This is an optimization exercise on Yosys and OpenROAD, whose aim is small area, not a production implementation.
Where RTL was checked, it was by simulation tests only, not by an equivalence proof against the original.
Not every run is shown, and edits may drop behaviour that the tests do not exercise.
For runs 2 to 8, only the layout was checked, not whether the RTL still works.

### design.v
`timescale 1ns/1ns
module FIR(
		input				clk,			 
		input				rst_n,		 
		input				clk_en,		 
		input  [15:0]	filter_in,	 
		output [15:0]	filter_out	 
);
parameter  [7:0]	coeff0 = 8'd7;
parameter  [7:0]	coeff1 = 8'd5;
parameter  [7:0]	coeff2 = 8'd51;
parameter  [7:0]	coeff3 = 8'd135;
parameter  [7:0]	coeff4 = 8'd179;
parameter  [7:0]	coeff5 = 8'd135;
parameter  [7:0]	coeff6 = 8'd51;
parameter  [7:0]	coeff7 = 8'd5;
parameter  [7:0]	coeff8 = 8'd7;
reg [15:0]	delay_pipeline [0:8];	 
reg [23:0]	product 			[0:8];	 
reg [26:0]	sum;							 
always@(posedge clk or negedge rst_n) begin
	if(!rst_n) begin
		delay_pipeline[0] <= 0;
		delay_pipeline[1] <= 0;
		delay_pipeline[2] <= 0;
		delay_pipeline[3] <= 0;
		delay_pipeline[4] <= 0;
		delay_pipeline[5] <= 0;
		delay_pipeline[6] <= 0;
		delay_pipeline[7] <= 0;
		delay_pipeline[8] <= 0;
	end
	else if(clk_en) begin
		delay_pipeline[0] <= filter_in;
		delay_pipeline[1] <= delay_pipeline[0];
		delay_pipeline[2] <= delay_pipeline[1];
		delay_pipeline[3] <= delay_pipeline[2];
	   delay_pipeline[4] <= delay_pipeline[3];
		delay_pipeline[5] <= delay_pipeline[4];
		delay_pipeline[6] <= delay_pipeline[5];
		delay_pipeline[7] <= delay_pipeline[6];
	   delay_pipeline[8] <= delay_pipeline[7];
	end
end
always@(posedge clk or negedge rst_n) begin
	if(!rst_n) begin
		product[0] <= 0; 
		product[1] <= 0; 
		product[2] <= 0; 
		product[3] <= 0; 
	   product[4] <= 0; 
	   product[5] <= 0; 
	   product[6] <= 0; 
	   product[7] <= 0; 
	   product[8] <= 0; 
	end
	else if(clk_en) begin
		product[0] <= delay_pipeline[0]*coeff0;
		product[1] <= delay_pipeline[1]*coeff1;
		product[2] <= delay_pipeline[2]*coeff2;
		product[3] <= delay_pipeline[3]*coeff3;
		product[4] <= delay_pipeline[4]*coeff4;
		product[5] <= delay_pipeline[5]*coeff5;
		product[6] <= delay_pipeline[6]*coeff6;
		product[7] <= delay_pipeline[7]*coeff7;
		product[8] <= delay_pipeline[8]*coeff8;
	end
end
always@(posedge clk or negedge rst_n) begin
	if(!rst_n)
		sum <= 0;
	else if(clk_en)
		sum <= (product[8]+product[7]+product[6]+product[5]+product[4]+product[3]+product[2]+product[1]+product[0]);
end	
assign filter_out = sum[26:11];
endmodule
### run.sh
#!/bin/bash
# synth_recipe.tcl (not shown) runs the flow's synth.tcl, then flattens the netlist and writes it again
# the make line also repeats each setting of config.mk as NAME=value (left out here)
make -C /OpenROAD-flow-scripts/flow DESIGN_CONFIG=/design/flow/config.mk WORK_HOME=/design/flow/orfs CLKGATE_MAP_FILE= SYNTH_SCRIPT=/design/flow/synth_recipe.tcl finish
### config.mk
export PLATFORM = sky130hd
export DESIGN_NAME = FIR
export DESIGN_NICKNAME = FIR
export VERILOG_FILES = /design/flow/design.v
export SDC_FILE = /design/flow/constraint.sdc
export NUM_CORES = 4
export LEC_CHECK = 0
export CAP_MARGIN = 20
export CORE_MARGIN = 2
export CORE_UTILIZATION = 40
export SLEW_MARGIN = 20
### constraint.sdc
create_clock -name core_clock -period 6.0 [get_ports {clk}]
set_input_delay 1.2000 -clock core_clock [delete_from_list [all_inputs] [get_ports {clk}]]
set_output_delay 1.2000 -clock core_clock [all_outputs]
set_load 0.01 [all_outputs]
### Signal wires on met1, run 1

Drawn at 1.5 px/um. Supply wires on this layer in grey.
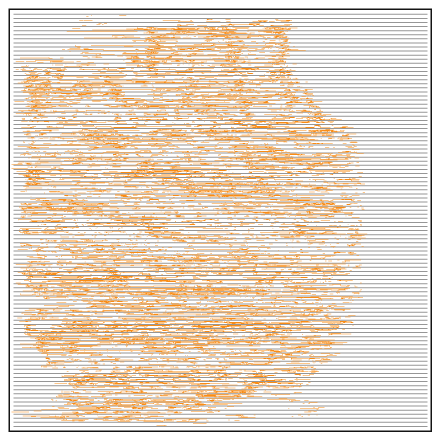
The layer holds 46% of the routed length. The wires run mostly horizontal. The longest straight run is 78.2 um. The layer carries 33.7 mm of wire. 3,419 nets have wire on it.
via count: 20,306
WL final: 72,500 um
GR Util met1: 26.4%

### Signal wires on met2, run 1

Drawn at 1.5 px/um.
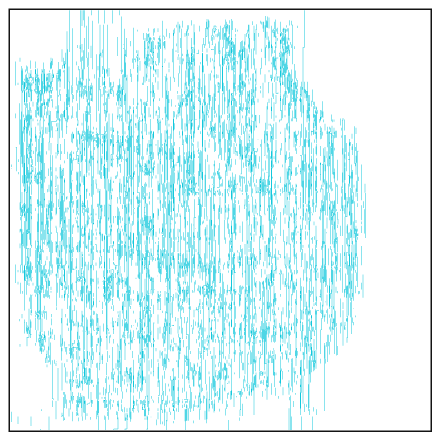
3,102 nets have wire on it. The layer holds 49% of the routed length. The longest straight run is 153 um. The wires run mostly vertical.

### Metal 3, run 1

Drawn at 2 px/um.
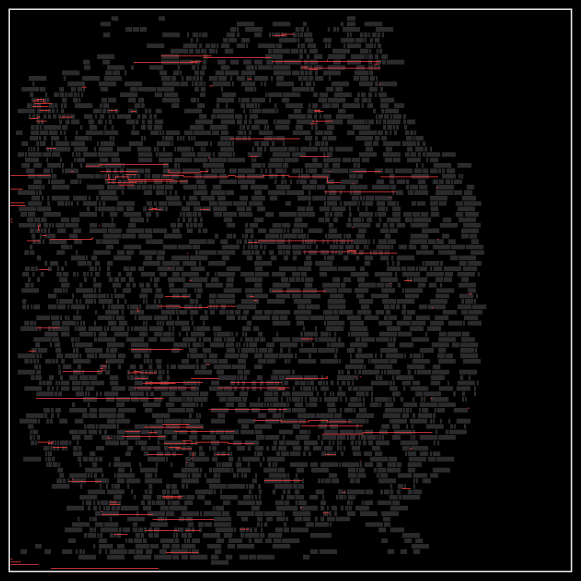
The longest straight run is 63.7 um. 110 nets have wire on it. The wires run mostly horizontal. The layer carries 1,970 um of wire. The layer holds 2.7% of the routed length.

### Signal wires on met4, run 1

Drawn at 1.5 px/um. Supply wires on this layer in grey.
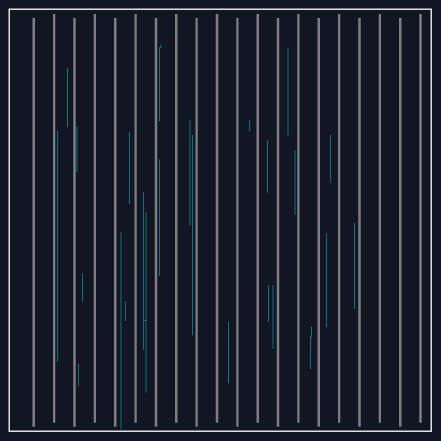
13 nets have wire on it. The longest straight run is 154 um. The layer holds 2.0% of the routed length. The layer carries 1,440 um of wire.

==> out/results.ini, run 1 <==
[die]
chipWidth_um = 280
ioPinCount = 35
core-area_sq_um = 75800
chipHeight_um = 280
row_count = 101
start_util_pct = 40.3

[grt]
grt.total_usage_pct = 19.3
grt_first_pass_wirelength_um = 119000
grt.overflow.total = 0
grt_pass1_vias = 21483
grt_max_degree = 157

[setup_path]
path_max_fanout = 6
cpPeakStageDelay_ps = 530
start_kind = flop
cp.arrival_ps = 5460
critPathRequiredTime_ps = 6410
cp_num_buf_inv = 2
cp-end-kind = flop
crit_family = adder cells
crit_slowest_cell = fa_1
crit_top_cell = fa_1
worstSetupPathType = reg2reg

[run_status]
status = complete, no violations

[timing]
max_freq_mhz = 198
post-route-period-util_pct = 84.1
finalHoldViolations = 0
slew_headroom_pct = 38.7
whs_ps = 486
tightest_slew_ps = 920
fin_tns_setup_ps = 0
report.final.slew_viol_count = 0
setup_slack_ps = 955
setup_violations = 0
fin_worst_skew_ps = 18.9
rsz0062_at_grt = false

[cts]
cts.sinks = 342
cts_resized = 0
htreeDepth = 2
postCtsHoldBufs = 0

[min_path]
hold_class = reg2reg

[cells_and_area]
syn_to_final_growth_pct = 9.53
layout-drive-gt1-share_pct = 11.1
n_antenna_cell = 0
fin_util_pct = 44.1
final_cells = 3852
postLayoutCellArea_sq_um = 33500
fin_nets = 3575

[synthesis]
synth.distinct_cells = 74
synth_most_common_cell = inv_1
syn-cell-area_sq_um = 30500
yosys_warnings = 3
ys_top_cells_by_count = inv_1, ha_1, dfrtp_1
ys.flop_type = dfrtp_1
yosysTopAreaCellShare_pct = 28.0
synth-edff-count = 0
synth_cells = 2820
async_flop_share_pct = 100
synth_area_leaders = dfrtp_1, fa_1, ha_1, mux2_2, inv_1

[placement]
place_area_sq_um = 32000
io_buffers = 34
place_inst = 3781
place.gp.congestion = 0.905

[run]
maxCapViolations = 0

[routing]
drc_errors = 0
drt_iter0_drc = 1117
wl_per_cell_um = 18.8
first_pass_iters = 5
viasPerCell = 5.27

-- run 1: cells by family after synthesis --
group | count (synthesis) | share of synthesized area (%)
fa+ha+maj | 710 | 36.7
mux | 226 | 8.26
buf+inv | 514 | 6.32
flops | 342 | 28.0
xor+xnor | 108 | 3.10
simple gates | 421 | 6.70
compound gates | 499 | 10.9
-- run 1: layer usage --
metal / GRT usage, % / share of wire (%) / wire length, um
met4: 4.29 / 2.0 / 1440
met2: 33.0 / 49 / 35400
met5: 0 / 0 / 0
met3: 1.87 / 2.7 / 1970
met1: 26.4 / 46 / 33700
-- run 1: worst paths after layout --
check / startpoint / end / slack, ps / cells after the start
max: product[0][6]$_DFFE_PN0P_ / sum[26]$_DFFE_PN0P_ / 950 / 15
min: sum[19]$_DFFE_PN0P_ / sum[19]$_DFFE_PN0P_ / 490 / 2
max reg2reg: product[0][6]$_DFFE_PN0P_ / sum[26]$_DFFE_PN0P_ / 950 / 15
min reg2reg: sum[19]$_DFFE_PN0P_ / sum[19]$_DFFE_PN0P_ / 490 / 2
max in group asynchronous: rst_n / delay_pipeline[6][14]$_DFFE_PN0P_ / 4020 / 2
min in group asynchronous: rst_n / delay_pipeline[0][15]$_DFFE_PN0P_ / 640 / 1
-- run 1: placed cells by master (no fill, tap or decap), drive strengths merged, types with 74 or more instances in the layout --
master    n
a21oi   123
mux2    208
fa      310
nand2   114
inv     455
xnor2    74
ha      400
dfrtp   342
nor2    102
o21ai   122
-- run 1: sequential cells by signal, indices dropped and copies added (netlist names) --
| register | flops |
|---|---|
| delay_pipeline | 142 |
| sum | 16 |
| product | 184 |
-- run 1: layout make-up --
type	count	area, sq um
clock buffers	60	1250
clock inverters	11	209
fillers	7168	42400
inverters	455	1710
multi-input cells	1964	20100
flip-flops and latches	342	8560
well taps	978	1220
repair buffers	42	448
-- run 1: worst reg2reg max path, stage by stage, from the launching register on --
cell,delay [ps]
dfrtp_1,340
inv_1,60
fa_1,530
inv_1,60
fa_1,500
fa_1,510
fa_1,490
ha_1,330
a21o_1,190
a221oi_1,290
o211ai_1,230
a31o_2,400
a211oi_1,420
o221ai_1,230
a21oi_1,200
a21oi_1,80
## Run 2: files that changed since run 1, shown whole
==> design.v <==
`timescale 1ns/1ns
module FIR(
	input				clk,
	input				rst_n,
	input				clk_en,
	input  [15:0]	filter_in,
	output [15:0]	filter_out
);
reg [15:0] d0, d1, d2, d3, d4, d5, d6, d7, d8;
reg [15:0] out;
reg [22:0] R;    
reg clr;    
always @(posedge clk or negedge rst_n) begin
	if (!rst_n) clr <= 1'b1;
	else        clr <= 1'b0;
end
always @(posedge clk or negedge rst_n) begin
	if (!rst_n) out <= 16'd0;
	else if (clk_en & ~clr) out <= S[26:11];
end
always @(posedge clk) begin
	if (clk_en) d0 <= filter_in;
	else if (clr) d0 <= 16'd0;
	if (clr) begin
		d1 <= 16'd0; d2 <= 16'd0; d3 <= 16'd0; d4 <= 16'd0; d5 <= 16'd0; d6 <= 16'd0; d7 <= 16'd0; d8 <= 16'd0; R <= {23{1'b0}};
	end else if (clk_en) begin
		d1 <= d0; d2 <= d1; d3 <= d2; d4 <= d3; d5 <= d4; d6 <= d5; d7 <= d6; d8 <= d7; R <= P;
	end
end
wire [16:0] A1 = d0 + d8;
wire [16:0] B1 = d1 + d7;
wire [16:0] C1 = d2 + d6;
wire Ps1 = ~(A1[1] ^ B1[4]);
wire Pc2 = A1[1] | B1[4];
wire Ps3 = A1[2] ^ B1[5] ^ B1[3];
wire Pc4 = (A1[2] & B1[5]) | (A1[2] & B1[3]) | (B1[5] & B1[3]);
wire Ps5 = A1[3] ^ B1[6] ^ B1[4];
wire Pc6 = (A1[3] & B1[6]) | (A1[3] & B1[4]) | (B1[6] & B1[4]);
wire Ps7 = C1[4] ^ C1[0];
wire Pc8 = C1[4] & C1[0];
wire Ps9 = A1[4] ^ B1[7] ^ B1[5];
wire Pc10 = (A1[4] & B1[7]) | (A1[4] & B1[5]) | (B1[7] & B1[5]);
wire Ps11 = C1[5] ^ C1[1] ^ ~A1[7];
wire Pc12 = (C1[5] & C1[1]) | (C1[5] & ~A1[7]) | (C1[1] & ~A1[7]);
wire Ps13 = A1[5] ^ B1[8] ^ B1[6];
wire Pc14 = (A1[5] & B1[8]) | (A1[5] & B1[6]) | (B1[8] & B1[6]);
wire Ps15 = C1[6] ^ C1[2] ^ ~A1[8];
wire Pc16 = (C1[6] & C1[2]) | (C1[6] & ~A1[8]) | (C1[2] & ~A1[8]);
wire Ps17 = A1[6] ^ B1[9] ^ B1[7];
wire Pc18 = (A1[6] & B1[9]) | (A1[6] & B1[7]) | (B1[9] & B1[7]);
wire Ps19 = C1[7] ^ C1[3] ^ ~A1[9];
wire Pc20 = (C1[7] & C1[3]) | (C1[7] & ~A1[9]) | (C1[3] & ~A1[9]);
wire Ps21 = A1[7] ^ B1[10] ^ B1[8];
wire Pc22 = (A1[7] & B1[10]) | (A1[7] & B1[8]) | (B1[10] & B1[8]);
wire Ps23 = C1[8] ^ C1[4] ^ ~A1[10];
wire Pc24 = (C1[8] & C1[4]) | (C1[8] & ~A1[10]) | (C1[4] & ~A1[10]);
wire Ps25 = A1[8] ^ B1[11] ^ B1[9];
wire Pc26 = (A1[8] & B1[11]) | (A1[8] & B1[9]) | (B1[11] & B1[9]);
wire Ps27 = C1[9] ^ C1[5] ^ ~A1[11];
wire Pc28 = (C1[9] & C1[5]) | (C1[9] & ~A1[11]) | (C1[5] & ~A1[11]);
wire Ps29 = A1[9] ^ B1[12] ^ B1[10];
wire Pc30 = (A1[9] & B1[12]) | (A1[9] & B1[10]) | (B1[12] & B1[10]);
wire Ps31 = C1[10] ^ C1[6] ^ ~A1[12];
wire Pc32 = (C1[10] & C1[6]) | (C1[10] & ~A1[12]) | (C1[6] & ~A1[12]);
wire Ps33 = A1[10] ^ B1[13] ^ B1[11];
wire Pc34 = (A1[10] & B1[13]) | (A1[10] & B1[11]) | (B1[13] & B1[11]);
wire Ps35 = C1[11] ^ C1[7] ^ ~A1[13];
wire Pc36 = (C1[11] & C1[7]) | (C1[11] & ~A1[13]) | (C1[7] & ~A1[13]);
wire Ps37 = A1[11] ^ B1[14] ^ B1[12];
wire Pc38 = (A1[11] & B1[14]) | (A1[11] & B1[12]) | (B1[14] & B1[12]);
wire Ps39 = C1[12] ^ C1[8] ^ ~A1[14];
wire Pc40 = (C1[12] & C1[8]) | (C1[12] & ~A1[14]) | (C1[8] & ~A1[14]);
wire Ps41 = A1[12] ^ B1[15] ^ B1[13];
wire Pc42 = (A1[12] & B1[15]) | (A1[12] & B1[13]) | (B1[15] & B1[13]);
wire Ps43 = C1[13] ^ C1[9] ^ ~A1[15];
wire Pc44 = (C1[13] & C1[9]) | (C1[13] & ~A1[15]) | (C1[9] & ~A1[15]);
wire Ps45 = A1[13] ^ B1[16] ^ B1[14];
wire Pc46 = (A1[13] & B1[16]) | (A1[13] & B1[14]) | (B1[16] & B1[14]);
wire Ps47 = C1[14] ^ C1[10] ^ ~A1[16];
wire Pc48 = (C1[14] & C1[10]) | (C1[14] & ~A1[16]) | (C1[10] & ~A1[16]);
wire Ps49 = A1[14] ^ B1[15];
wire Pc50 = A1[14] & B1[15];
wire Ps51 = ~A1[15];
wire Pc52 = A1[15];
wire Ps53 = B1[2] ^ B1[0];
wire Pc54 = B1[2] & B1[0];
wire Ps55 = A1[0] ^ B1[3] ^ B1[1];
wire Pc56 = (A1[0] & B1[3]) | (A1[0] & B1[1]) | (B1[3] & B1[1]);
wire Ps57 = C1[1] ^ ~A1[3];
wire Pc58 = C1[1] & ~A1[3];
wire Ps59 = B1[2] ^ C1[2] ^ ~A1[4];
wire Pc60 = (B1[2] & C1[2]) | (B1[2] & ~A1[4]) | (C1[2] & ~A1[4]);
wire Ps61 = ~C1[4] ^ ~C1[0] ^ Ps1;
wire Pc62 = (~C1[4] & ~C1[0]) | (~C1[4] & Ps1) | (~C1[0] & Ps1);
wire Ps63 = C1[3] ^ ~A1[5] ^ ~C1[5];
wire Pc64 = (C1[3] & ~A1[5]) | (C1[3] & ~C1[5]) | (~A1[5] & ~C1[5]);
wire Ps65 = ~C1[1] ^ Pc2 ^ Ps3;
wire Pc66 = (~C1[1] & Pc2) | (~C1[1] & Ps3) | (Pc2 & Ps3);
wire Ps67 = ~A1[6] ^ ~C1[6] ^ ~C1[2];
wire Pc68 = (~A1[6] & ~C1[6]) | (~A1[6] & ~C1[2]) | (~C1[6] & ~C1[2]);
wire Ps69 = Ps7 ^ Pc4 ^ Ps5;
wire Pc70 = (Ps7 & Pc4) | (Ps7 & Ps5) | (Pc4 & Ps5);
wire Ps71 = ~C1[7] ^ ~C1[3] ^ Pc8;
wire Pc72 = (~C1[7] & ~C1[3]) | (~C1[7] & Pc8) | (~C1[3] & Pc8);
wire Ps73 = Pc6 ^ Ps9 ^ Ps11;
wire Pc74 = (Pc6 & Ps9) | (Pc6 & Ps11) | (Ps9 & Ps11);
wire Ps75 = ~C1[8] ^ ~C1[4] ^ Pc10;
wire Pc76 = (~C1[8] & ~C1[4]) | (~C1[8] & Pc10) | (~C1[4] & Pc10);
wire Ps77 = Pc12 ^ Ps13 ^ Ps15;
wire Pc78 = (Pc12 & Ps13) | (Pc12 & Ps15) | (Ps13 & Ps15);
wire Ps79 = ~C1[9] ^ ~C1[5] ^ Pc14;
wire Pc80 = (~C1[9] & ~C1[5]) | (~C1[9] & Pc14) | (~C1[5] & Pc14);
wire Ps81 = Pc16 ^ Ps17 ^ Ps19;
wire Pc82 = (Pc16 & Ps17) | (Pc16 & Ps19) | (Ps17 & Ps19);
wire Ps83 = ~C1[10] ^ ~C1[6] ^ Pc18;
wire Pc84 = (~C1[10] & ~C1[6]) | (~C1[10] & Pc18) | (~C1[6] & Pc18);
wire Ps85 = Pc20 ^ Ps21 ^ Ps23;
wire Pc86 = (Pc20 & Ps21) | (Pc20 & Ps23) | (Ps21 & Ps23);
wire Ps87 = ~C1[11] ^ ~C1[7] ^ Pc22;
wire Pc88 = (~C1[11] & ~C1[7]) | (~C1[11] & Pc22) | (~C1[7] & Pc22);
wire Ps89 = Pc24 ^ Ps25 ^ Ps27;
wire Pc90 = (Pc24 & Ps25) | (Pc24 & Ps27) | (Ps25 & Ps27);
wire Ps91 = ~C1[12] ^ ~C1[8] ^ Pc26;
wire Pc92 = (~C1[12] & ~C1[8]) | (~C1[12] & Pc26) | (~C1[8] & Pc26);
wire Ps93 = Pc28 ^ Ps29 ^ Ps31;
wire Pc94 = (Pc28 & Ps29) | (Pc28 & Ps31) | (Ps29 & Ps31);
wire Ps95 = ~C1[13] ^ ~C1[9] ^ Pc30;
wire Pc96 = (~C1[13] & ~C1[9]) | (~C1[13] & Pc30) | (~C1[9] & Pc30);
wire Ps97 = Pc32 ^ Ps33 ^ Ps35;
wire Pc98 = (Pc32 & Ps33) | (Pc32 & Ps35) | (Ps33 & Ps35);
wire Ps99 = ~C1[14] ^ ~C1[10] ^ Pc34;
wire Pc100 = (~C1[14] & ~C1[10]) | (~C1[14] & Pc34) | (~C1[10] & Pc34);
wire Ps101 = Pc36 ^ Ps37 ^ Ps39;
wire Pc102 = (Pc36 & Ps37) | (Pc36 & Ps39) | (Ps37 & Ps39);
wire Ps103 = ~C1[15] ^ ~C1[11] ^ Pc38;
wire Pc104 = (~C1[15] & ~C1[11]) | (~C1[15] & Pc38) | (~C1[11] & Pc38);
wire Ps105 = Pc40 ^ Ps41 ^ Ps43;
wire Pc106 = (Pc40 & Ps41) | (Pc40 & Ps43) | (Ps41 & Ps43);
wire Ps107 = ~C1[16] ^ ~C1[12] ^ Pc42;
wire Pc108 = (~C1[16] & ~C1[12]) | (~C1[16] & Pc42) | (~C1[12] & Pc42);
wire Ps109 = Pc44 ^ Ps45 ^ Ps47;
wire Pc110 = (Pc44 & Ps45) | (Pc44 & Ps47) | (Ps45 & Ps47);
wire Ps111 = C1[15] ^ C1[11] ^ ~C1[13];
wire Pc112 = (C1[15] & C1[11]) | (C1[15] & ~C1[13]) | (C1[11] & ~C1[13]);
wire Ps113 = Ps49 ^ Pc46 ^ Pc48;
wire Pc114 = (Ps49 & Pc46) | (Ps49 & Pc48) | (Pc46 & Pc48);
wire Ps115 = B1[16] ^ C1[16] ^ C1[12];
wire Pc116 = (B1[16] & C1[16]) | (B1[16] & C1[12]) | (C1[16] & C1[12]);
wire Ps117 = ~C1[14] ^ Pc50 ^ Ps51;
wire Pc118 = (~C1[14] & Pc50) | (~C1[14] & Ps51) | (Pc50 & Ps51);
wire Ps119 = ~(A1[16] ^ C1[13]);
wire Pc120 = A1[16] | C1[13];
wire Ps121 = ~C1[15] ^ Pc52;
wire Pc122 = ~C1[15] & Pc52;
wire Ps123 = ~C1[14];
wire Pc124 = C1[14];
wire Ps125 = ~B1[1];
wire Pc126 = B1[1];
wire Ps127 = C1[0] ^ ~A1[2] ^ ~C1[2];
wire Pc128 = (C1[0] & ~A1[2]) | (C1[0] & ~C1[2]) | (~A1[2] & ~C1[2]);
wire Ps129 = ~C1[3] ^ Pc54 ^ Ps57;
wire Pc130 = (~C1[3] & Pc54) | (~C1[3] & Ps57) | (Pc54 & Ps57);
wire Ps131 = Pc58 ^ Pc56 ^ Ps59;
wire Pc132 = (Pc58 & Pc56) | (Pc58 & Ps59) | (Pc56 & Ps59);
wire Ps133 = Pc60 ^ Ps63 ^ Pc62;
wire Pc134 = (Pc60 & Ps63) | (Pc60 & Pc62) | (Ps63 & Pc62);
wire Ps135 = Pc64 ^ Ps67 ^ Pc66;
wire Pc136 = (Pc64 & Ps67) | (Pc64 & Pc66) | (Ps67 & Pc66);
wire Ps137 = Pc68 ^ Ps71 ^ Pc70;
wire Pc138 = (Pc68 & Ps71) | (Pc68 & Pc70) | (Ps71 & Pc70);
wire Ps139 = Pc72 ^ Ps75 ^ Pc74;
wire Pc140 = (Pc72 & Ps75) | (Pc72 & Pc74) | (Ps75 & Pc74);
wire Ps141 = Pc76 ^ Ps79 ^ Pc78;
wire Pc142 = (Pc76 & Ps79) | (Pc76 & Pc78) | (Ps79 & Pc78);
wire Ps143 = Pc80 ^ Ps83 ^ Pc82;
wire Pc144 = (Pc80 & Ps83) | (Pc80 & Pc82) | (Ps83 & Pc82);
wire Ps145 = Pc84 ^ Ps87 ^ Pc86;
wire Pc146 = (Pc84 & Ps87) | (Pc84 & Pc86) | (Ps87 & Pc86);
wire Ps147 = Pc88 ^ Ps91 ^ Pc90;
wire Pc148 = (Pc88 & Ps91) | (Pc88 & Pc90) | (Ps91 & Pc90);
wire Ps149 = Pc92 ^ Ps95 ^ Pc94;
wire Pc150 = (Pc92 & Ps95) | (Pc92 & Pc94) | (Ps95 & Pc94);
wire Ps151 = Pc96 ^ Ps99 ^ Pc98;
wire Pc152 = (Pc96 & Ps99) | (Pc96 & Pc98) | (Ps99 & Pc98);
wire Ps153 = Pc100 ^ Ps103 ^ Pc102;
wire Pc154 = (Pc100 & Ps103) | (Pc100 & Pc102) | (Ps103 & Pc102);
wire Ps155 = Pc104 ^ Ps107 ^ Pc106;
wire Pc156 = (Pc104 & Ps107) | (Pc104 & Pc106) | (Ps107 & Pc106);
wire Ps157 = Ps111 ^ Pc108 ^ Pc110;
wire Pc158 = (Ps111 & Pc108) | (Ps111 & Pc110) | (Pc108 & Pc110);
wire Ps159 = Pc112 ^ Ps115 ^ Ps117;
wire Pc160 = (Pc112 & Ps115) | (Pc112 & Ps117) | (Ps115 & Ps117);
wire Ps161 = Pc116 ^ Ps119 ^ Ps121;
wire Pc162 = (Pc116 & Ps119) | (Pc116 & Ps121) | (Ps119 & Ps121);
wire Ps163 = ~C1[16] ^ Ps123 ^ Pc120;
wire Pc164 = (~C1[16] & Ps123) | (~C1[16] & Pc120) | (Ps123 & Pc120);
wire Ps165 = B1[0] ^ ~A1[0];
wire Pc166 = B1[0] & ~A1[0];
wire Ps167 = ~A1[1] ^ ~C1[1] ^ Ps125;
wire Pc168 = (~A1[1] & ~C1[1]) | (~A1[1] & Ps125) | (~C1[1] & Ps125);
wire Ps169 = Pc126 ^ Ps53 ^ Ps127;
wire Pc170 = (Pc126 & Ps53) | (Pc126 & Ps127) | (Ps53 & Ps127);
wire Ps171 = Pc128 ^ Ps55 ^ Ps129;
wire Pc172 = (Pc128 & Ps55) | (Pc128 & Ps129) | (Ps55 & Ps129);
wire Ps173 = Pc130 ^ Ps61 ^ Ps131;
wire Pc174 = (Pc130 & Ps61) | (Pc130 & Ps131) | (Ps61 & Ps131);
wire Ps175 = Pc132 ^ Ps65 ^ Ps133;
wire Pc176 = (Pc132 & Ps65) | (Pc132 & Ps133) | (Ps65 & Ps133);
wire Ps177 = Ps69 ^ Pc134 ^ Ps135;
wire Pc178 = (Ps69 & Pc134) | (Ps69 & Ps135) | (Pc134 & Ps135);
wire Ps179 = Ps73 ^ Pc136 ^ Ps137;
wire Pc180 = (Ps73 & Pc136) | (Ps73 & Ps137) | (Pc136 & Ps137);
wire Ps181 = Ps77 ^ Pc138 ^ Ps139;
wire Pc182 = (Ps77 & Pc138) | (Ps77 & Ps139) | (Pc138 & Ps139);
wire Ps183 = Ps81 ^ Pc140 ^ Ps141;
wire Pc184 = (Ps81 & Pc140) | (Ps81 & Ps141) | (Pc140 & Ps141);
wire Ps185 = Ps85 ^ Pc142 ^ Ps143;
wire Pc186 = (Ps85 & Pc142) | (Ps85 & Ps143) | (Pc142 & Ps143);
wire Ps187 = Ps89 ^ Pc144 ^ Ps145;
wire Pc188 = (Ps89 & Pc144) | (Ps89 & Ps145) | (Pc144 & Ps145);
wire Ps189 = Ps93 ^ Pc146 ^ Ps147;
wire Pc190 = (Ps93 & Pc146) | (Ps93 & Ps147) | (Pc146 & Ps147);
wire Ps191 = Ps97 ^ Pc148 ^ Ps149;
wire Pc192 = (Ps97 & Pc148) | (Ps97 & Ps149) | (Pc148 & Ps149);
wire Ps193 = Ps101 ^ Pc150 ^ Ps151;
wire Pc194 = (Ps101 & Pc150) | (Ps101 & Ps151) | (Pc150 & Ps151);
wire Ps195 = Ps105 ^ Pc152 ^ Ps153;
wire Pc196 = (Ps105 & Pc152) | (Ps105 & Ps153) | (Pc152 & Ps153);
wire Ps197 = Ps109 ^ Pc154 ^ Ps155;
wire Pc198 = (Ps109 & Pc154) | (Ps109 & Ps155) | (Pc154 & Ps155);
wire Ps199 = Ps113 ^ Pc156 ^ Ps157;
wire Pc200 = (Ps113 & Pc156) | (Ps113 & Ps157) | (Pc156 & Ps157);
wire Ps201 = Pc114 ^ Ps159 ^ Pc158;
wire Pc202 = (Pc114 & Ps159) | (Pc114 & Pc158) | (Ps159 & Pc158);
wire Ps203 = Pc118 ^ Ps161 ^ Pc160;
wire Pc204 = (Pc118 & Ps161) | (Pc118 & Pc160) | (Ps161 & Pc160);
wire Ps205 = Pc122 ^ Ps163 ^ Pc162;
wire Pc206 = (Pc122 & Ps163) | (Pc122 & Pc162) | (Ps163 & Pc162);
wire Ps207 = C1[15] ^ Pc124 ^ Pc164;
wire Pc208 = (C1[15] & Pc124) | (C1[15] & Pc164) | (Pc124 & Pc164);
wire Ps209 = ~C1[16];
wire Pc210 = C1[16];
wire [22:0] P_r1 = {Pc208, Pc206, Pc204, Pc202, Pc200, Pc198, Pc196, Pc194, Pc192, Pc190, Pc188, Pc186, Pc184, Pc182, Pc180, Pc178, Pc176, Pc174, Pc172, Pc170, Pc168, Pc166, Ps165};
wire [22:0] P_r2 = {Ps209, Ps207, Ps205, Ps203, Ps201, Ps199, Ps197, Ps195, Ps193, Ps191, Ps189, Ps187, Ps185, Ps183, Ps181, Ps179, Ps177, Ps175, Ps173, Ps171, Ps169, Ps167, ~C1[0]};
wire [22:0] P = P_r1 + P_r2;
wire [16:0] D2 = d4 + d6;
wire Ss211 = ~d5[2];
wire Sc212 = d5[2];
wire Ss213 = d5[3] ^ R[5];
wire Sc214 = d5[3] & R[5];
wire Ss215 = ~(d5[4] ^ R[6]);
wire Sc216 = d5[4] | R[6];
wire Ss217 = ~d5[6] ^ ~d5[2];
wire Sc218 = ~d5[6] & ~d5[2];
wire Ss219 = d5[5] ^ R[7] ^ ~d5[7];
wire Sc220 = (d5[5] & R[7]) | (d5[5] & ~d5[7]) | (R[7] & ~d5[7]);
wire Ss221 = ~d5[3] ^ ~d5[1] ^ D2[4];
wire Sc222 = (~d5[3] & ~d5[1]) | (~d5[3] & D2[4]) | (~d5[1] & D2[4]);
wire Ss223 = d5[6] ^ d5[0] ^ R[8];
wire Sc224 = (d5[6] & d5[0]) | (d5[6] & R[8]) | (d5[0] & R[8]);
wire Ss225 = ~d5[8] ^ ~d5[4] ^ ~d5[2];
wire Sc226 = (~d5[8] & ~d5[4]) | (~d5[8] & ~d5[2]) | (~d5[4] & ~d5[2]);
wire Ss227 = D2[5] ^ D2[1];
wire Sc228 = D2[5] & D2[1];
wire Ss229 = d5[7] ^ d5[1] ^ R[9];
wire Sc230 = (d5[7] & d5[1]) | (d5[7] & R[9]) | (d5[1] & R[9]);
wire Ss231 = ~d5[9] ^ ~d5[5] ^ ~d5[3];
wire Sc232 = (~d5[9] & ~d5[5]) | (~d5[9] & ~d5[3]) | (~d5[5] & ~d5[3]);
wire Ss233 = D2[6] ^ D2[2] ^ ~D2[9];
wire Sc234 = (D2[6] & D2[2]) | (D2[6] & ~D2[9]) | (D2[2] & ~D2[9]);
wire Ss235 = d5[8] ^ d5[2] ^ R[10];
wire Sc236 = (d5[8] & d5[2]) | (d5[8] & R[10]) | (d5[2] & R[10]);
wire Ss237 = ~d5[10] ^ ~d5[6] ^ ~d5[4];
wire Sc238 = (~d5[10] & ~d5[6]) | (~d5[10] & ~d5[4]) | (~d5[6] & ~d5[4]);
wire Ss239 = D2[7] ^ D2[3] ^ ~D2[10];
wire Sc240 = (D2[7] & D2[3]) | (D2[7] & ~D2[10]) | (D2[3] & ~D2[10]);
wire Ss241 = d5[9] ^ d5[3] ^ R[11];
wire Sc242 = (d5[9] & d5[3]) | (d5[9] & R[11]) | (d5[3] & R[11]);
wire Ss243 = ~d5[11] ^ ~d5[7] ^ ~d5[5];
wire Sc244 = (~d5[11] & ~d5[7]) | (~d5[11] & ~d5[5]) | (~d5[7] & ~d5[5]);
wire Ss245 = D2[8] ^ D2[4] ^ ~D2[11];
wire Sc246 = (D2[8] & D2[4]) | (D2[8] & ~D2[11]) | (D2[4] & ~D2[11]);
wire Ss247 = d5[10] ^ d5[4] ^ R[12];
wire Sc248 = (d5[10] & d5[4]) | (d5[10] & R[12]) | (d5[4] & R[12]);
wire Ss249 = ~d5[12] ^ ~d5[8] ^ ~d5[6];
wire Sc250 = (~d5[12] & ~d5[8]) | (~d5[12] & ~d5[6]) | (~d5[8] & ~d5[6]);
wire Ss251 = D2[9] ^ D2[5] ^ ~D2[12];
wire Sc252 = (D2[9] & D2[5]) | (D2[9] & ~D2[12]) | (D2[5] & ~D2[12]);
wire Ss253 = d5[11] ^ d5[5] ^ R[13];
wire Sc254 = (d5[11] & d5[5]) | (d5[11] & R[13]) | (d5[5] & R[13]);
wire Ss255 = ~d5[13] ^ ~d5[9] ^ ~d5[7];
wire Sc256 = (~d5[13] & ~d5[9]) | (~d5[13] & ~d5[7]) | (~d5[9] & ~d5[7]);
wire Ss257 = D2[10] ^ D2[6] ^ ~D2[13];
wire Sc258 = (D2[10] & D2[6]) | (D2[10] & ~D2[13]) | (D2[6] & ~D2[13]);
wire Ss259 = d5[12] ^ d5[6] ^ R[14];
wire Sc260 = (d5[12] & d5[6]) | (d5[12] & R[14]) | (d5[6] & R[14]);
wire Ss261 = ~d5[14] ^ ~d5[10] ^ ~d5[8];
wire Sc262 = (~d5[14] & ~d5[10]) | (~d5[14] & ~d5[8]) | (~d5[10] & ~d5[8]);
wire Ss263 = D2[11] ^ D2[7] ^ ~D2[14];
wire Sc264 = (D2[11] & D2[7]) | (D2[11] & ~D2[14]) | (D2[7] & ~D2[14]);
wire Ss265 = d5[13] ^ d5[7] ^ R[15];
wire Sc266 = (d5[13] & d5[7]) | (d5[13] & R[15]) | (d5[7] & R[15]);
wire Ss267 = ~d5[15] ^ ~d5[11] ^ ~d5[9];
wire Sc268 = (~d5[15] & ~d5[11]) | (~d5[15] & ~d5[9]) | (~d5[11] & ~d5[9]);
wire Ss269 = D2[12] ^ D2[8] ^ ~D2[15];
wire Sc270 = (D2[12] & D2[8]) | (D2[12] & ~D2[15]) | (D2[8] & ~D2[15]);
wire Ss271 = ~(d5[14] ^ d5[8]);
wire Sc272 = d5[14] | d5[8];
wire Ss273 = R[16] ^ ~d5[12] ^ ~d5[10];
wire Sc274 = (R[16] & ~d5[12]) | (R[16] & ~d5[10]) | (~d5[12] & ~d5[10]);
wire Ss275 = D2[13] ^ D2[9] ^ ~D2[16];
wire Sc276 = (D2[13] & D2[9]) | (D2[13] & ~D2[16]) | (D2[9] & ~D2[16]);
wire Ss277 = d5[15] ^ d5[9] ^ R[17];
wire Sc278 = (d5[15] & d5[9]) | (d5[15] & R[17]) | (d5[9] & R[17]);
wire Ss279 = ~d5[13] ^ ~d5[11] ^ D2[14];
wire Sc280 = (~d5[13] & ~d5[11]) | (~d5[13] & D2[14]) | (~d5[11] & D2[14]);
wire Ss281 = ~(d5[10] ^ R[18]);
wire Sc282 = d5[10] | R[18];
wire Ss283 = ~d5[14] ^ ~d5[12];
wire Sc284 = ~d5[14] & ~d5[12];
wire Ss285 = ~(d5[11] ^ R[19]);
wire Sc286 = d5[11] | R[19];
wire Ss287 = ~d5[15] ^ ~d5[13];
wire Sc288 = ~d5[15] & ~d5[13];
wire Ss289 = d5[1] ^ R[3];
wire Sc290 = d5[1] & R[3];
wire Ss291 = R[4] ^ ~d5[4] ^ ~d5[0];
wire Sc292 = (R[4] & ~d5[4]) | (R[4] & ~d5[0]) | (~d5[4] & ~d5[0]);
wire Ss293 = Ss211 ^ D2[1];
wire Sc294 = Ss211 & D2[1];
wire Ss295 = ~d5[5] ^ ~d5[1] ^ Sc212;
wire Sc296 = (~d5[5] & ~d5[1]) | (~d5[5] & Sc212) | (~d5[1] & Sc212);
wire Ss297 = Ss213 ^ D2[2] ^ ~D2[5];
wire Sc298 = (Ss213 & D2[2]) | (Ss213 & ~D2[5]) | (D2[2] & ~D2[5]);
wire Ss299 = ~d5[0] ^ Sc214 ^ Ss217;
wire Sc300 = (~d5[0] & Sc214) | (~d5[0] & Ss217) | (Sc214 & Ss217);
wire Ss301 = Ss215 ^ D2[3] ^ ~D2[6];
wire Sc302 = (Ss215 & D2[3]) | (Ss215 & ~D2[6]) | (D2[3] & ~D2[6]);
wire Ss303 = Sc218 ^ Sc216 ^ Ss219;
wire Sc304 = (Sc218 & Sc216) | (Sc218 & Ss219) | (Sc216 & Ss219);
wire Ss305 = D2[0] ^ ~D2[7] ^ Ss221;
wire Sc306 = (D2[0] & ~D2[7]) | (D2[0] & Ss221) | (~D2[7] & Ss221);
wire Ss307 = Sc220 ^ Ss223 ^ Ss225;
wire Sc308 = (Sc220 & Ss223) | (Sc220 & Ss225) | (Ss223 & Ss225);
wire Ss309 = ~D2[8] ^ Ss227 ^ Sc222;
wire Sc310 = (~D2[8] & Ss227) | (~D2[8] & Sc222) | (Ss227 & Sc222);
wire Ss311 = Sc224 ^ Sc226 ^ Ss229;
wire Sc312 = (Sc224 & Sc226) | (Sc224 & Ss229) | (Sc226 & Ss229);
wire Ss313 = Ss231 ^ Sc228 ^ Ss233;
wire Sc314 = (Ss231 & Sc228) | (Ss231 & Ss233) | (Sc228 & Ss233);
wire Ss315 = Sc230 ^ Sc232 ^ Ss235;
wire Sc316 = (Sc230 & Sc232) | (Sc230 & Ss235) | (Sc232 & Ss235);
wire Ss317 = Ss237 ^ Sc234 ^ Ss239;
wire Sc318 = (Ss237 & Sc234) | (Ss237 & Ss239) | (Sc234 & Ss239);
wire Ss319 = Sc236 ^ Sc238 ^ Ss241;
wire Sc320 = (Sc236 & Sc238) | (Sc236 & Ss241) | (Sc238 & Ss241);
wire Ss321 = Ss243 ^ Sc240 ^ Ss245;
wire Sc322 = (Ss243 & Sc240) | (Ss243 & Ss245) | (Sc240 & Ss245);
wire Ss323 = Sc242 ^ Sc244 ^ Ss247;
wire Sc324 = (Sc242 & Sc244) | (Sc242 & Ss247) | (Sc244 & Ss247);
wire Ss325 = Ss249 ^ Sc246 ^ Ss251;
wire Sc326 = (Ss249 & Sc246) | (Ss249 & Ss251) | (Sc246 & Ss251);
wire Ss327 = Sc248 ^ Sc250 ^ Ss253;
wire Sc328 = (Sc248 & Sc250) | (Sc248 & Ss253) | (Sc250 & Ss253);
wire Ss329 = Ss255 ^ Sc252 ^ Ss257;
wire Sc330 = (Ss255 & Sc252) | (Ss255 & Ss257) | (Sc252 & Ss257);
wire Ss331 = Sc254 ^ Sc256 ^ Ss259;
wire Sc332 = (Sc254 & Sc256) | (Sc254 & Ss259) | (Sc256 & Ss259);
wire Ss333 = Ss261 ^ Sc258 ^ Ss263;
wire Sc334 = (Ss261 & Sc258) | (Ss261 & Ss263) | (Sc258 & Ss263);
wire Ss335 = Sc260 ^ Sc262 ^ Ss265;
wire Sc336 = (Sc260 & Sc262) | (Sc260 & Ss265) | (Sc262 & Ss265);
wire Ss337 = Ss267 ^ Sc264 ^ Ss269;
wire Sc338 = (Ss267 & Sc264) | (Ss267 & Ss269) | (Sc264 & Ss269);
wire Ss339 = Sc266 ^ Sc268 ^ Ss271;
wire Sc340 = (Sc266 & Sc268) | (Sc266 & Ss271) | (Sc268 & Ss271);
wire Ss341 = Ss273 ^ Sc270 ^ Ss275;
wire Sc342 = (Ss273 & Sc270) | (Ss273 & Ss275) | (Sc270 & Ss275);
wire Ss343 = Sc272 ^ Sc274 ^ Ss277;
wire Sc344 = (Sc272 & Sc274) | (Sc272 & Ss277) | (Sc274 & Ss277);
wire Ss345 = D2[10] ^ Sc276 ^ Ss279;
wire Sc346 = (D2[10] & Sc276) | (D2[10] & Ss279) | (Sc276 & Ss279);
wire Ss347 = Ss283 ^ Sc278 ^ Ss281;
wire Sc348 = (Ss283 & Sc278) | (Ss283 & Ss281) | (Sc278 & Ss281);
wire Ss349 = D2[15] ^ D2[11] ^ Sc280;
wire Sc350 = (D2[15] & D2[11]) | (D2[15] & Sc280) | (D2[11] & Sc280);
wire Ss351 = Sc284 ^ Ss287 ^ Sc282;
wire Sc352 = (Sc284 & Ss287) | (Sc284 & Sc282) | (Ss287 & Sc282);
wire Ss353 = Ss285 ^ D2[16] ^ D2[12];
wire Sc354 = (Ss285 & D2[16]) | (Ss285 & D2[12]) | (D2[16] & D2[12]);
wire Ss355 = d5[12] ^ R[20] ^ ~d5[14];
wire Sc356 = (d5[12] & R[20]) | (d5[12] & ~d5[14]) | (R[20] & ~d5[14]);
wire Ss357 = Sc288 ^ Sc286 ^ D2[13];
wire Sc358 = (Sc288 & Sc286) | (Sc288 & D2[13]) | (Sc286 & D2[13]);
wire Ss359 = ~(d5[13] ^ R[21]);
wire Sc360 = d5[13] | R[21];
wire Ss361 = ~d5[15] ^ D2[14];
wire Sc362 = ~d5[15] & D2[14];
wire Ss363 = d5[14] ^ R[22];
wire Sc364 = d5[14] & R[22];
wire Ss365 = ~R[1];
wire Sc366 = R[1];
wire Ss367 = d5[0] ^ R[2] ^ ~d5[2];
wire Sc368 = (d5[0] & R[2]) | (d5[0] & ~d5[2]) | (R[2] & ~d5[2]);
wire Ss369 = ~d5[3] ^ Ss289 ^ D2[0];
wire Sc370 = (~d5[3] & Ss289) | (~d5[3] & D2[0]) | (Ss289 & D2[0]);
wire Ss371 = Sc290 ^ Ss291 ^ ~D2[4];
wire Sc372 = (Sc290 & Ss291) | (Sc290 & ~D2[4]) | (Ss291 & ~D2[4]);
wire Ss373 = Sc292 ^ Ss295 ^ Sc294;
wire Sc374 = (Sc292 & Ss295) | (Sc292 & Sc294) | (Ss295 & Sc294);
wire Ss375 = Sc296 ^ Ss299 ^ Sc298;
wire Sc376 = (Sc296 & Ss299) | (Sc296 & Sc298) | (Ss299 & Sc298);
wire Ss377 = Sc300 ^ Ss303 ^ Sc302;
wire Sc378 = (Sc300 & Ss303) | (Sc300 & Sc302) | (Ss303 & Sc302);
wire Ss379 = Sc304 ^ Ss307 ^ Sc306;
wire Sc380 = (Sc304 & Ss307) | (Sc304 & Sc306) | (Ss307 & Sc306);
wire Ss381 = Sc308 ^ Ss311 ^ Sc310;
wire Sc382 = (Sc308 & Ss311) | (Sc308 & Sc310) | (Ss311 & Sc310);
wire Ss383 = Sc312 ^ Ss315 ^ Sc314;
wire Sc384 = (Sc312 & Ss315) | (Sc312 & Sc314) | (Ss315 & Sc314);
wire Ss385 = Sc316 ^ Ss319 ^ Sc318;
wire Sc386 = (Sc316 & Ss319) | (Sc316 & Sc318) | (Ss319 & Sc318);
wire Ss387 = Sc320 ^ Ss323 ^ Sc322;
wire Sc388 = (Sc320 & Ss323) | (Sc320 & Sc322) | (Ss323 & Sc322);
wire Ss389 = Sc324 ^ Ss327 ^ Sc326;
wire Sc390 = (Sc324 & Ss327) | (Sc324 & Sc326) | (Ss327 & Sc326);
wire Ss391 = Sc328 ^ Ss331 ^ Sc330;
wire Sc392 = (Sc328 & Ss331) | (Sc328 & Sc330) | (Ss331 & Sc330);
wire Ss393 = Sc332 ^ Ss335 ^ Sc334;
wire Sc394 = (Sc332 & Ss335) | (Sc332 & Sc334) | (Ss335 & Sc334);
wire Ss395 = Sc336 ^ Ss339 ^ Sc338;
wire Sc396 = (Sc336 & Ss339) | (Sc336 & Sc338) | (Ss339 & Sc338);
wire Ss397 = Sc340 ^ Ss343 ^ Sc342;
wire Sc398 = (Sc340 & Ss343) | (Sc340 & Sc342) | (Ss343 & Sc342);
wire Ss399 = Sc344 ^ Ss347 ^ Sc346;
wire Sc400 = (Sc344 & Ss347) | (Sc344 & Sc346) | (Ss347 & Sc346);
wire Ss401 = Sc348 ^ Ss351 ^ Ss353;
wire Sc402 = (Sc348 & Ss351) | (Sc348 & Ss353) | (Ss351 & Ss353);
wire Ss403 = Ss355 ^ Sc352 ^ Sc354;
wire Sc404 = (Ss355 & Sc352) | (Ss355 & Sc354) | (Sc352 & Sc354);
wire Ss405 = Sc356 ^ Ss359 ^ Ss361;
wire Sc406 = (Sc356 & Ss359) | (Sc356 & Ss361) | (Ss359 & Ss361);
wire Ss407 = Ss363 ^ Sc360 ^ D2[15];
wire Sc408 = (Ss363 & Sc360) | (Ss363 & D2[15]) | (Sc360 & D2[15]);
wire Ss409 = ~(d5[15] ^ Sc364);
wire Sc410 = d5[15] | Sc364;
wire Ss411 = R[0] ^ ~d5[0];
wire Sc412 = R[0] & ~d5[0];
wire Ss413 = ~d5[1] ^ Ss365 ^ ~D2[1];
wire Sc414 = (~d5[1] & Ss365) | (~d5[1] & ~D2[1]) | (Ss365 & ~D2[1]);
wire Ss415 = Sc366 ^ Ss367 ^ ~D2[2];
wire Sc416 = (Sc366 & Ss367) | (Sc366 & ~D2[2]) | (Ss367 & ~D2[2]);
wire Ss417 = Sc368 ^ ~D2[3] ^ Ss369;
wire Sc418 = (Sc368 & ~D2[3]) | (Sc368 & Ss369) | (~D2[3] & Ss369);
wire Ss419 = Ss293 ^ Sc370 ^ Ss371;
wire Sc420 = (Ss293 & Sc370) | (Ss293 & Ss371) | (Sc370 & Ss371);
wire Ss421 = Sc372 ^ Ss297 ^ Ss373;
wire Sc422 = (Sc372 & Ss297) | (Sc372 & Ss373) | (Ss297 & Ss373);
wire Ss423 = Ss301 ^ Sc374 ^ Ss375;
wire Sc424 = (Ss301 & Sc374) | (Ss301 & Ss375) | (Sc374 & Ss375);
wire Ss425 = Sc376 ^ Ss377 ^ Ss305;
wire Sc426 = (Sc376 & Ss377) | (Sc376 & Ss305) | (Ss377 & Ss305);
wire Ss427 = Sc378 ^ Ss309 ^ Ss379;
wire Sc428 = (Sc378 & Ss309) | (Sc378 & Ss379) | (Ss309 & Ss379);
wire Ss429 = Ss313 ^ Sc380 ^ Ss381;
wire Sc430 = (Ss313 & Sc380) | (Ss313 & Ss381) | (Sc380 & Ss381);
wire Ss431 = Ss317 ^ Sc382 ^ Ss383;
wire Sc432 = (Ss317 & Sc382) | (Ss317 & Ss383) | (Sc382 & Ss383);
wire Ss433 = Ss321 ^ Sc384 ^ Ss385;
wire Sc434 = (Ss321 & Sc384) | (Ss321 & Ss385) | (Sc384 & Ss385);
wire Ss435 = Ss325 ^ Sc386 ^ Ss387;
wire Sc436 = (Ss325 & Sc386) | (Ss325 & Ss387) | (Sc386 & Ss387);
wire Ss437 = Ss329 ^ Sc388 ^ Ss389;
wire Sc438 = (Ss329 & Sc388) | (Ss329 & Ss389) | (Sc388 & Ss389);
wire Ss439 = Ss333 ^ Sc390 ^ Ss391;
wire Sc440 = (Ss333 & Sc390) | (Ss333 & Ss391) | (Sc390 & Ss391);
wire Ss441 = Ss337 ^ Sc392 ^ Ss393;
wire Sc442 = (Ss337 & Sc392) | (Ss337 & Ss393) | (Sc392 & Ss393);
wire Ss443 = Ss341 ^ Sc394 ^ Ss395;
wire Sc444 = (Ss341 & Sc394) | (Ss341 & Ss395) | (Sc394 & Ss395);
wire Ss445 = Ss345 ^ Sc396 ^ Ss397;
wire Sc446 = (Ss345 & Sc396) | (Ss345 & Ss397) | (Sc396 & Ss397);
wire Ss447 = Ss349 ^ Sc398 ^ Ss399;
wire Sc448 = (Ss349 & Sc398) | (Ss349 & Ss399) | (Sc398 & Ss399);
wire Ss449 = Sc350 ^ Ss401 ^ Sc400;
wire Sc450 = (Sc350 & Ss401) | (Sc350 & Sc400) | (Ss401 & Sc400);
wire Ss451 = Ss357 ^ Sc402 ^ Ss403;
wire Sc452 = (Ss357 & Sc402) | (Ss357 & Ss403) | (Sc402 & Ss403);
wire Ss453 = Sc358 ^ Ss405 ^ Sc404;
wire Sc454 = (Sc358 & Ss405) | (Sc358 & Sc404) | (Ss405 & Sc404);
wire Ss455 = Sc362 ^ Ss407 ^ Sc406;
wire Sc456 = (Sc362 & Ss407) | (Sc362 & Sc406) | (Ss407 & Sc406);
wire Ss457 = Ss409 ^ D2[16] ^ Sc408;
wire Sc458 = (Ss409 & D2[16]) | (Ss409 & Sc408) | (D2[16] & Sc408);
wire Ss459 = ~Sc410;
wire Sc460 = Sc410;
wire [26:0] S_r1 = {1'b1, Sc460, Sc458, Sc456, Sc454, Sc452, Sc450, Sc448, Sc446, Sc444, Sc442, Sc440, Sc438, Sc436, Sc434, Sc432, Sc430, Sc428, Sc426, Sc424, Sc422, Sc420, Sc418, Sc416, Sc414, Sc412, Ss411};
wire [26:0] S_r2 = {1'b0, 1'b1, Ss459, Ss457, Ss455, Ss453, Ss451, Ss449, Ss447, Ss445, Ss443, Ss441, Ss439, Ss437, Ss435, Ss433, Ss431, Ss429, Ss427, Ss425, Ss423, Ss421, Ss419, Ss417, Ss415, Ss413, ~D2[0]};
wire [26:0] S = S_r1 + S_r2;
assign filter_out = out;
endmodule
==> out/results.ini, run 2 <==
[setup_path]
critPathRequiredTime_ps = 6350
reg2regPathDepth = 26
reg2reg_to = R[22]$_SDFFE_PP0P_
worstSetupPathType = reg2reg
start_kind = flop
crit_family = compound AO/OA/AOI/OAI gates
cpPeakStageDelay_ps = 430
reg2reg_from = d6[0]$_SDFFE_PP0P_
cp-end-kind = flop
r2r_slack_ps = 80

[synthesis]
yosys_warnings = 1
synth_compound_area_share_pct = 11.4
syn-cell-area_sq_um = 16600
async_flop_share_pct = 9.24
synth_mux_area_share_pct = 8.22
synth_area_leaders = fa_1, dfxtp_1, ha_1, mux2i_1, inv_1
synth_adder_area_share_pct = 33.4
synth_cells = 1726
ys.flop_type = dfxtp_1
yosysTopAreaCellShare_pct = 21.7

[die]
chipWidth_um = 208
core-area_sq_um = 40800
ioPinCount = 35
chipHeight_um = 208
row_count = 74
start_util_pct = 40.6

[routing]
wl_per_cell_um = 16.6
viasPerCell = 5.01
drt_wl_total_um = 41300
first_pass_iters = 5

[grt]
grt_max_degree = 79
grt.total_usage_pct = 19.3

[min_path]
worstHoldStart = out[13]$_DFFE_PN0P_
holdPathStages = 2
hold_class = reg2reg
holdPathEnd = out[13]$_DFFE_PN0P_

[placement]
place_inst = 2428
place_area_sq_um = 18800
place.gp.congestion = 0.932
io_buffers = 34

[timing]
post-route-period-util_pct = 98.6
setup_violations = 0
slew_headroom_pct = 39.7
report.final.slew_viol_count = 0
tightest_slew_ps = 905

[cells_and_area]
nFillCells = 3757
n_antenna_cell = 0
largest_register = R
postLayoutCellArea_sq_um = 20100
layout-drive-gt1-share_pct = 19.2
mostFrequentLayoutCell = inv_1
syn_to_final_growth_pct = 21.5

[cts]
cts.sinks = 184
postCtsHoldBufs = 0
htreeDepth = 4

[run_status]
status = complete, no violations

## run 2: cell count changes after synthesis, moves of 88 or more
cell     change
fa_1       -130
nor2_1      +88
dfxtp_1    +151
inv_1      -189
dfrtp_1    -326
mux2i_1    +118
ha_1       -257
mux2_2     -208
## run 2: what timing repair did
item	CTS	global route
setup endpoints to repair	11	20
resized for setup	41	99
pin swaps	26	78
setup buffers	7	17
## run 2: layout make-up
class | instances | area, sq um | area share, %
Clock buffer | 22 | 454 | 2.26
Clock inverter | 10 | 140 | 0.696
Inverter | 267 | 1000 | 4.99
Multi-Input combinational cell | 1234 | 12000 | 59.9
Sequential cell | 184 | 3950 | 19.6
Tap cell | 532 | 666 | 3.31
Timing Repair Buffer | 235 | 1870 | 9.29
## run 2: worst reg2reg max path: cells and delay by family, from the launching register on
family	cells	cell delay, ps
simple gates	4	830
xor+xnor	1	180
flops	1	360
compound gates	11	2230
buf+inv	3	230
fa+ha+maj	7	1980
## run 2: cells by family after synthesis
family / count (synthesis)
compound gates: 278
flops: 184
fa+ha+maj: 337
buf+inv: 308
mux: 136
simple gates: 374
xor+xnor: 108
other cells: 1
## run 2: routing by layer
| metal | routed length (um) | GRT usage, % | vias up |
|---|---|---|---|
| met5 | 0 | 0 | - |
| met4 | 861 | 5.86 | 0 |
| met3 | 1020 | 2.19 | 43 |
| met2 | 20000 | 33.1 | 166 |
| met1 | 19400 | 25.7 | 6088 |
| li1 | - | - | 6137 |
## run 2: worst max-delay path by stage
stage,start,endpoint,cells past startpoint
after floorplan,d1[0]$_SDFFE_PP0P_,R[22]$_SDFFE_PP0P_,24
after global placement,d0[0]$_SDFFCE_PN0P_,R[22]$_SDFFE_PP0P_,25
after detailed placement,d0[0]$_SDFFCE_PN0P_,R[22]$_SDFFE_PP0P_,25
after CTS,d4[2]$_SDFFE_PP0P_,out[11]$_DFFE_PN0P_,24
after global routing,d6[0]$_SDFFE_PP0P_,out[11]$_DFFE_PN0P_,27
final,d6[0]$_SDFFE_PP0P_,R[22]$_SDFFE_PP0P_,26
## run 2: through the flow
step                      setup WS, ps  utilization (%)  TNS [ps]
after floorplan                   45.0                -         0
after detailed placement          -336             46.0     -1210
after global placement            -298             46.0      -721
after CTS                         4.12             47.9         0
final                             83.4             49.3         0
after global routing              -218             49.3     -1030
### Signal wires on met2, run 2

Drawn at 2 px/um.
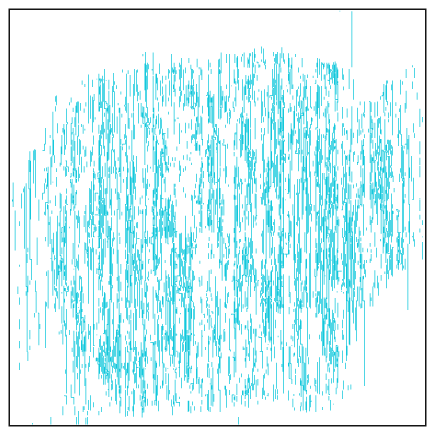
The layer carries 20,000 um of wire. 1,914 nets have wire on it. The wires run mostly vertical.

### Metal 3, run 2

Drawn at 3 px/um.
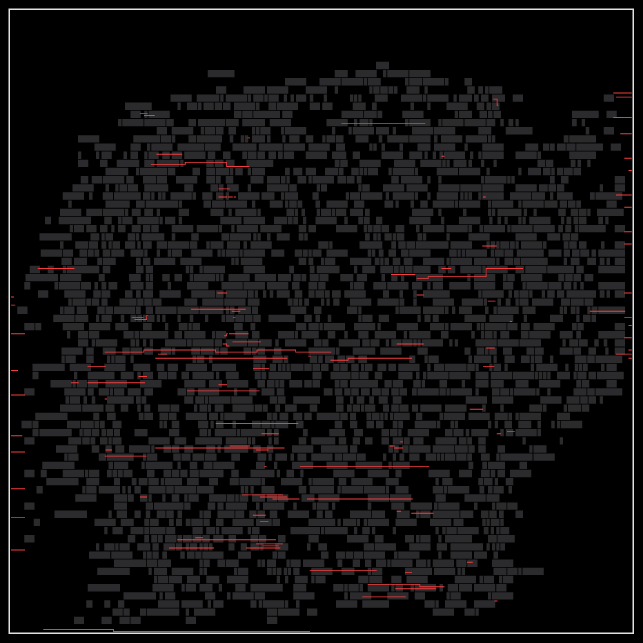
The longest straight run is 65.3 um. 85 nets have wire on it.

==> inputs of run 3 (changes only) <==
--- a/config.mk
+++ b/config.mk
@@ -8,4 +8,5 @@
 export CAP_MARGIN = 20
 export CORE_MARGIN = 2
 export CORE_UTILIZATION = 40
+export GPL_TIMING_DRIVEN = 0
 export SLEW_MARGIN = 20
==> out/results.ini, run 3 <==
[setup_path]
cp-end-kind = flop
start_kind = flop
path_max_fanout = 3
cp.arrival_ps = 6370
reg2reg_from = d6[0]$_SDFFE_PP0P_
crit_slowest_cell = fa_2
critPathLaunch = d6[0]$_SDFFE_PP0P_
reg2reg_to = R[22]$_SDFFE_PP0P_
crit_family = compound AO/OA/AOI/OAI gates

[placement]
place_inst = 2291
place.gp.congestion = 0.867
io_buffers = 33

[timing]
tightest_slew_ps = 1020
setup_slack_ps = -27.6
post-route-period-util_pct = 100
slew_headroom_pct = 32.1
max_freq_mhz = 166
fin_worst_skew_ps = 13.4
setup_violations = 1
rsz0062_at_grt = true
fin_tns_setup_ps = -27.6

[die]
row_count = 74
start_util_pct = 40.6
ioPinCount = 35

[routing]
wl_per_cell_um = 18.3
first_pass_iters = 5
drc_errors = 0
viasPerCell = 5.14

[run_status]
status = finished with violations
violations = negative setup slack

[synthesis]
ys_top_cells_by_count = inv_1, nor2_1, fa_1
syn-cell-area_sq_um = 16600
async_flop_share_pct = 9.24
synth_most_common_cell = inv_1
yosys_warnings = 1
synth-edff-count = 16
synth_area_leaders = fa_1, dfxtp_1, ha_1, mux2i_1, inv_1

[grt]
grt.total_usage_pct = 20.2
grt_max_degree = 24
grt.overflow.total = 0
grt_pass1_vias = 12590

[cells_and_area]
nFillCells = 3794
fin_util_pct = 48.3
final_cells = 2388
n_antenna_cell = 0
largest_register_ffs = 23
mostFrequentLayoutCell = inv_1
most-common-layout-cells = inv_1, nor2_1, fa_1, mux2i_1, dfxtp_1

[min_path]
hold_class = reg2reg

[cts]
postCtsHoldBufs = 0

[run]
maxCapViolations = 0

## run 3: cell counts after synthesis
No cell type changed its count.
## run 3: logic make-up (layout without fill, tap and decap cells)
logic type	after synthesis	after routing	synth area share [%]
simple gates	374	374	10.3
fa+ha+maj	337	337	33.4
buf+inv	308	438	6.99
compound gates	278	278	11.4
flops	184	184	23.7
mux	136	136	8.22
xor+xnor	108	108	5.88
other cells	1	1	0.0226
## run 3: per-layer routing
layer | track usage [%] | part of all wire, % | vias up
li1 | - | - | 5926
met4 | 6.21 | 2.7 | 0
met3 | 2.41 | 3.4 | 52
met2 | 33.6 | 48 | 230
met1 | 27.6 | 46 | 6078
met5 | 0 | 0 | -
## run 3: worst reg2reg max path, delay by kind of cell, from the launching register on
kind | cells | cell delay (ps)
AO/OA/AOI/OAI | 11 | 2210
XOR/XNOR | 1 | 180
buffers and inverters | 3 | 190
adder cells (fa/ha/maj) | 7 | 2000
flip-flops | 1 | 370
AND/OR/NAND/NOR | 4 | 980
## run 3: area by class of cell
type / count / area (sq um) / share of cell area, %
plain buffers: 40 / 153 / 0.775
repair buffers: 99 / 843 / 4.28
inverters: 267 / 1000 / 5.10
multi-input cells: 1234 / 12500 / 63.4
clock inverters: 13 / 133 / 0.673
flip-flops and latches: 184 / 3970 / 20.1
well taps: 532 / 666 / 3.38
clock buffers: 19 / 453 / 2.30
## run 3: what timing repair did
item,in CTS,in global routing
resized for setup,120,98
setup endpoints to repair,22,18
setup buffers,33,32
pin swaps,56,91
## run 3: worst min-delay path by stage
stage	startpoint	end	slack (ps)	cells after the start
floorplan	R[22]$_SDFFE_PP0P_	R[22]$_SDFFE_PP0P_	450	1
global placement	out[9]$_DFFE_PN0P_	out[9]$_DFFE_PN0P_	460	2
detailed placement	out[9]$_DFFE_PN0P_	out[9]$_DFFE_PN0P_	470	2
CTS	out[9]$_DFFE_PN0P_	out[9]$_DFFE_PN0P_	480	2
global route	out[1]$_DFFE_PN0P_	out[1]$_DFFE_PN0P_	500	2
finish	out[12]$_DFFE_PN0P_	out[12]$_DFFE_PN0P_	480	2
### Signal wires on met4, run 3

Drawn at 2 px/um. Supply wires on this layer in grey.
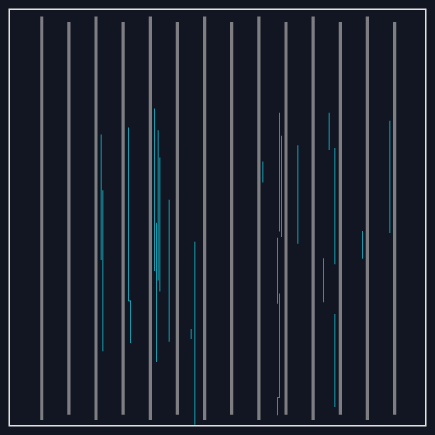
The layer carries 1,190 um of wire. 20 nets have wire on it. The wires run mostly vertical. The longest straight run is 91.1 um.
WL final: 43,600 um
via count: 12,286

### Signal wires on met1, run 3

Drawn at 2 px/um. Supply wires on this layer in grey.
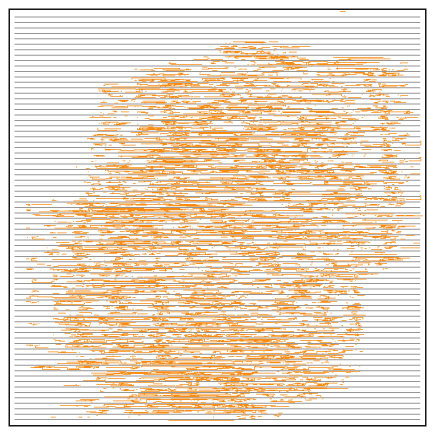
2,094 nets have wire on it. The wires run mostly horizontal.

## Run 4: large edit since run 3, in outline
design.v: 501 -> 511 lines; modules unchanged: 0
  FIR: edited, 500 -> 510 lines
--- a/config.mk
+++ b/config.mk
@@ -9,4 +9,3 @@
 export CORE_MARGIN = 2
 export CORE_UTILIZATION = 40
-export GPL_TIMING_DRIVEN = 0
 export SLEW_MARGIN = 20
==> out/results.ini, run 4 <==
[run_status]
status = finished with violations
violations = negative setup slack

[placement]
place_area_sq_um = 19100
io_buffers = 34
place_inst = 2409
place.gp.congestion = 0.881

[synthesis]
async_flop_share_pct = 9.60
syn-cell-area_sq_um = 15800
synth_cells = 1605
ys.flop_type = dfxtp_1
yosysTopAreaCellShare_pct = 28.0
synth_most_common_cell = inv_1
synth.distinct_cells = 67

[die]
ioPinCount = 35
chipWidth_um = 203
core-area_sq_um = 38800
row_count = 72
start_util_pct = 40.7
chipHeight_um = 203

[timing]
setup_violations = 16
whs_ps = 480
tightest_slew_ps = 873
slew_headroom_pct = 41.8
finalHoldViolations = 0
setup_slack_ps = -681
rsz0062_at_grt = true
fin_worst_skew_ps = 13.8
report.final.slew_viol_count = 0
fin_tns_setup_ps = -7140
post-route-period-util_pct = 111
max_freq_mhz = 150

[cts]
cts.sinks = 177
htreeDepth = 4

[routing]
wl_per_cell_um = 16.4
drc_errors = 0
first_pass_iters = 5
drt_iter0_drc = 535

[setup_path]
crit_top_cell = fa_1
cp_num_buf_inv = 7
crit_family = adder cells
path_depth = 27
cp-end-kind = flop
cp.arrival_ps = 7060
critPathRequiredTime_ps = 6380
critPathLaunch = d9[0]$_SDFFE_PP0P_
worstSetupPathType = reg2reg
reg2reg_from = d9[0]$_SDFFE_PP0P_
path_max_fanout = 4
start_kind = flop

[cells_and_area]
fin_nets = 2287
layout-drive-gt1-share_pct = 27.7
most-common-layout-cells = buf_4, inv_1, fa_1, nor2_1, mux2i_1
mostFrequentLayoutCell = buf_4

[grt]
grt_max_degree = 108
grt.overflow.total = 0
grt_pass1_vias = 12600
grt_first_pass_wirelength_um = 65700

[min_path]
holdPathStages = 2
worstHoldStart = out[13]$_DFFE_PN0P_
hold_class = reg2reg

## run 4: logic make-up after synthesis
kind of cell | synth area share, %
adder cells (fa/ha/maj) | 36.8
buffers and inverters | 8.28
AND/OR/NAND/NOR | 8.75
XOR/XNOR | 3.77
flip-flops | 24.0
other | 0.0237
multiplexers | 9.24
AO/OA/AOI/OAI | 9.19
## run 4: worst min-delay path, delay by kind of cell, from the launching register on
kind	cells	cell delay [ps]
simple gates	1	50
compound gates	1	60
flops	1	340
## run 4: worst paths after layout
path / end / slack (ps)
worst min-delay path: out[13]$_DFFE_PN0P_ / 480
worst max register to register: out[11]$_DFFE_PN0P_ / -680
max in group asynchronous: out[15]$_DFFE_PN0P_ / 4370
worst min register to register: out[13]$_DFFE_PN0P_ / 480
worst max-delay path: out[11]$_DFFE_PN0P_ / -680
min in group asynchronous: out[0]$_DFFE_PN0P_ / 1170
## run 4: timing repair
item / CTS / global route
setup endpoints to repair: 16 / 16
pin swaps: 78 / 112
resized for setup: 84 / 82
setup buffers: 15 / 16
hold buffers: 0 / 0
## run 4: per-stage QoR
stage | utilization [%] | setup slack, ps
final | 52.9 | -681
after global routing | 52.9 | -951
after CTS | 51.9 | -564
after detailed placement | 49.2 | -765
after global placement | 49.2 | -664
after floorplan | - | -302
## run 4: layer usage
metal  GRT usage [%]  wire length [um]  vias to the layer above
met3            2.71              1250                       41
met4            5.76               772                        0
met1            28.8             20000                     5765
met2            33.5             18500                      199
met5               0                 0                        -
li1                -                 -                     5797
## run 4: final cells by class
class / instances / area [sq um]
fillers: 3481 / 18300
inverters: 304 / 1150
repair buffers: 356 / 2820
clock inverters: 13 / 158
multi-input cells: 1080 / 11500
well taps: 518 / 648
clock buffers: 19 / 453
flip-flops and latches: 177 / 3800
### Signal wires on met1, run 4

Drawn at 2 px/um. Supply wires on this layer in grey.
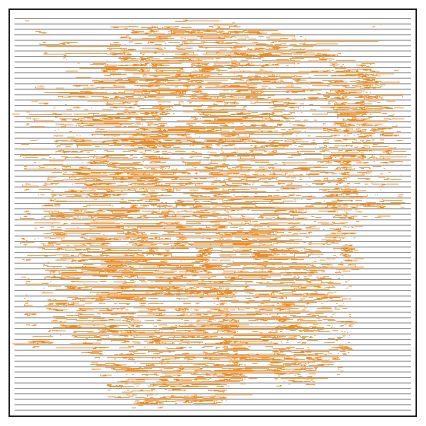
The layer carries 20,000 um of wire. The wires run mostly horizontal. 2,172 nets have wire on it. The longest straight run is 73.1 um. The layer holds 49% of the routed length.

### Signal wires on met2, run 4

Drawn at 2 px/um.
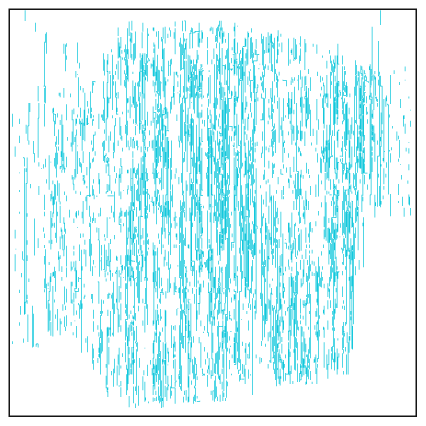
The wires run mostly vertical. The layer carries 18,500 um of wire.
WL final: 40,500 um
via count: 11,802
GRT met2 Usage: 33.5%

==> run 5: too many edits to list; what changed since run 4 <==
design.v: 511 -> 1026 lines; modules unchanged: 0
  FIR: edited, 510 -> 1011 lines
  fa: new, 4 lines
  mx: new, 3 lines
  mx1: new, 3 lines
  ha: new, 4 lines
==> module mx1 as of run 5 <==
module mx1(input s1, input a, input s0, input b, input c, output y);
assign y = (s1 & a) | (s0 & b) | c;
endmodule
==> module fa as of run 5 <==
module fa(input a, input b, input c, output s, output co);
assign s = a ^ b ^ c;
assign co = (a & b) | (a & c) | (b & c);
endmodule
==> module mx as of run 5 <==
module mx(input s1, input a, input s0, input b, output y);
assign y = (s1 & a) | (s0 & b);
endmodule
==> module ha as of run 5 <==
module ha(input a, input b, output s, output co);
assign s = a ^ b;
assign co = a & b;
endmodule
--- a/config.mk
+++ b/config.mk
@@ -10,2 +10,3 @@
 export CORE_UTILIZATION = 40
 export SLEW_MARGIN = 20
+export SYNTH_HIERARCHICAL = 1
==> out/results.ini, run 5 <==
[run_status]
status = complete, no violations

[cts]
post_cts_buffers = 0
cts_resized = 0
postCtsHoldBufs = 0
cts.sinks = 209

[cells_and_area]
final_cells = 1694
mostFrequentLayoutCell = fa_1
most-common-layout-cells = fa_1, dfxtp_1, a22o_1, ha_1, inv_1
nFillCells = 3245
syn_to_final_growth_pct = 13.1
n_antenna_cell = 0
fin_nets = 1585
top_regs = R1 (24), R2 (24)

[timing]
setup_violations = 0
report.final.slew_viol_count = 0
post-route-period-util_pct = 89.0
max_freq_mhz = 187
slew_headroom_pct = 44.7
fin_worst_skew_ps = 10.4
tightest_slew_ps = 827
finalHoldViolations = 0
rsz0062_at_grt = false

[min_path]
holdPathStages = 1
worstHoldStart = R1[18]$_DFF_P_
hold_class = reg2reg
holdPathEnd = R1[18]$_DFF_P_

[synthesis]
synth_area_leaders = fa_1, dfxtp_1, a22o_1, ha_1, dfrtp_1
synth.distinct_cells = 58
synth-edff-count = 0
async_flop_share_pct = 8.13
yosysTopAreaCellShare_pct = 30.2
yosys_warnings = 7
syn-cell-area_sq_um = 14500
synth_cells = 1141
ys.flop_type = dfxtp_1

[placement]
place_inst = 1650
io_buffers = 34
place.gp.congestion = 0.848

[grt]
grt_first_pass_wirelength_um = 55200
grt_max_degree = 91
grt.overflow.total = 0

[routing]
first_pass_iters = 5
drc_errors = 0
wl_per_cell_um = 19.1
viasPerCell = 5.48
drt_iter0_drc = 519

[setup_path]
critPathRequiredTime_ps = 6410
reg2regPathDepth = 14
cp-end-kind = flop
reg2reg_to = R1[17]$_DFF_P_
worstSetupPathType = reg2reg
path_max_fanout = 8
reg2reg_from = d5[1]$_DFF_P_
start_kind = flop

[die]
start_util_pct = 40.7
chipHeight_um = 194
row_count = 69
ioPinCount = 35

[run]
maxCapViolations = 0

run 5: logic make-up (layout without fill, tap and decap cells):
family,Yosys count,count (layout),synth area share (%)
buffers and inverters,62,154,1.61
AO/OA/AOI/OAI,332,332,19.2
multiplexers,1,1,0.0690
other,2,2,0.0518
XOR/XNOR,60,60,3.62
flip-flops,209,209,29.5
AND/OR/NAND/NOR,125,125,4.42
adder cells (fa/ha/maj),350,350,41.5
run 5: final cells by class:
type / count / area, sq um / share of cell area [%]
Sequential cell: 209 / 4270 / 26.1
Clock buffer: 35 / 733 / 4.47
Inverter: 61 / 234 / 1.43
Clock inverter: 8 / 76.3 / 0.466
Tap cell: 461 / 577 / 3.52
Timing Repair Buffer: 50 / 498 / 3.04
Multi-Input combinational cell: 870 / 10000 / 61.0
run 5: worst max-delay path by stage:
| stage | startpoint | end | cells after the start |
|---|---|---|---|
| 3_5_place_dp | d5[1]$_DFF_P_ | R1[13]$_DFF_P_ | 14 |
| 2_1_floorplan | clk_en | R1[10]$_DFF_P_ | 2 |
| 3_3_place_gp | d5[1]$_DFF_P_ | R1[16]$_DFF_P_ | 14 |
| 5_1_grt | d5[1]$_DFF_P_ | R1[17]$_DFF_P_ | 14 |
| 4_1_cts | d5[1]$_DFF_P_ | R1[13]$_DFF_P_ | 14 |
| 6_report | d5[1]$_DFF_P_ | R1[17]$_DFF_P_ | 14 |
run 5: metrics by stage:
stage / cell area, sq um / setup WS [ps] / util, % / hold WS [ps]
after floorplan: 14500 / 703 / - / 439
after global placement: 15600 / 761 / 43.6 / 454
after detailed placement: 15600 / 653 / 43.6 / 455
after CTS: 16400 / 644 / 45.9 / 474
after global routing: 16400 / 408 / 46.0 / 486
final: 16400 / 662 / 46.0 / 473
run 5: modules after synthesis (local to each module, per instance):
module  times used  area [sq um]
mx             191          8.76
mx1             17          10.0
fa             219          20.0
FIR              1          6910
ha             109          12.5
run 5: per-layer routing:
layer / GRT usage (%) / wire length (um) / vias to the layer above
met3: 2.71 / 996 / 55
met1: 24.8 / 14900 / 4726
met2: 31.1 / 15600 / 120
met4: 4.79 / 851 / 0
met5: 0 / 0 / -
li1: - / - / 4389
run 5: worst max-delay path, stage by stage (launching register included):
cell and delay, ps:
dfxtp_1 630, ha_1 340, ha_1 190, o21a_1 180
o21a_1 200, or2_2 290, a21o_1 210, a311oi_2 360
xnor2_1 280, fa_1 490, fa_1 430, fa_1 450
fa_1 460, fa_1 370, a221o_1 320
### Congestion heat map, run 5

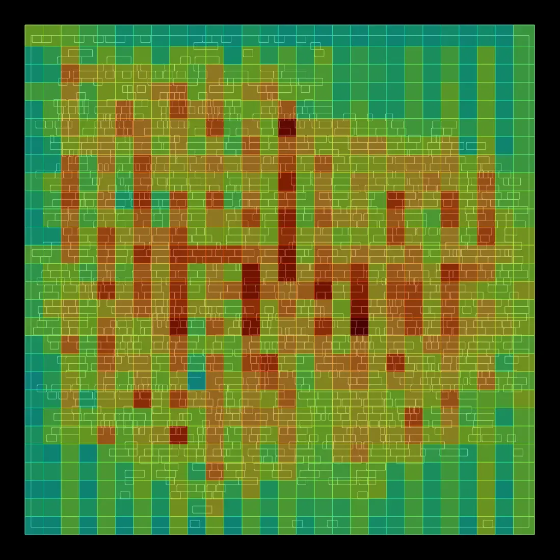
GRT Total Usage: 18.4%
met3 Use GR: 2.71%
GRT busiest layer: met2
GRT met2 Usage: 31.1%
GR Util met1: 24.8%

### Signal wires on met1, run 5

Drawn at 2 px/um. Supply wires on this layer in grey.
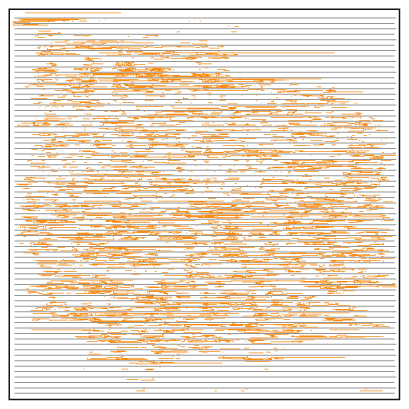
The longest straight run is 67.2 um. The layer holds 46% of the routed length. The layer carries 14,900 um of wire. The wires run mostly horizontal.
WL final: 32,400 um
via count: 9,290

==> inputs of run 6 (changes only) <==
--- a/config.mk
+++ b/config.mk
@@ -7,6 +7,7 @@
 export LEC_CHECK = 0
 export CAP_MARGIN = 20
 export CORE_MARGIN = 2
-export CORE_UTILIZATION = 40
+export CORE_UTILIZATION = 65
+export GPL_TIMING_DRIVEN = 0
 export SLEW_MARGIN = 20
 export SYNTH_HIERARCHICAL = 1
==> out/results.ini, run 6 <==
[run_status]
status = complete, no violations

[placement]
pre_cts_ws_ps = 524
io_buffers = 34

[cells_and_area]
fin_util_pct = 74.3
fin_nets = 1578
mostFrequentLayoutCell = fa_1
n_antenna_cell = 0
layout-drive-gt1-share_pct = 5.95
top_regs = R1 (24), R2 (24)

[synthesis]
yosys_warnings = 7
ys.flop_type = dfxtp_1
synth_area_leaders = fa_1, dfxtp_1, a22o_1, ha_1, dfrtp_1
syn-cell-area_sq_um = 14500
async_flop_share_pct = 8.13
synth.distinct_cells = 58

[setup_path]
start_kind = flop
cp.arrival_ps = 5840
crit_top_cell = fa_1
cpPeakStageDelay_ps = 610
path_max_fanout = 8
cp-end-kind = flop
critPathRequiredTime_ps = 6400

[routing]
wl_per_cell_um = 20.6
via_count = 9476
drt_iter0_drc = 488
drt_wl_total_um = 31100
viasPerCell = 6.29
first_pass_iters = 5

[cts]
cts_resized = 0
htreeDepth = 1
post_cts_buffers = 0
cts.sinks = 209
postCtsHoldBufs = 0

[die]
ioPinCount = 35
row_count = 54
chipWidth_um = 153

[timing]
finalHoldViolations = 0
fin_worst_skew_ps = 10.0
slew_headroom_pct = 37.2
tightest_slew_ps = 935
post-route-period-util_pct = 90.6
whs_ps = 468

[run]
maxCapViolations = 0

[grt]
grt_max_degree = 137
grt_first_pass_wirelength_um = 53000
grt_pass1_vias = 10475
grt.overflow.total = 0

run 6: changes by cell type in the layout (fill, tap and decap cells not counted), sizes merged:
cell,change
clkdlybuf4s50,-1
clkbuf,+2
clkinv,-1
bufinv,+1
inv,-1
clkinvlp,+2
buf,-8
run 6: cell type report:
cell class	count	area [sq um]	share of cell area (%)
plain buffers	1	3.75	0.0231
inverters	61	236	1.45
multi-input cells	870	10000	61.5
clock buffers	36	791	4.86
repair buffers	41	513	3.15
clock inverters	9	106	0.653
well taps	280	350	2.15
flip-flops and latches	209	4270	26.2
run 6: routing by layer:
metal  wire [um]  track usage (%)  vias to the layer above  share of wire [%]
li1            -                -                     4376                  -
met1       12900             36.1                     4852                 41
met2       15900             49.7                      185                 51
met3        1140             3.60                       63                3.7
met4        1150             9.57                        0                3.7
met5           0                0                        -                  0
run 6: modules after synthesis, one instance, submodules excluded:
module,area [sq um],cells,copies in the design
mx,8.76,1,191
ha,12.5,1,109
FIR,6910,605,1
fa,20.0,1,219
mx1,10.0,1,17
run 6: logic make-up after synthesis:
family,count (synthesis),share of synthesized area (%)
xor gates and xnor gates,60,3.62
buffers and inverters,62,1.61
muxes,1,0.0690
DFF,209,29.5
other,2,0.0518
and+or+nand+nor,125,4.42
AOI/OAI and AO/OA,332,19.2
adders and majority gates,350,41.5
run 6: path summary, 6_finish.rpt:
check                      slack [ps]      startpoint                end  cells past startpoint
max                               560   d5[1]$_DFF_P_     R1[17]$_DFF_P_                     14
max in group asynchronous        4390           rst_n  out[14]$_DFF_PN0_                      1
min reg2reg                       470  R2[20]$_DFF_P_     R2[20]$_DFF_P_                      1
min in group asynchronous        1130           rst_n   out[0]$_DFF_PN0_                      1
min                               470  R2[20]$_DFF_P_     R2[20]$_DFF_P_                      1
max reg2reg                       560   d5[1]$_DFF_P_     R1[17]$_DFF_P_                     14
run 6: critical path, delay by kind of cell (launching register included):
kind / cells / cell delay (ps)
adders and majority gates: 7 / 2830
AOI/OAI and AO/OA: 5 / 1290
DFF: 1 / 610
xor gates and xnor gates: 1 / 300
and+or+nand+nor: 1 / 290
run 6: through the flow:
step,instances,setup TNS (ps),cell area [sq um]
after floorplan,1141,0,14500
after global placement,1455,-521930,15200
after detailed placement,1462,0,15400
after CTS,1507,0,16300
after global routing,1507,0,16300
final,1507,0,16300
### Signal wires on met2, run 6

Drawn at 3 px/um.
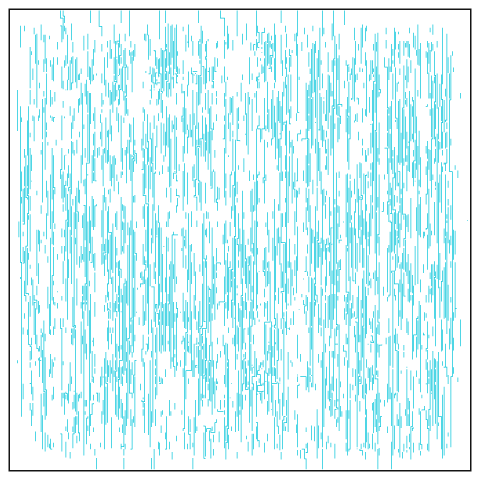
The layer carries 15,900 um of wire. The longest straight run is 70.4 um. The wires run mostly vertical.

### Signal wires on met4, run 6

Drawn at 3 px/um. Supply wires on this layer in grey.
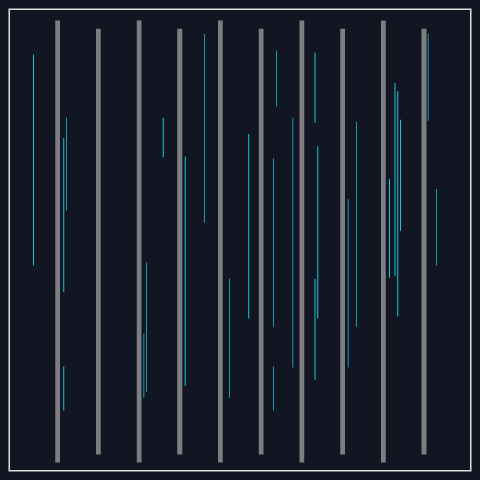
18 nets have wire on it. The wires run mostly vertical.

==> inputs of run 7 (changes only) <==
--- a/config.mk
+++ b/config.mk
@@ -7,7 +7,8 @@
 export LEC_CHECK = 0
 export CAP_MARGIN = 20
 export CORE_MARGIN = 2
-export CORE_UTILIZATION = 65
-export GPL_TIMING_DRIVEN = 0
+export CORE_UTILIZATION = 40
+export CTS_CLUSTER_DIAMETER = 100
+export CTS_CLUSTER_SIZE = 30
 export SLEW_MARGIN = 20
 export SYNTH_HIERARCHICAL = 1
==> out/results.ini, run 7 <==
[cells_and_area]
fin_nets = 1573
layout-drive-gt1-share_pct = 4.55
mostFrequentLayoutCell = fa_1
top_regs = R1 (24), R2 (24)
nFillCells = 3263
most-common-layout-cells = fa_1, dfxtp_1, a22o_1, ha_1, inv_1
postLayoutCellArea_sq_um = 16000
syn_to_final_growth_pct = 10.1
n_antenna_cell = 0

[routing]
wl_per_cell_um = 19.1
drt_iter0_drc = 553
first_pass_iters = 5
drc_errors = 0
viasPerCell = 5.50

[grt]
grt_max_degree = 91
gr-usage-met3_pct = 2.03
grt.total_usage_pct = 18.0
busiest_layer = met2
antenna_found_initial = 0
grt_pass1_vias = 10095
grt.overflow.total = 0
grt_use_met2_pct = 31.0
grt_first_pass_wirelength_um = 54500

[synthesis]
syn-cell-area_sq_um = 14500
synth-edff-count = 0
ys_ff_latch = 209
synth_cells = 1141
synth_most_common_cell = fa_1
synth.distinct_cells = 58
yosysTopAreaCell = fa_1
yosys_warnings = 7
yosysTopAreaCellShare_pct = 30.2
async_flop_share_pct = 8.13
synth_area_leaders = fa_1, dfxtp_1, a22o_1, ha_1, dfrtp_1
ys_top_cells_by_count = fa_1, dfxtp_1, a22o_1
ys.flop_type = dfxtp_1
synth_nets = 1510

[setup_path]
cp.arrival_ps = 5730
cp-end-kind = flop
cpPeakStageDelay_ps = 640
critPathRequiredTime_ps = 6380
cp_cell_sequence = ha_1 > ha_1 > o21a_1 > o21a_1 > or2_2 > a21o_1 > a311oi_2 > xnor2_1 > fa_1 > fa_1 > fa_1 > fa_1 > fa_1 > a221o_1
crit_slowest_cell = dfxtp_1
crit_top_cell = fa_1
worstSetupPathType = reg2reg
path_max_fanout = 8
start_kind = flop

[placement]
io_buffers = 34
place_area_sq_um = 15600
dp_hpwl_um = 25100
place.gp.congestion = 0.848

[cts]
cts_resized = 0
post_cts_buffers = 0
cts.sinks = 209
htreeDepth = 1
postCtsHoldBufs = 0
clk_pin_slew_ps = 100
cts-buffers-inserted = 12
cts_root_buffer = clkbuf_16

[timing]
whs_ps = 479
min_period_ps = 5350
finalHoldViolations = 0
post-route-period-util_pct = 89.2
max_freq_mhz = 187
report.final.slew_viol_count = 0
rsz0062_at_grt = false
fin_tns_setup_ps = 0
fin_worst_skew_ps = 27.4
slew_headroom_pct = 46.4
tightest_slew_ps = 795
setup_violations = 0

[die]
row_count = 69
start_util_pct = 40.7
chipHeight_um = 194
ioPinCount = 35
chipWidth_um = 194
core-area_sq_um = 35700

[run_status]
status = complete, no violations

[run]
maxCapViolations = 0

[min_path]
hold_class = reg2reg

-- run 7: modules after synthesis, one instance, submodules excluded --
module | times used | cells inside | flip-flops and latches | cell area [sq um]
FIR | 1 | 605 | 209 | 6910
ha | 109 | 1 | 0 | 12.5
mx1 | 17 | 1 | 0 | 10.0
mx | 191 | 1 | 0 | 8.76
fa | 219 | 1 | 0 | 20.0
-- run 7: worst paths after layout --
kind / to / cells after the start / from / slack (ps)
min in group asynchronous: out[0]$_DFF_PN0_ / 1 / rst_n / 1160
setup reg to reg: R1[13]$_DFF_P_ / 14 / d5[1]$_DFF_P_ / 650
hold reg to reg: R1[23]$_DFF_P_ / 1 / R1[23]$_DFF_P_ / 480
max in group asynchronous: out[13]$_DFF_PN0_ / 1 / rst_n / 4360
hold / removal: R1[23]$_DFF_P_ / 1 / R1[23]$_DFF_P_ / 480
setup / recovery: R1[13]$_DFF_P_ / 14 / d5[1]$_DFF_P_ / 650
-- run 7: through the flow --
stage | setup WS [ps] | util, % | instances
2_1_floorplan | 703 | - | 1141
6_report | 647 | 44.8 | 1669
3_5_place_dp | 653 | 43.6 | 1650
5_1_grt | 396 | 44.8 | 1669
3_3_place_gp | 761 | 43.6 | 1650
4_1_cts | 625 | 44.7 | 1668
-- run 7: logic make-up after synthesis --
family          count (synthesis)  synth area share [%]
simple gates                  125                  4.42
buf+inv                        62                  1.61
xor+xnor                       60                  3.62
compound gates                332                  19.2
mux                             1                0.0690
flops                         209                  29.5
fa+ha+maj                     350                  41.5
other cells                     2                0.0518
-- run 7: layout make-up --
type                    instances  area [sq um]  share of cell area [%]
clock buffers                  15           343                    2.15
clock inverters                 3          36.3                   0.227
inverters                      61           234                    1.47
multi-input cells             870         10000                    62.7
flip-flops and latches        209          4270                    26.8
well taps                     461           577                    3.61
repair buffers                 50           498                    3.12
-- run 7: metal layers --
metal / vias up / part of all wire [%]
met2: 113 / 49
li1: 4353 / -
met5: - / 0
met4: 0 / 1.9
met1: 4679 / 46
met3: 30 / 2.9
-- run 7: worst max-delay path: cells and delay by family (launching register included) --
kind	cells	cell delay [ps]
adders and majority gates	7	2780
AOI/OAI and AO/OA	5	1260
DFF	1	640
and+or+nand+nor	1	290
xor gates and xnor gates	1	280
### Signal wires on met4, run 7

Drawn at 2 px/um. Supply wires on this layer in grey.
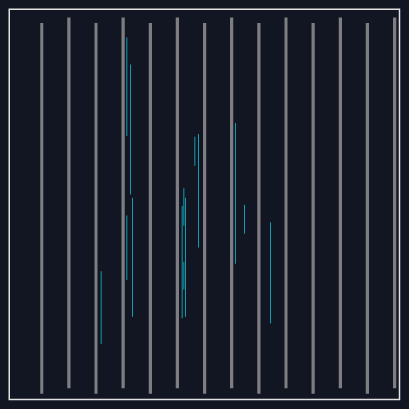
The layer carries 593 um of wire. The layer holds 1.9% of the routed length. The longest straight run is 70.0 um. The wires run mostly vertical. 12 nets have wire on it.
via count: 9,175
WL final: 31,800 um

### Signal wires on met1, run 7

Drawn at 2 px/um. Supply wires on this layer in grey.
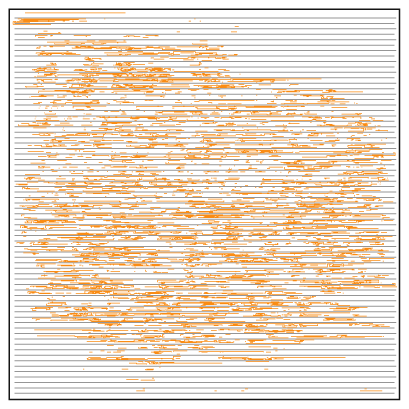
The longest straight run is 67.2 um. The layer holds 46% of the routed length. 1,471 nets have wire on it.
GR Util met1: 24.6%

--- run 8: outline of the changes from run 7 ---
design.v: 1026 -> 958 lines; modules unchanged: 4
  FIR: edited, 1011 -> 931 lines
  aoi21: new, 3 lines
  oai21: new, 3 lines
  nand2: new, 3 lines
  nor2: new, 3 lines
==> module aoi21 as of run 8 <==
module aoi21(input a, input b, input c, output y);
assign y = ~(a | (b & c));
endmodule
==> module nand2 as of run 8 <==
module nand2(input a, input b, output y);
assign y = ~(a & b);
endmodule
==> module nor2 as of run 8 <==
module nor2(input a, input b, output y);
assign y = ~(a | b);
endmodule
==> module oai21 as of run 8 <==
module oai21(input a, input b, input c, output y);
assign y = ~((a | b) & c);
endmodule
--- a/config.mk
+++ b/config.mk
@@ -9,6 +9,5 @@
 export CORE_MARGIN = 2
 export CORE_UTILIZATION = 40
-export CTS_CLUSTER_DIAMETER = 100
-export CTS_CLUSTER_SIZE = 30
+export CTS_BUF_LIST = sky130_fd_sc_hd__clkbuf_8
 export SLEW_MARGIN = 20
 export SYNTH_HIERARCHICAL = 1
==> out/results.ini, run 8 <==
[timing]
slew_headroom_pct = 28.7
setup_violations = 0
report.final.slew_viol_count = 0
min_period_ps = 5770
fin_worst_skew_ps = 16.4
finalHoldViolations = 0
tightest_slew_ps = 1070
rsz0062_at_grt = false
max_freq_mhz = 173
fin_tns_setup_ps = 0
post-route-period-util_pct = 96.2
setup_slack_ps = 229

[placement]
dp_hpwl_um = 25300
pre_cts_ws_ps = 73.7
place.gp.congestion = 0.825
io_buffers = 34

[cells_and_area]
n_antenna_cell = 0
syn_to_final_growth_pct = 12.6
largest_register_ffs = 35
largest_register = R
most-common-layout-cells = fa_1, dfxtp_1, a22o_1, ha_1, inv_1
mostFrequentLayoutCell = fa_1
final_cells = 1552
fin_nets = 1430

[cts]
cts_root_buffer = clkbuf_8
cts.sinks = 196
htreeDepth = 4
cts-buffers-inserted = 17
clockBufferDepth = 2
clk_pin_slew_ps = 110
cts_resized = 0
post_cts_buffers = 0

[setup_path]
path_max_fanout = 4
cp.arrival_ps = 6160
critPathRequiredTime_ps = 6390
cp-end-kind = flop
start_kind = flop
worstSetupPathType = reg2reg

[routing]
drt_iter0_drc = 487
wl_per_cell_um = 20.3
first_pass_iters = 6
viasPerCell = 5.44
drc_errors = 0

[synthesis]
synth_area_leaders = fa_1, dfxtp_1, a22o_1, ha_1, dfrtp_1
synth-edff-count = 0
ys_ff_latch = 196
synth_nets = 1340
synth_cells = 1007
syn-cell-area_sq_um = 13100
synth_most_common_cell = fa_1
ys_top_cells_by_count = fa_1, dfxtp_1, a22o_1
yosys_warnings = 7
ys.flop_type = dfxtp_1
synth.distinct_cells = 62
async_flop_share_pct = 8.67
yosysTopAreaCell = fa_1

[grt]
grt_first_pass_wirelength_um = 51100
antenna_found_initial = 1
grt.total_usage_pct = 20.0
grt_max_degree = 134
grt_pass1_vias = 8993
grt.overflow.total = 0

[die]
chipWidth_um = 185
chipHeight_um = 185
start_util_pct = 40.4
core-area_sq_um = 32400
row_count = 66
ioPinCount = 35

[run]
maxCapViolations = 0

[run_status]
status = complete, no violations

[min_path]
hold_class = reg2reg

==> run 8: area by class of cell <==
type	instances	area, sq um
well taps	442	553
fillers	3007	17600
clock buffers	20	275
flip-flops and latches	196	4010
clock inverters	12	143
multi-input cells	760	8910
inverters	51	196
repair buffers	71	631
==> run 8: Yosys stat by module (local to each module, per instance) <==
module	times used	cells
FIR	1	517
fa	206	1
mx1	17	1
ha	89	1
mx	178	1
==> run 8: cell families (layout without fill, tap and decap cells) <==
group / after synthesis / in the layout / share of synthesized area, %
fa+ha+maj: 314 / 314 / 41.9
other cells: 2 / 2 / 0.0575
flops: 196 / 196 / 30.7
xor+xnor: 37 / 37 / 2.48
buf+inv: 51 / 154 / 1.46
compound gates: 310 / 310 / 19.6
simple gates: 97 / 97 / 3.80
==> run 8: stage by stage <==
stage / cell area, sq um / utilization, % / hold slack, ps
floorplan: 13100 / - / 439
global placement: 14300 / 44.1 / 454
detailed placement: 14300 / 44.1 / 455
CTS: 14700 / 45.4 / 484
global route: 14700 / 45.5 / 494
finish: 14700 / 45.5 / 482
==> run 8: worst max-delay path: stages (launching register included) <==
cell	delay, ps
dfxtp_1	350
fa_1	470
ha_1	290
ha_1	150
o21ai_1	90
a221oi_2	410
o211ai_1	160
a41oi_2	290
nand4_1	160
and4b_1	250
o21bai_2	170
ha_4	250
fa_1	490
fa_1	390
fa_1	500
fa_1	420
ha_1	210
fa_1	430
a22o_1	210
==> run 8: final timing paths <==
| check | start | to | slack (ps) | depth (start not counted) |
|---|---|---|---|---|
| worst min-delay path | R[33]$_DFF_P_ | R[33]$_DFF_P_ | 480 | 1 |
| min in group asynchronous | rst_n | out[10]$_DFF_PN0_ | 1160 | 1 |
| max in group asynchronous | rst_n | out[14]$_DFF_PN0_ | 4370 | 1 |
| worst max-delay path | d2[1]$_DFF_P_ | R[27]$_DFF_P_ | 230 | 18 |
| worst max register to register | d2[1]$_DFF_P_ | R[27]$_DFF_P_ | 230 | 18 |
| worst min register to register | R[33]$_DFF_P_ | R[33]$_DFF_P_ | 480 | 1 |
==> run 8: layer usage <==
metal / track usage, % / wire [um] / vias up
met4: 6.35 / 955 / 0
met1: 25.7 / 13800 / 4335
li1: - / - / 3927
met2: 34.5 / 15800 / 146
met5: 0 / 0 / -
met3: 3.38 / 909 / 33
### Signal wires on met1, run 8

Drawn at 2 px/um. Supply wires on this layer in grey.
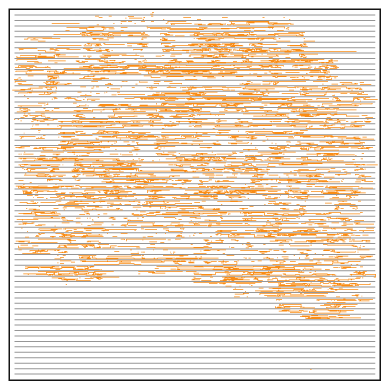
The layer carries 13,800 um of wire. The layer holds 44% of the routed length. The wires run mostly horizontal. The longest straight run is 82.3 um. 1,331 nets have wire on it.

### Signal wires on met4, run 8

Drawn at 2 px/um. Supply wires on this layer in grey.
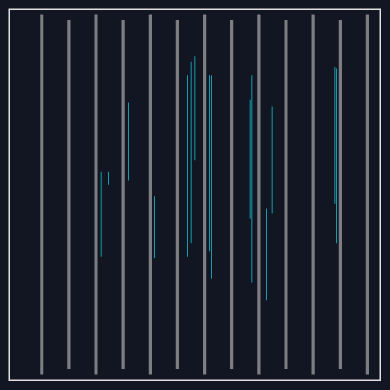
The layer holds 3.0% of the routed length. The longest straight run is 103 um. The wires run mostly vertical.
WL final: 31,400 um
via count: 8,441


==> notes/layouts.md <==
Pictures saved along the way, in no particular order.

Metal 3.
(a)
Drawn at 3 px/um.
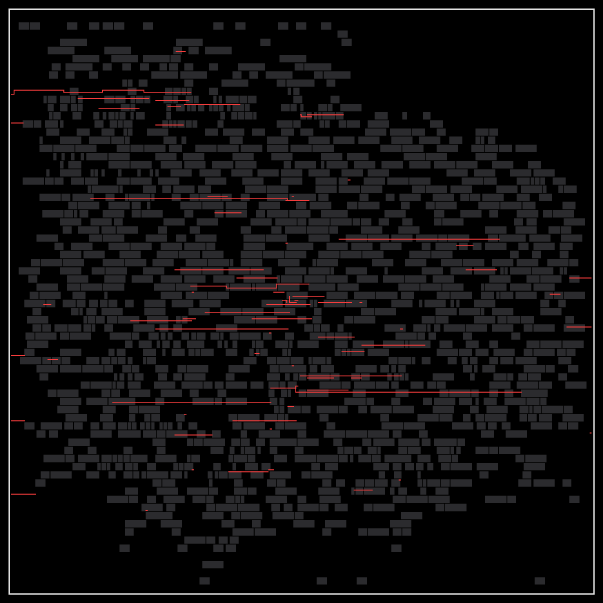
(b)
Drawn at 3 px/um.
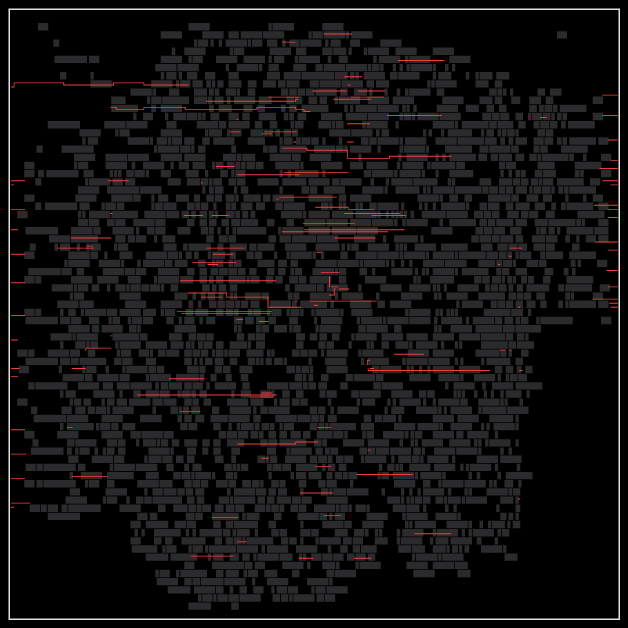
(c)
Drawn at 3 px/um.
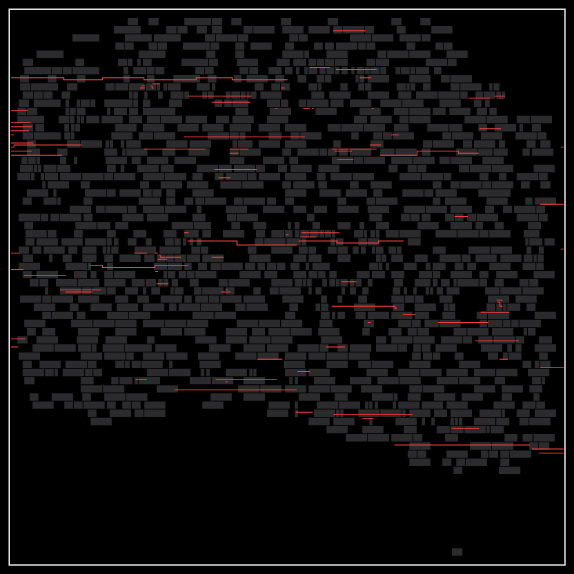
(d)
Drawn at 3 px/um.
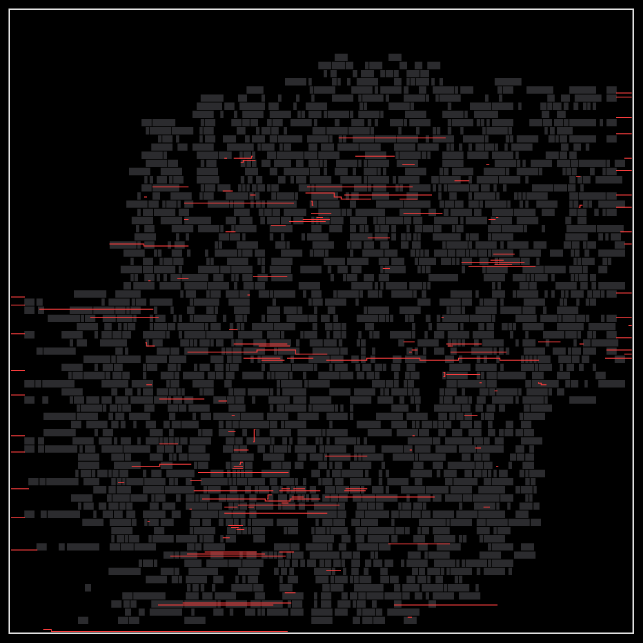
(e)
Drawn at 4 px/um.
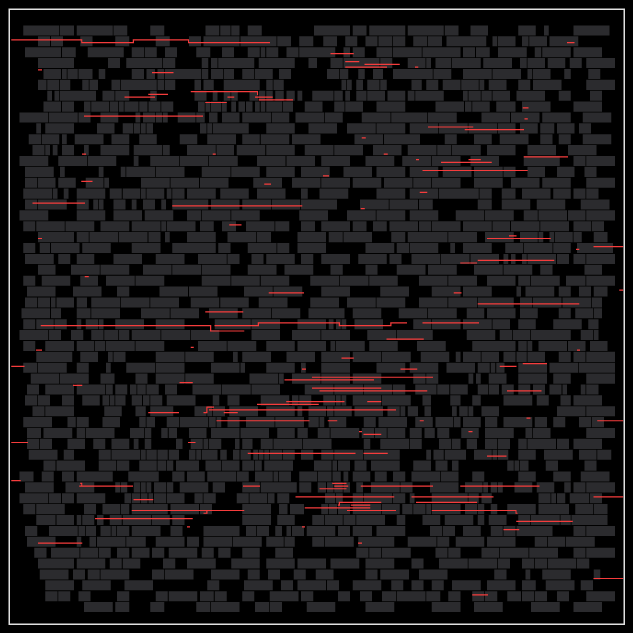
(c) -> run 8
(e) -> run 6
(d) -> run 3
(b) -> run 4
(a) -> run 7
Of these, smallest die: (e)


==> notes/layouts.md <==
Pictures saved along the way, in no particular order.

Congestion heat map.
image #1
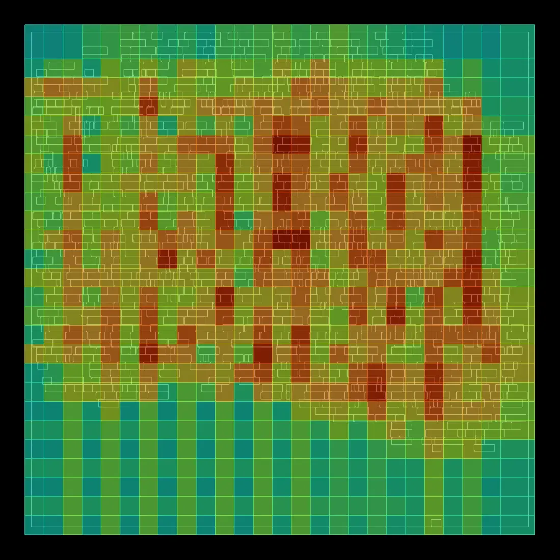
image #2
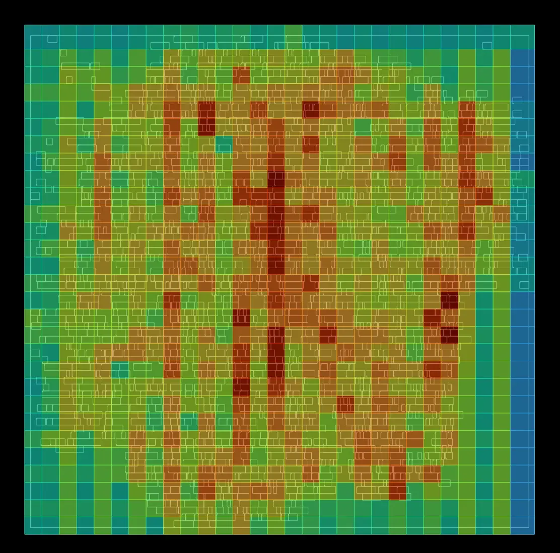
image #3
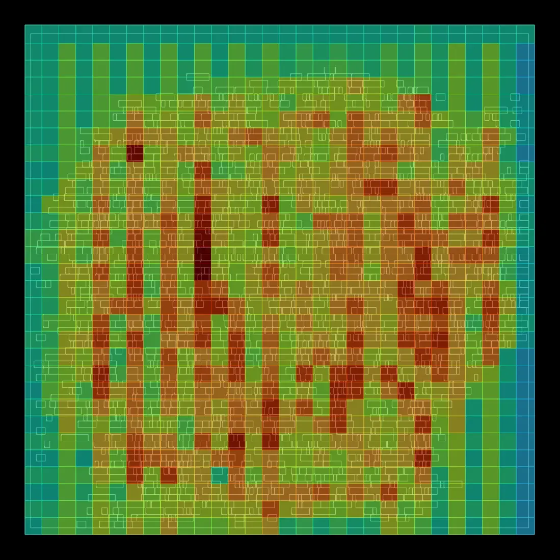
image #4
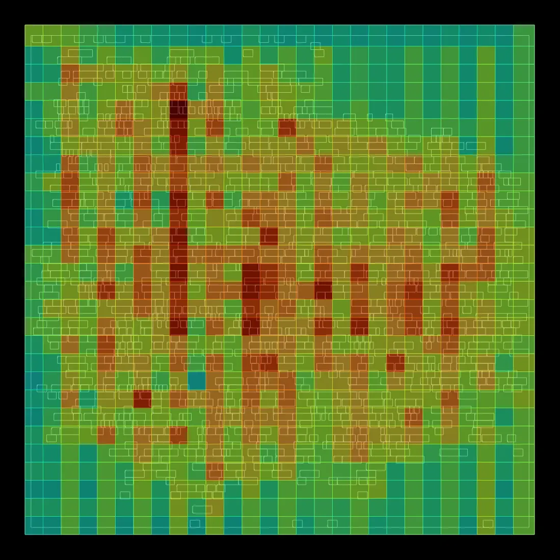
image #5
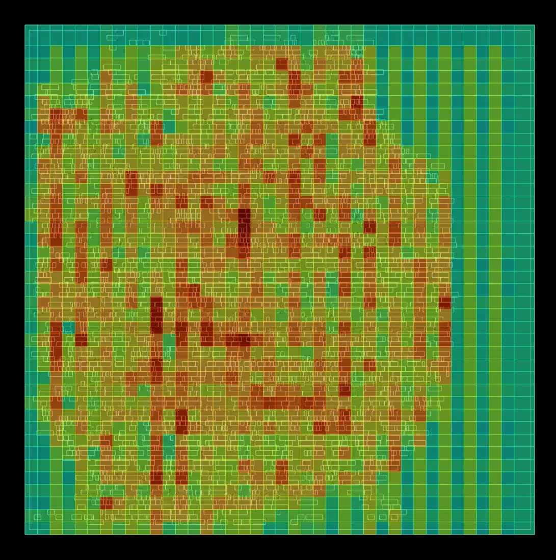
image #6
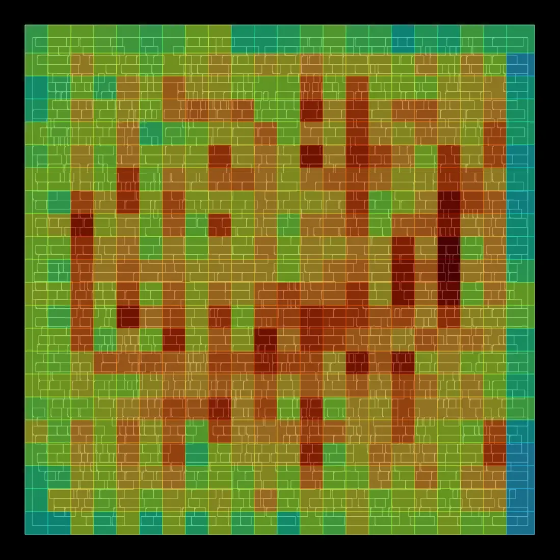
Of these, highest track usage: image #6
For run 1, see image #5.
For run 7, see image #4.
For run 4, see image #2.
For run 6, see image #6.
For run 2, see image #3.
For run 8, see image #1.

afterwards: timing with drivers on the ports:
The flow's constraints put no driver on any port. The routed layouts listed below were extracted and timed again, unchanged, in two steps. Step 1, drivers: a clkbuf_16 drives clk and a buf_2 each remaining input, both assumed. Step 2 adds t to the input delays and takes it off the output delays; t is the mean of the earliest and latest rising clock arrival at the registers after step 1. Input paths then give back, and output paths get back, about the clock's delay inside the block. a / b / c = ideal ports / drivers / drivers and shift; a / b = the first two.
| run | t, ns | slack for setup (ns) | hold slack, ns | pins driven straight from the clock port |
|---|---|---|---|---|
| run 1 | 0.628 | 0.955 / 0.955 / 0.955 | 0.486 / 0.486 / 0.486 | 1 |
| run 2 | 0.497 | 0.083 / 0.083 / 0.083 | 0.483 / 0.483 / 0.483 | 1 |
| run 3 | 0.504 | -0.028 / -0.028 / -0.028 | 0.480 / 0.480 / 0.480 | 1 |
| run 4 | 0.504 | -0.681 / -0.681 / -0.681 | 0.480 / 0.480 / 0.480 | 1 |
| run 5 | 0.577 | 0.662 / 0.662 / 0.662 | 0.473 / 0.473 / 0.473 | 1 |
| run 6 | 0.561 | 0.563 / 0.563 / 0.563 | 0.468 / 0.468 / 0.468 | 1 |
| run 7 | 0.536 | 0.647 / 0.647 / 0.647 | 0.479 / 0.479 / 0.479 | 1 |
| run 8 | 0.516 | 0.229 / 0.229 / 0.229 | 0.482 / 0.482 / 0.482 | 1 |
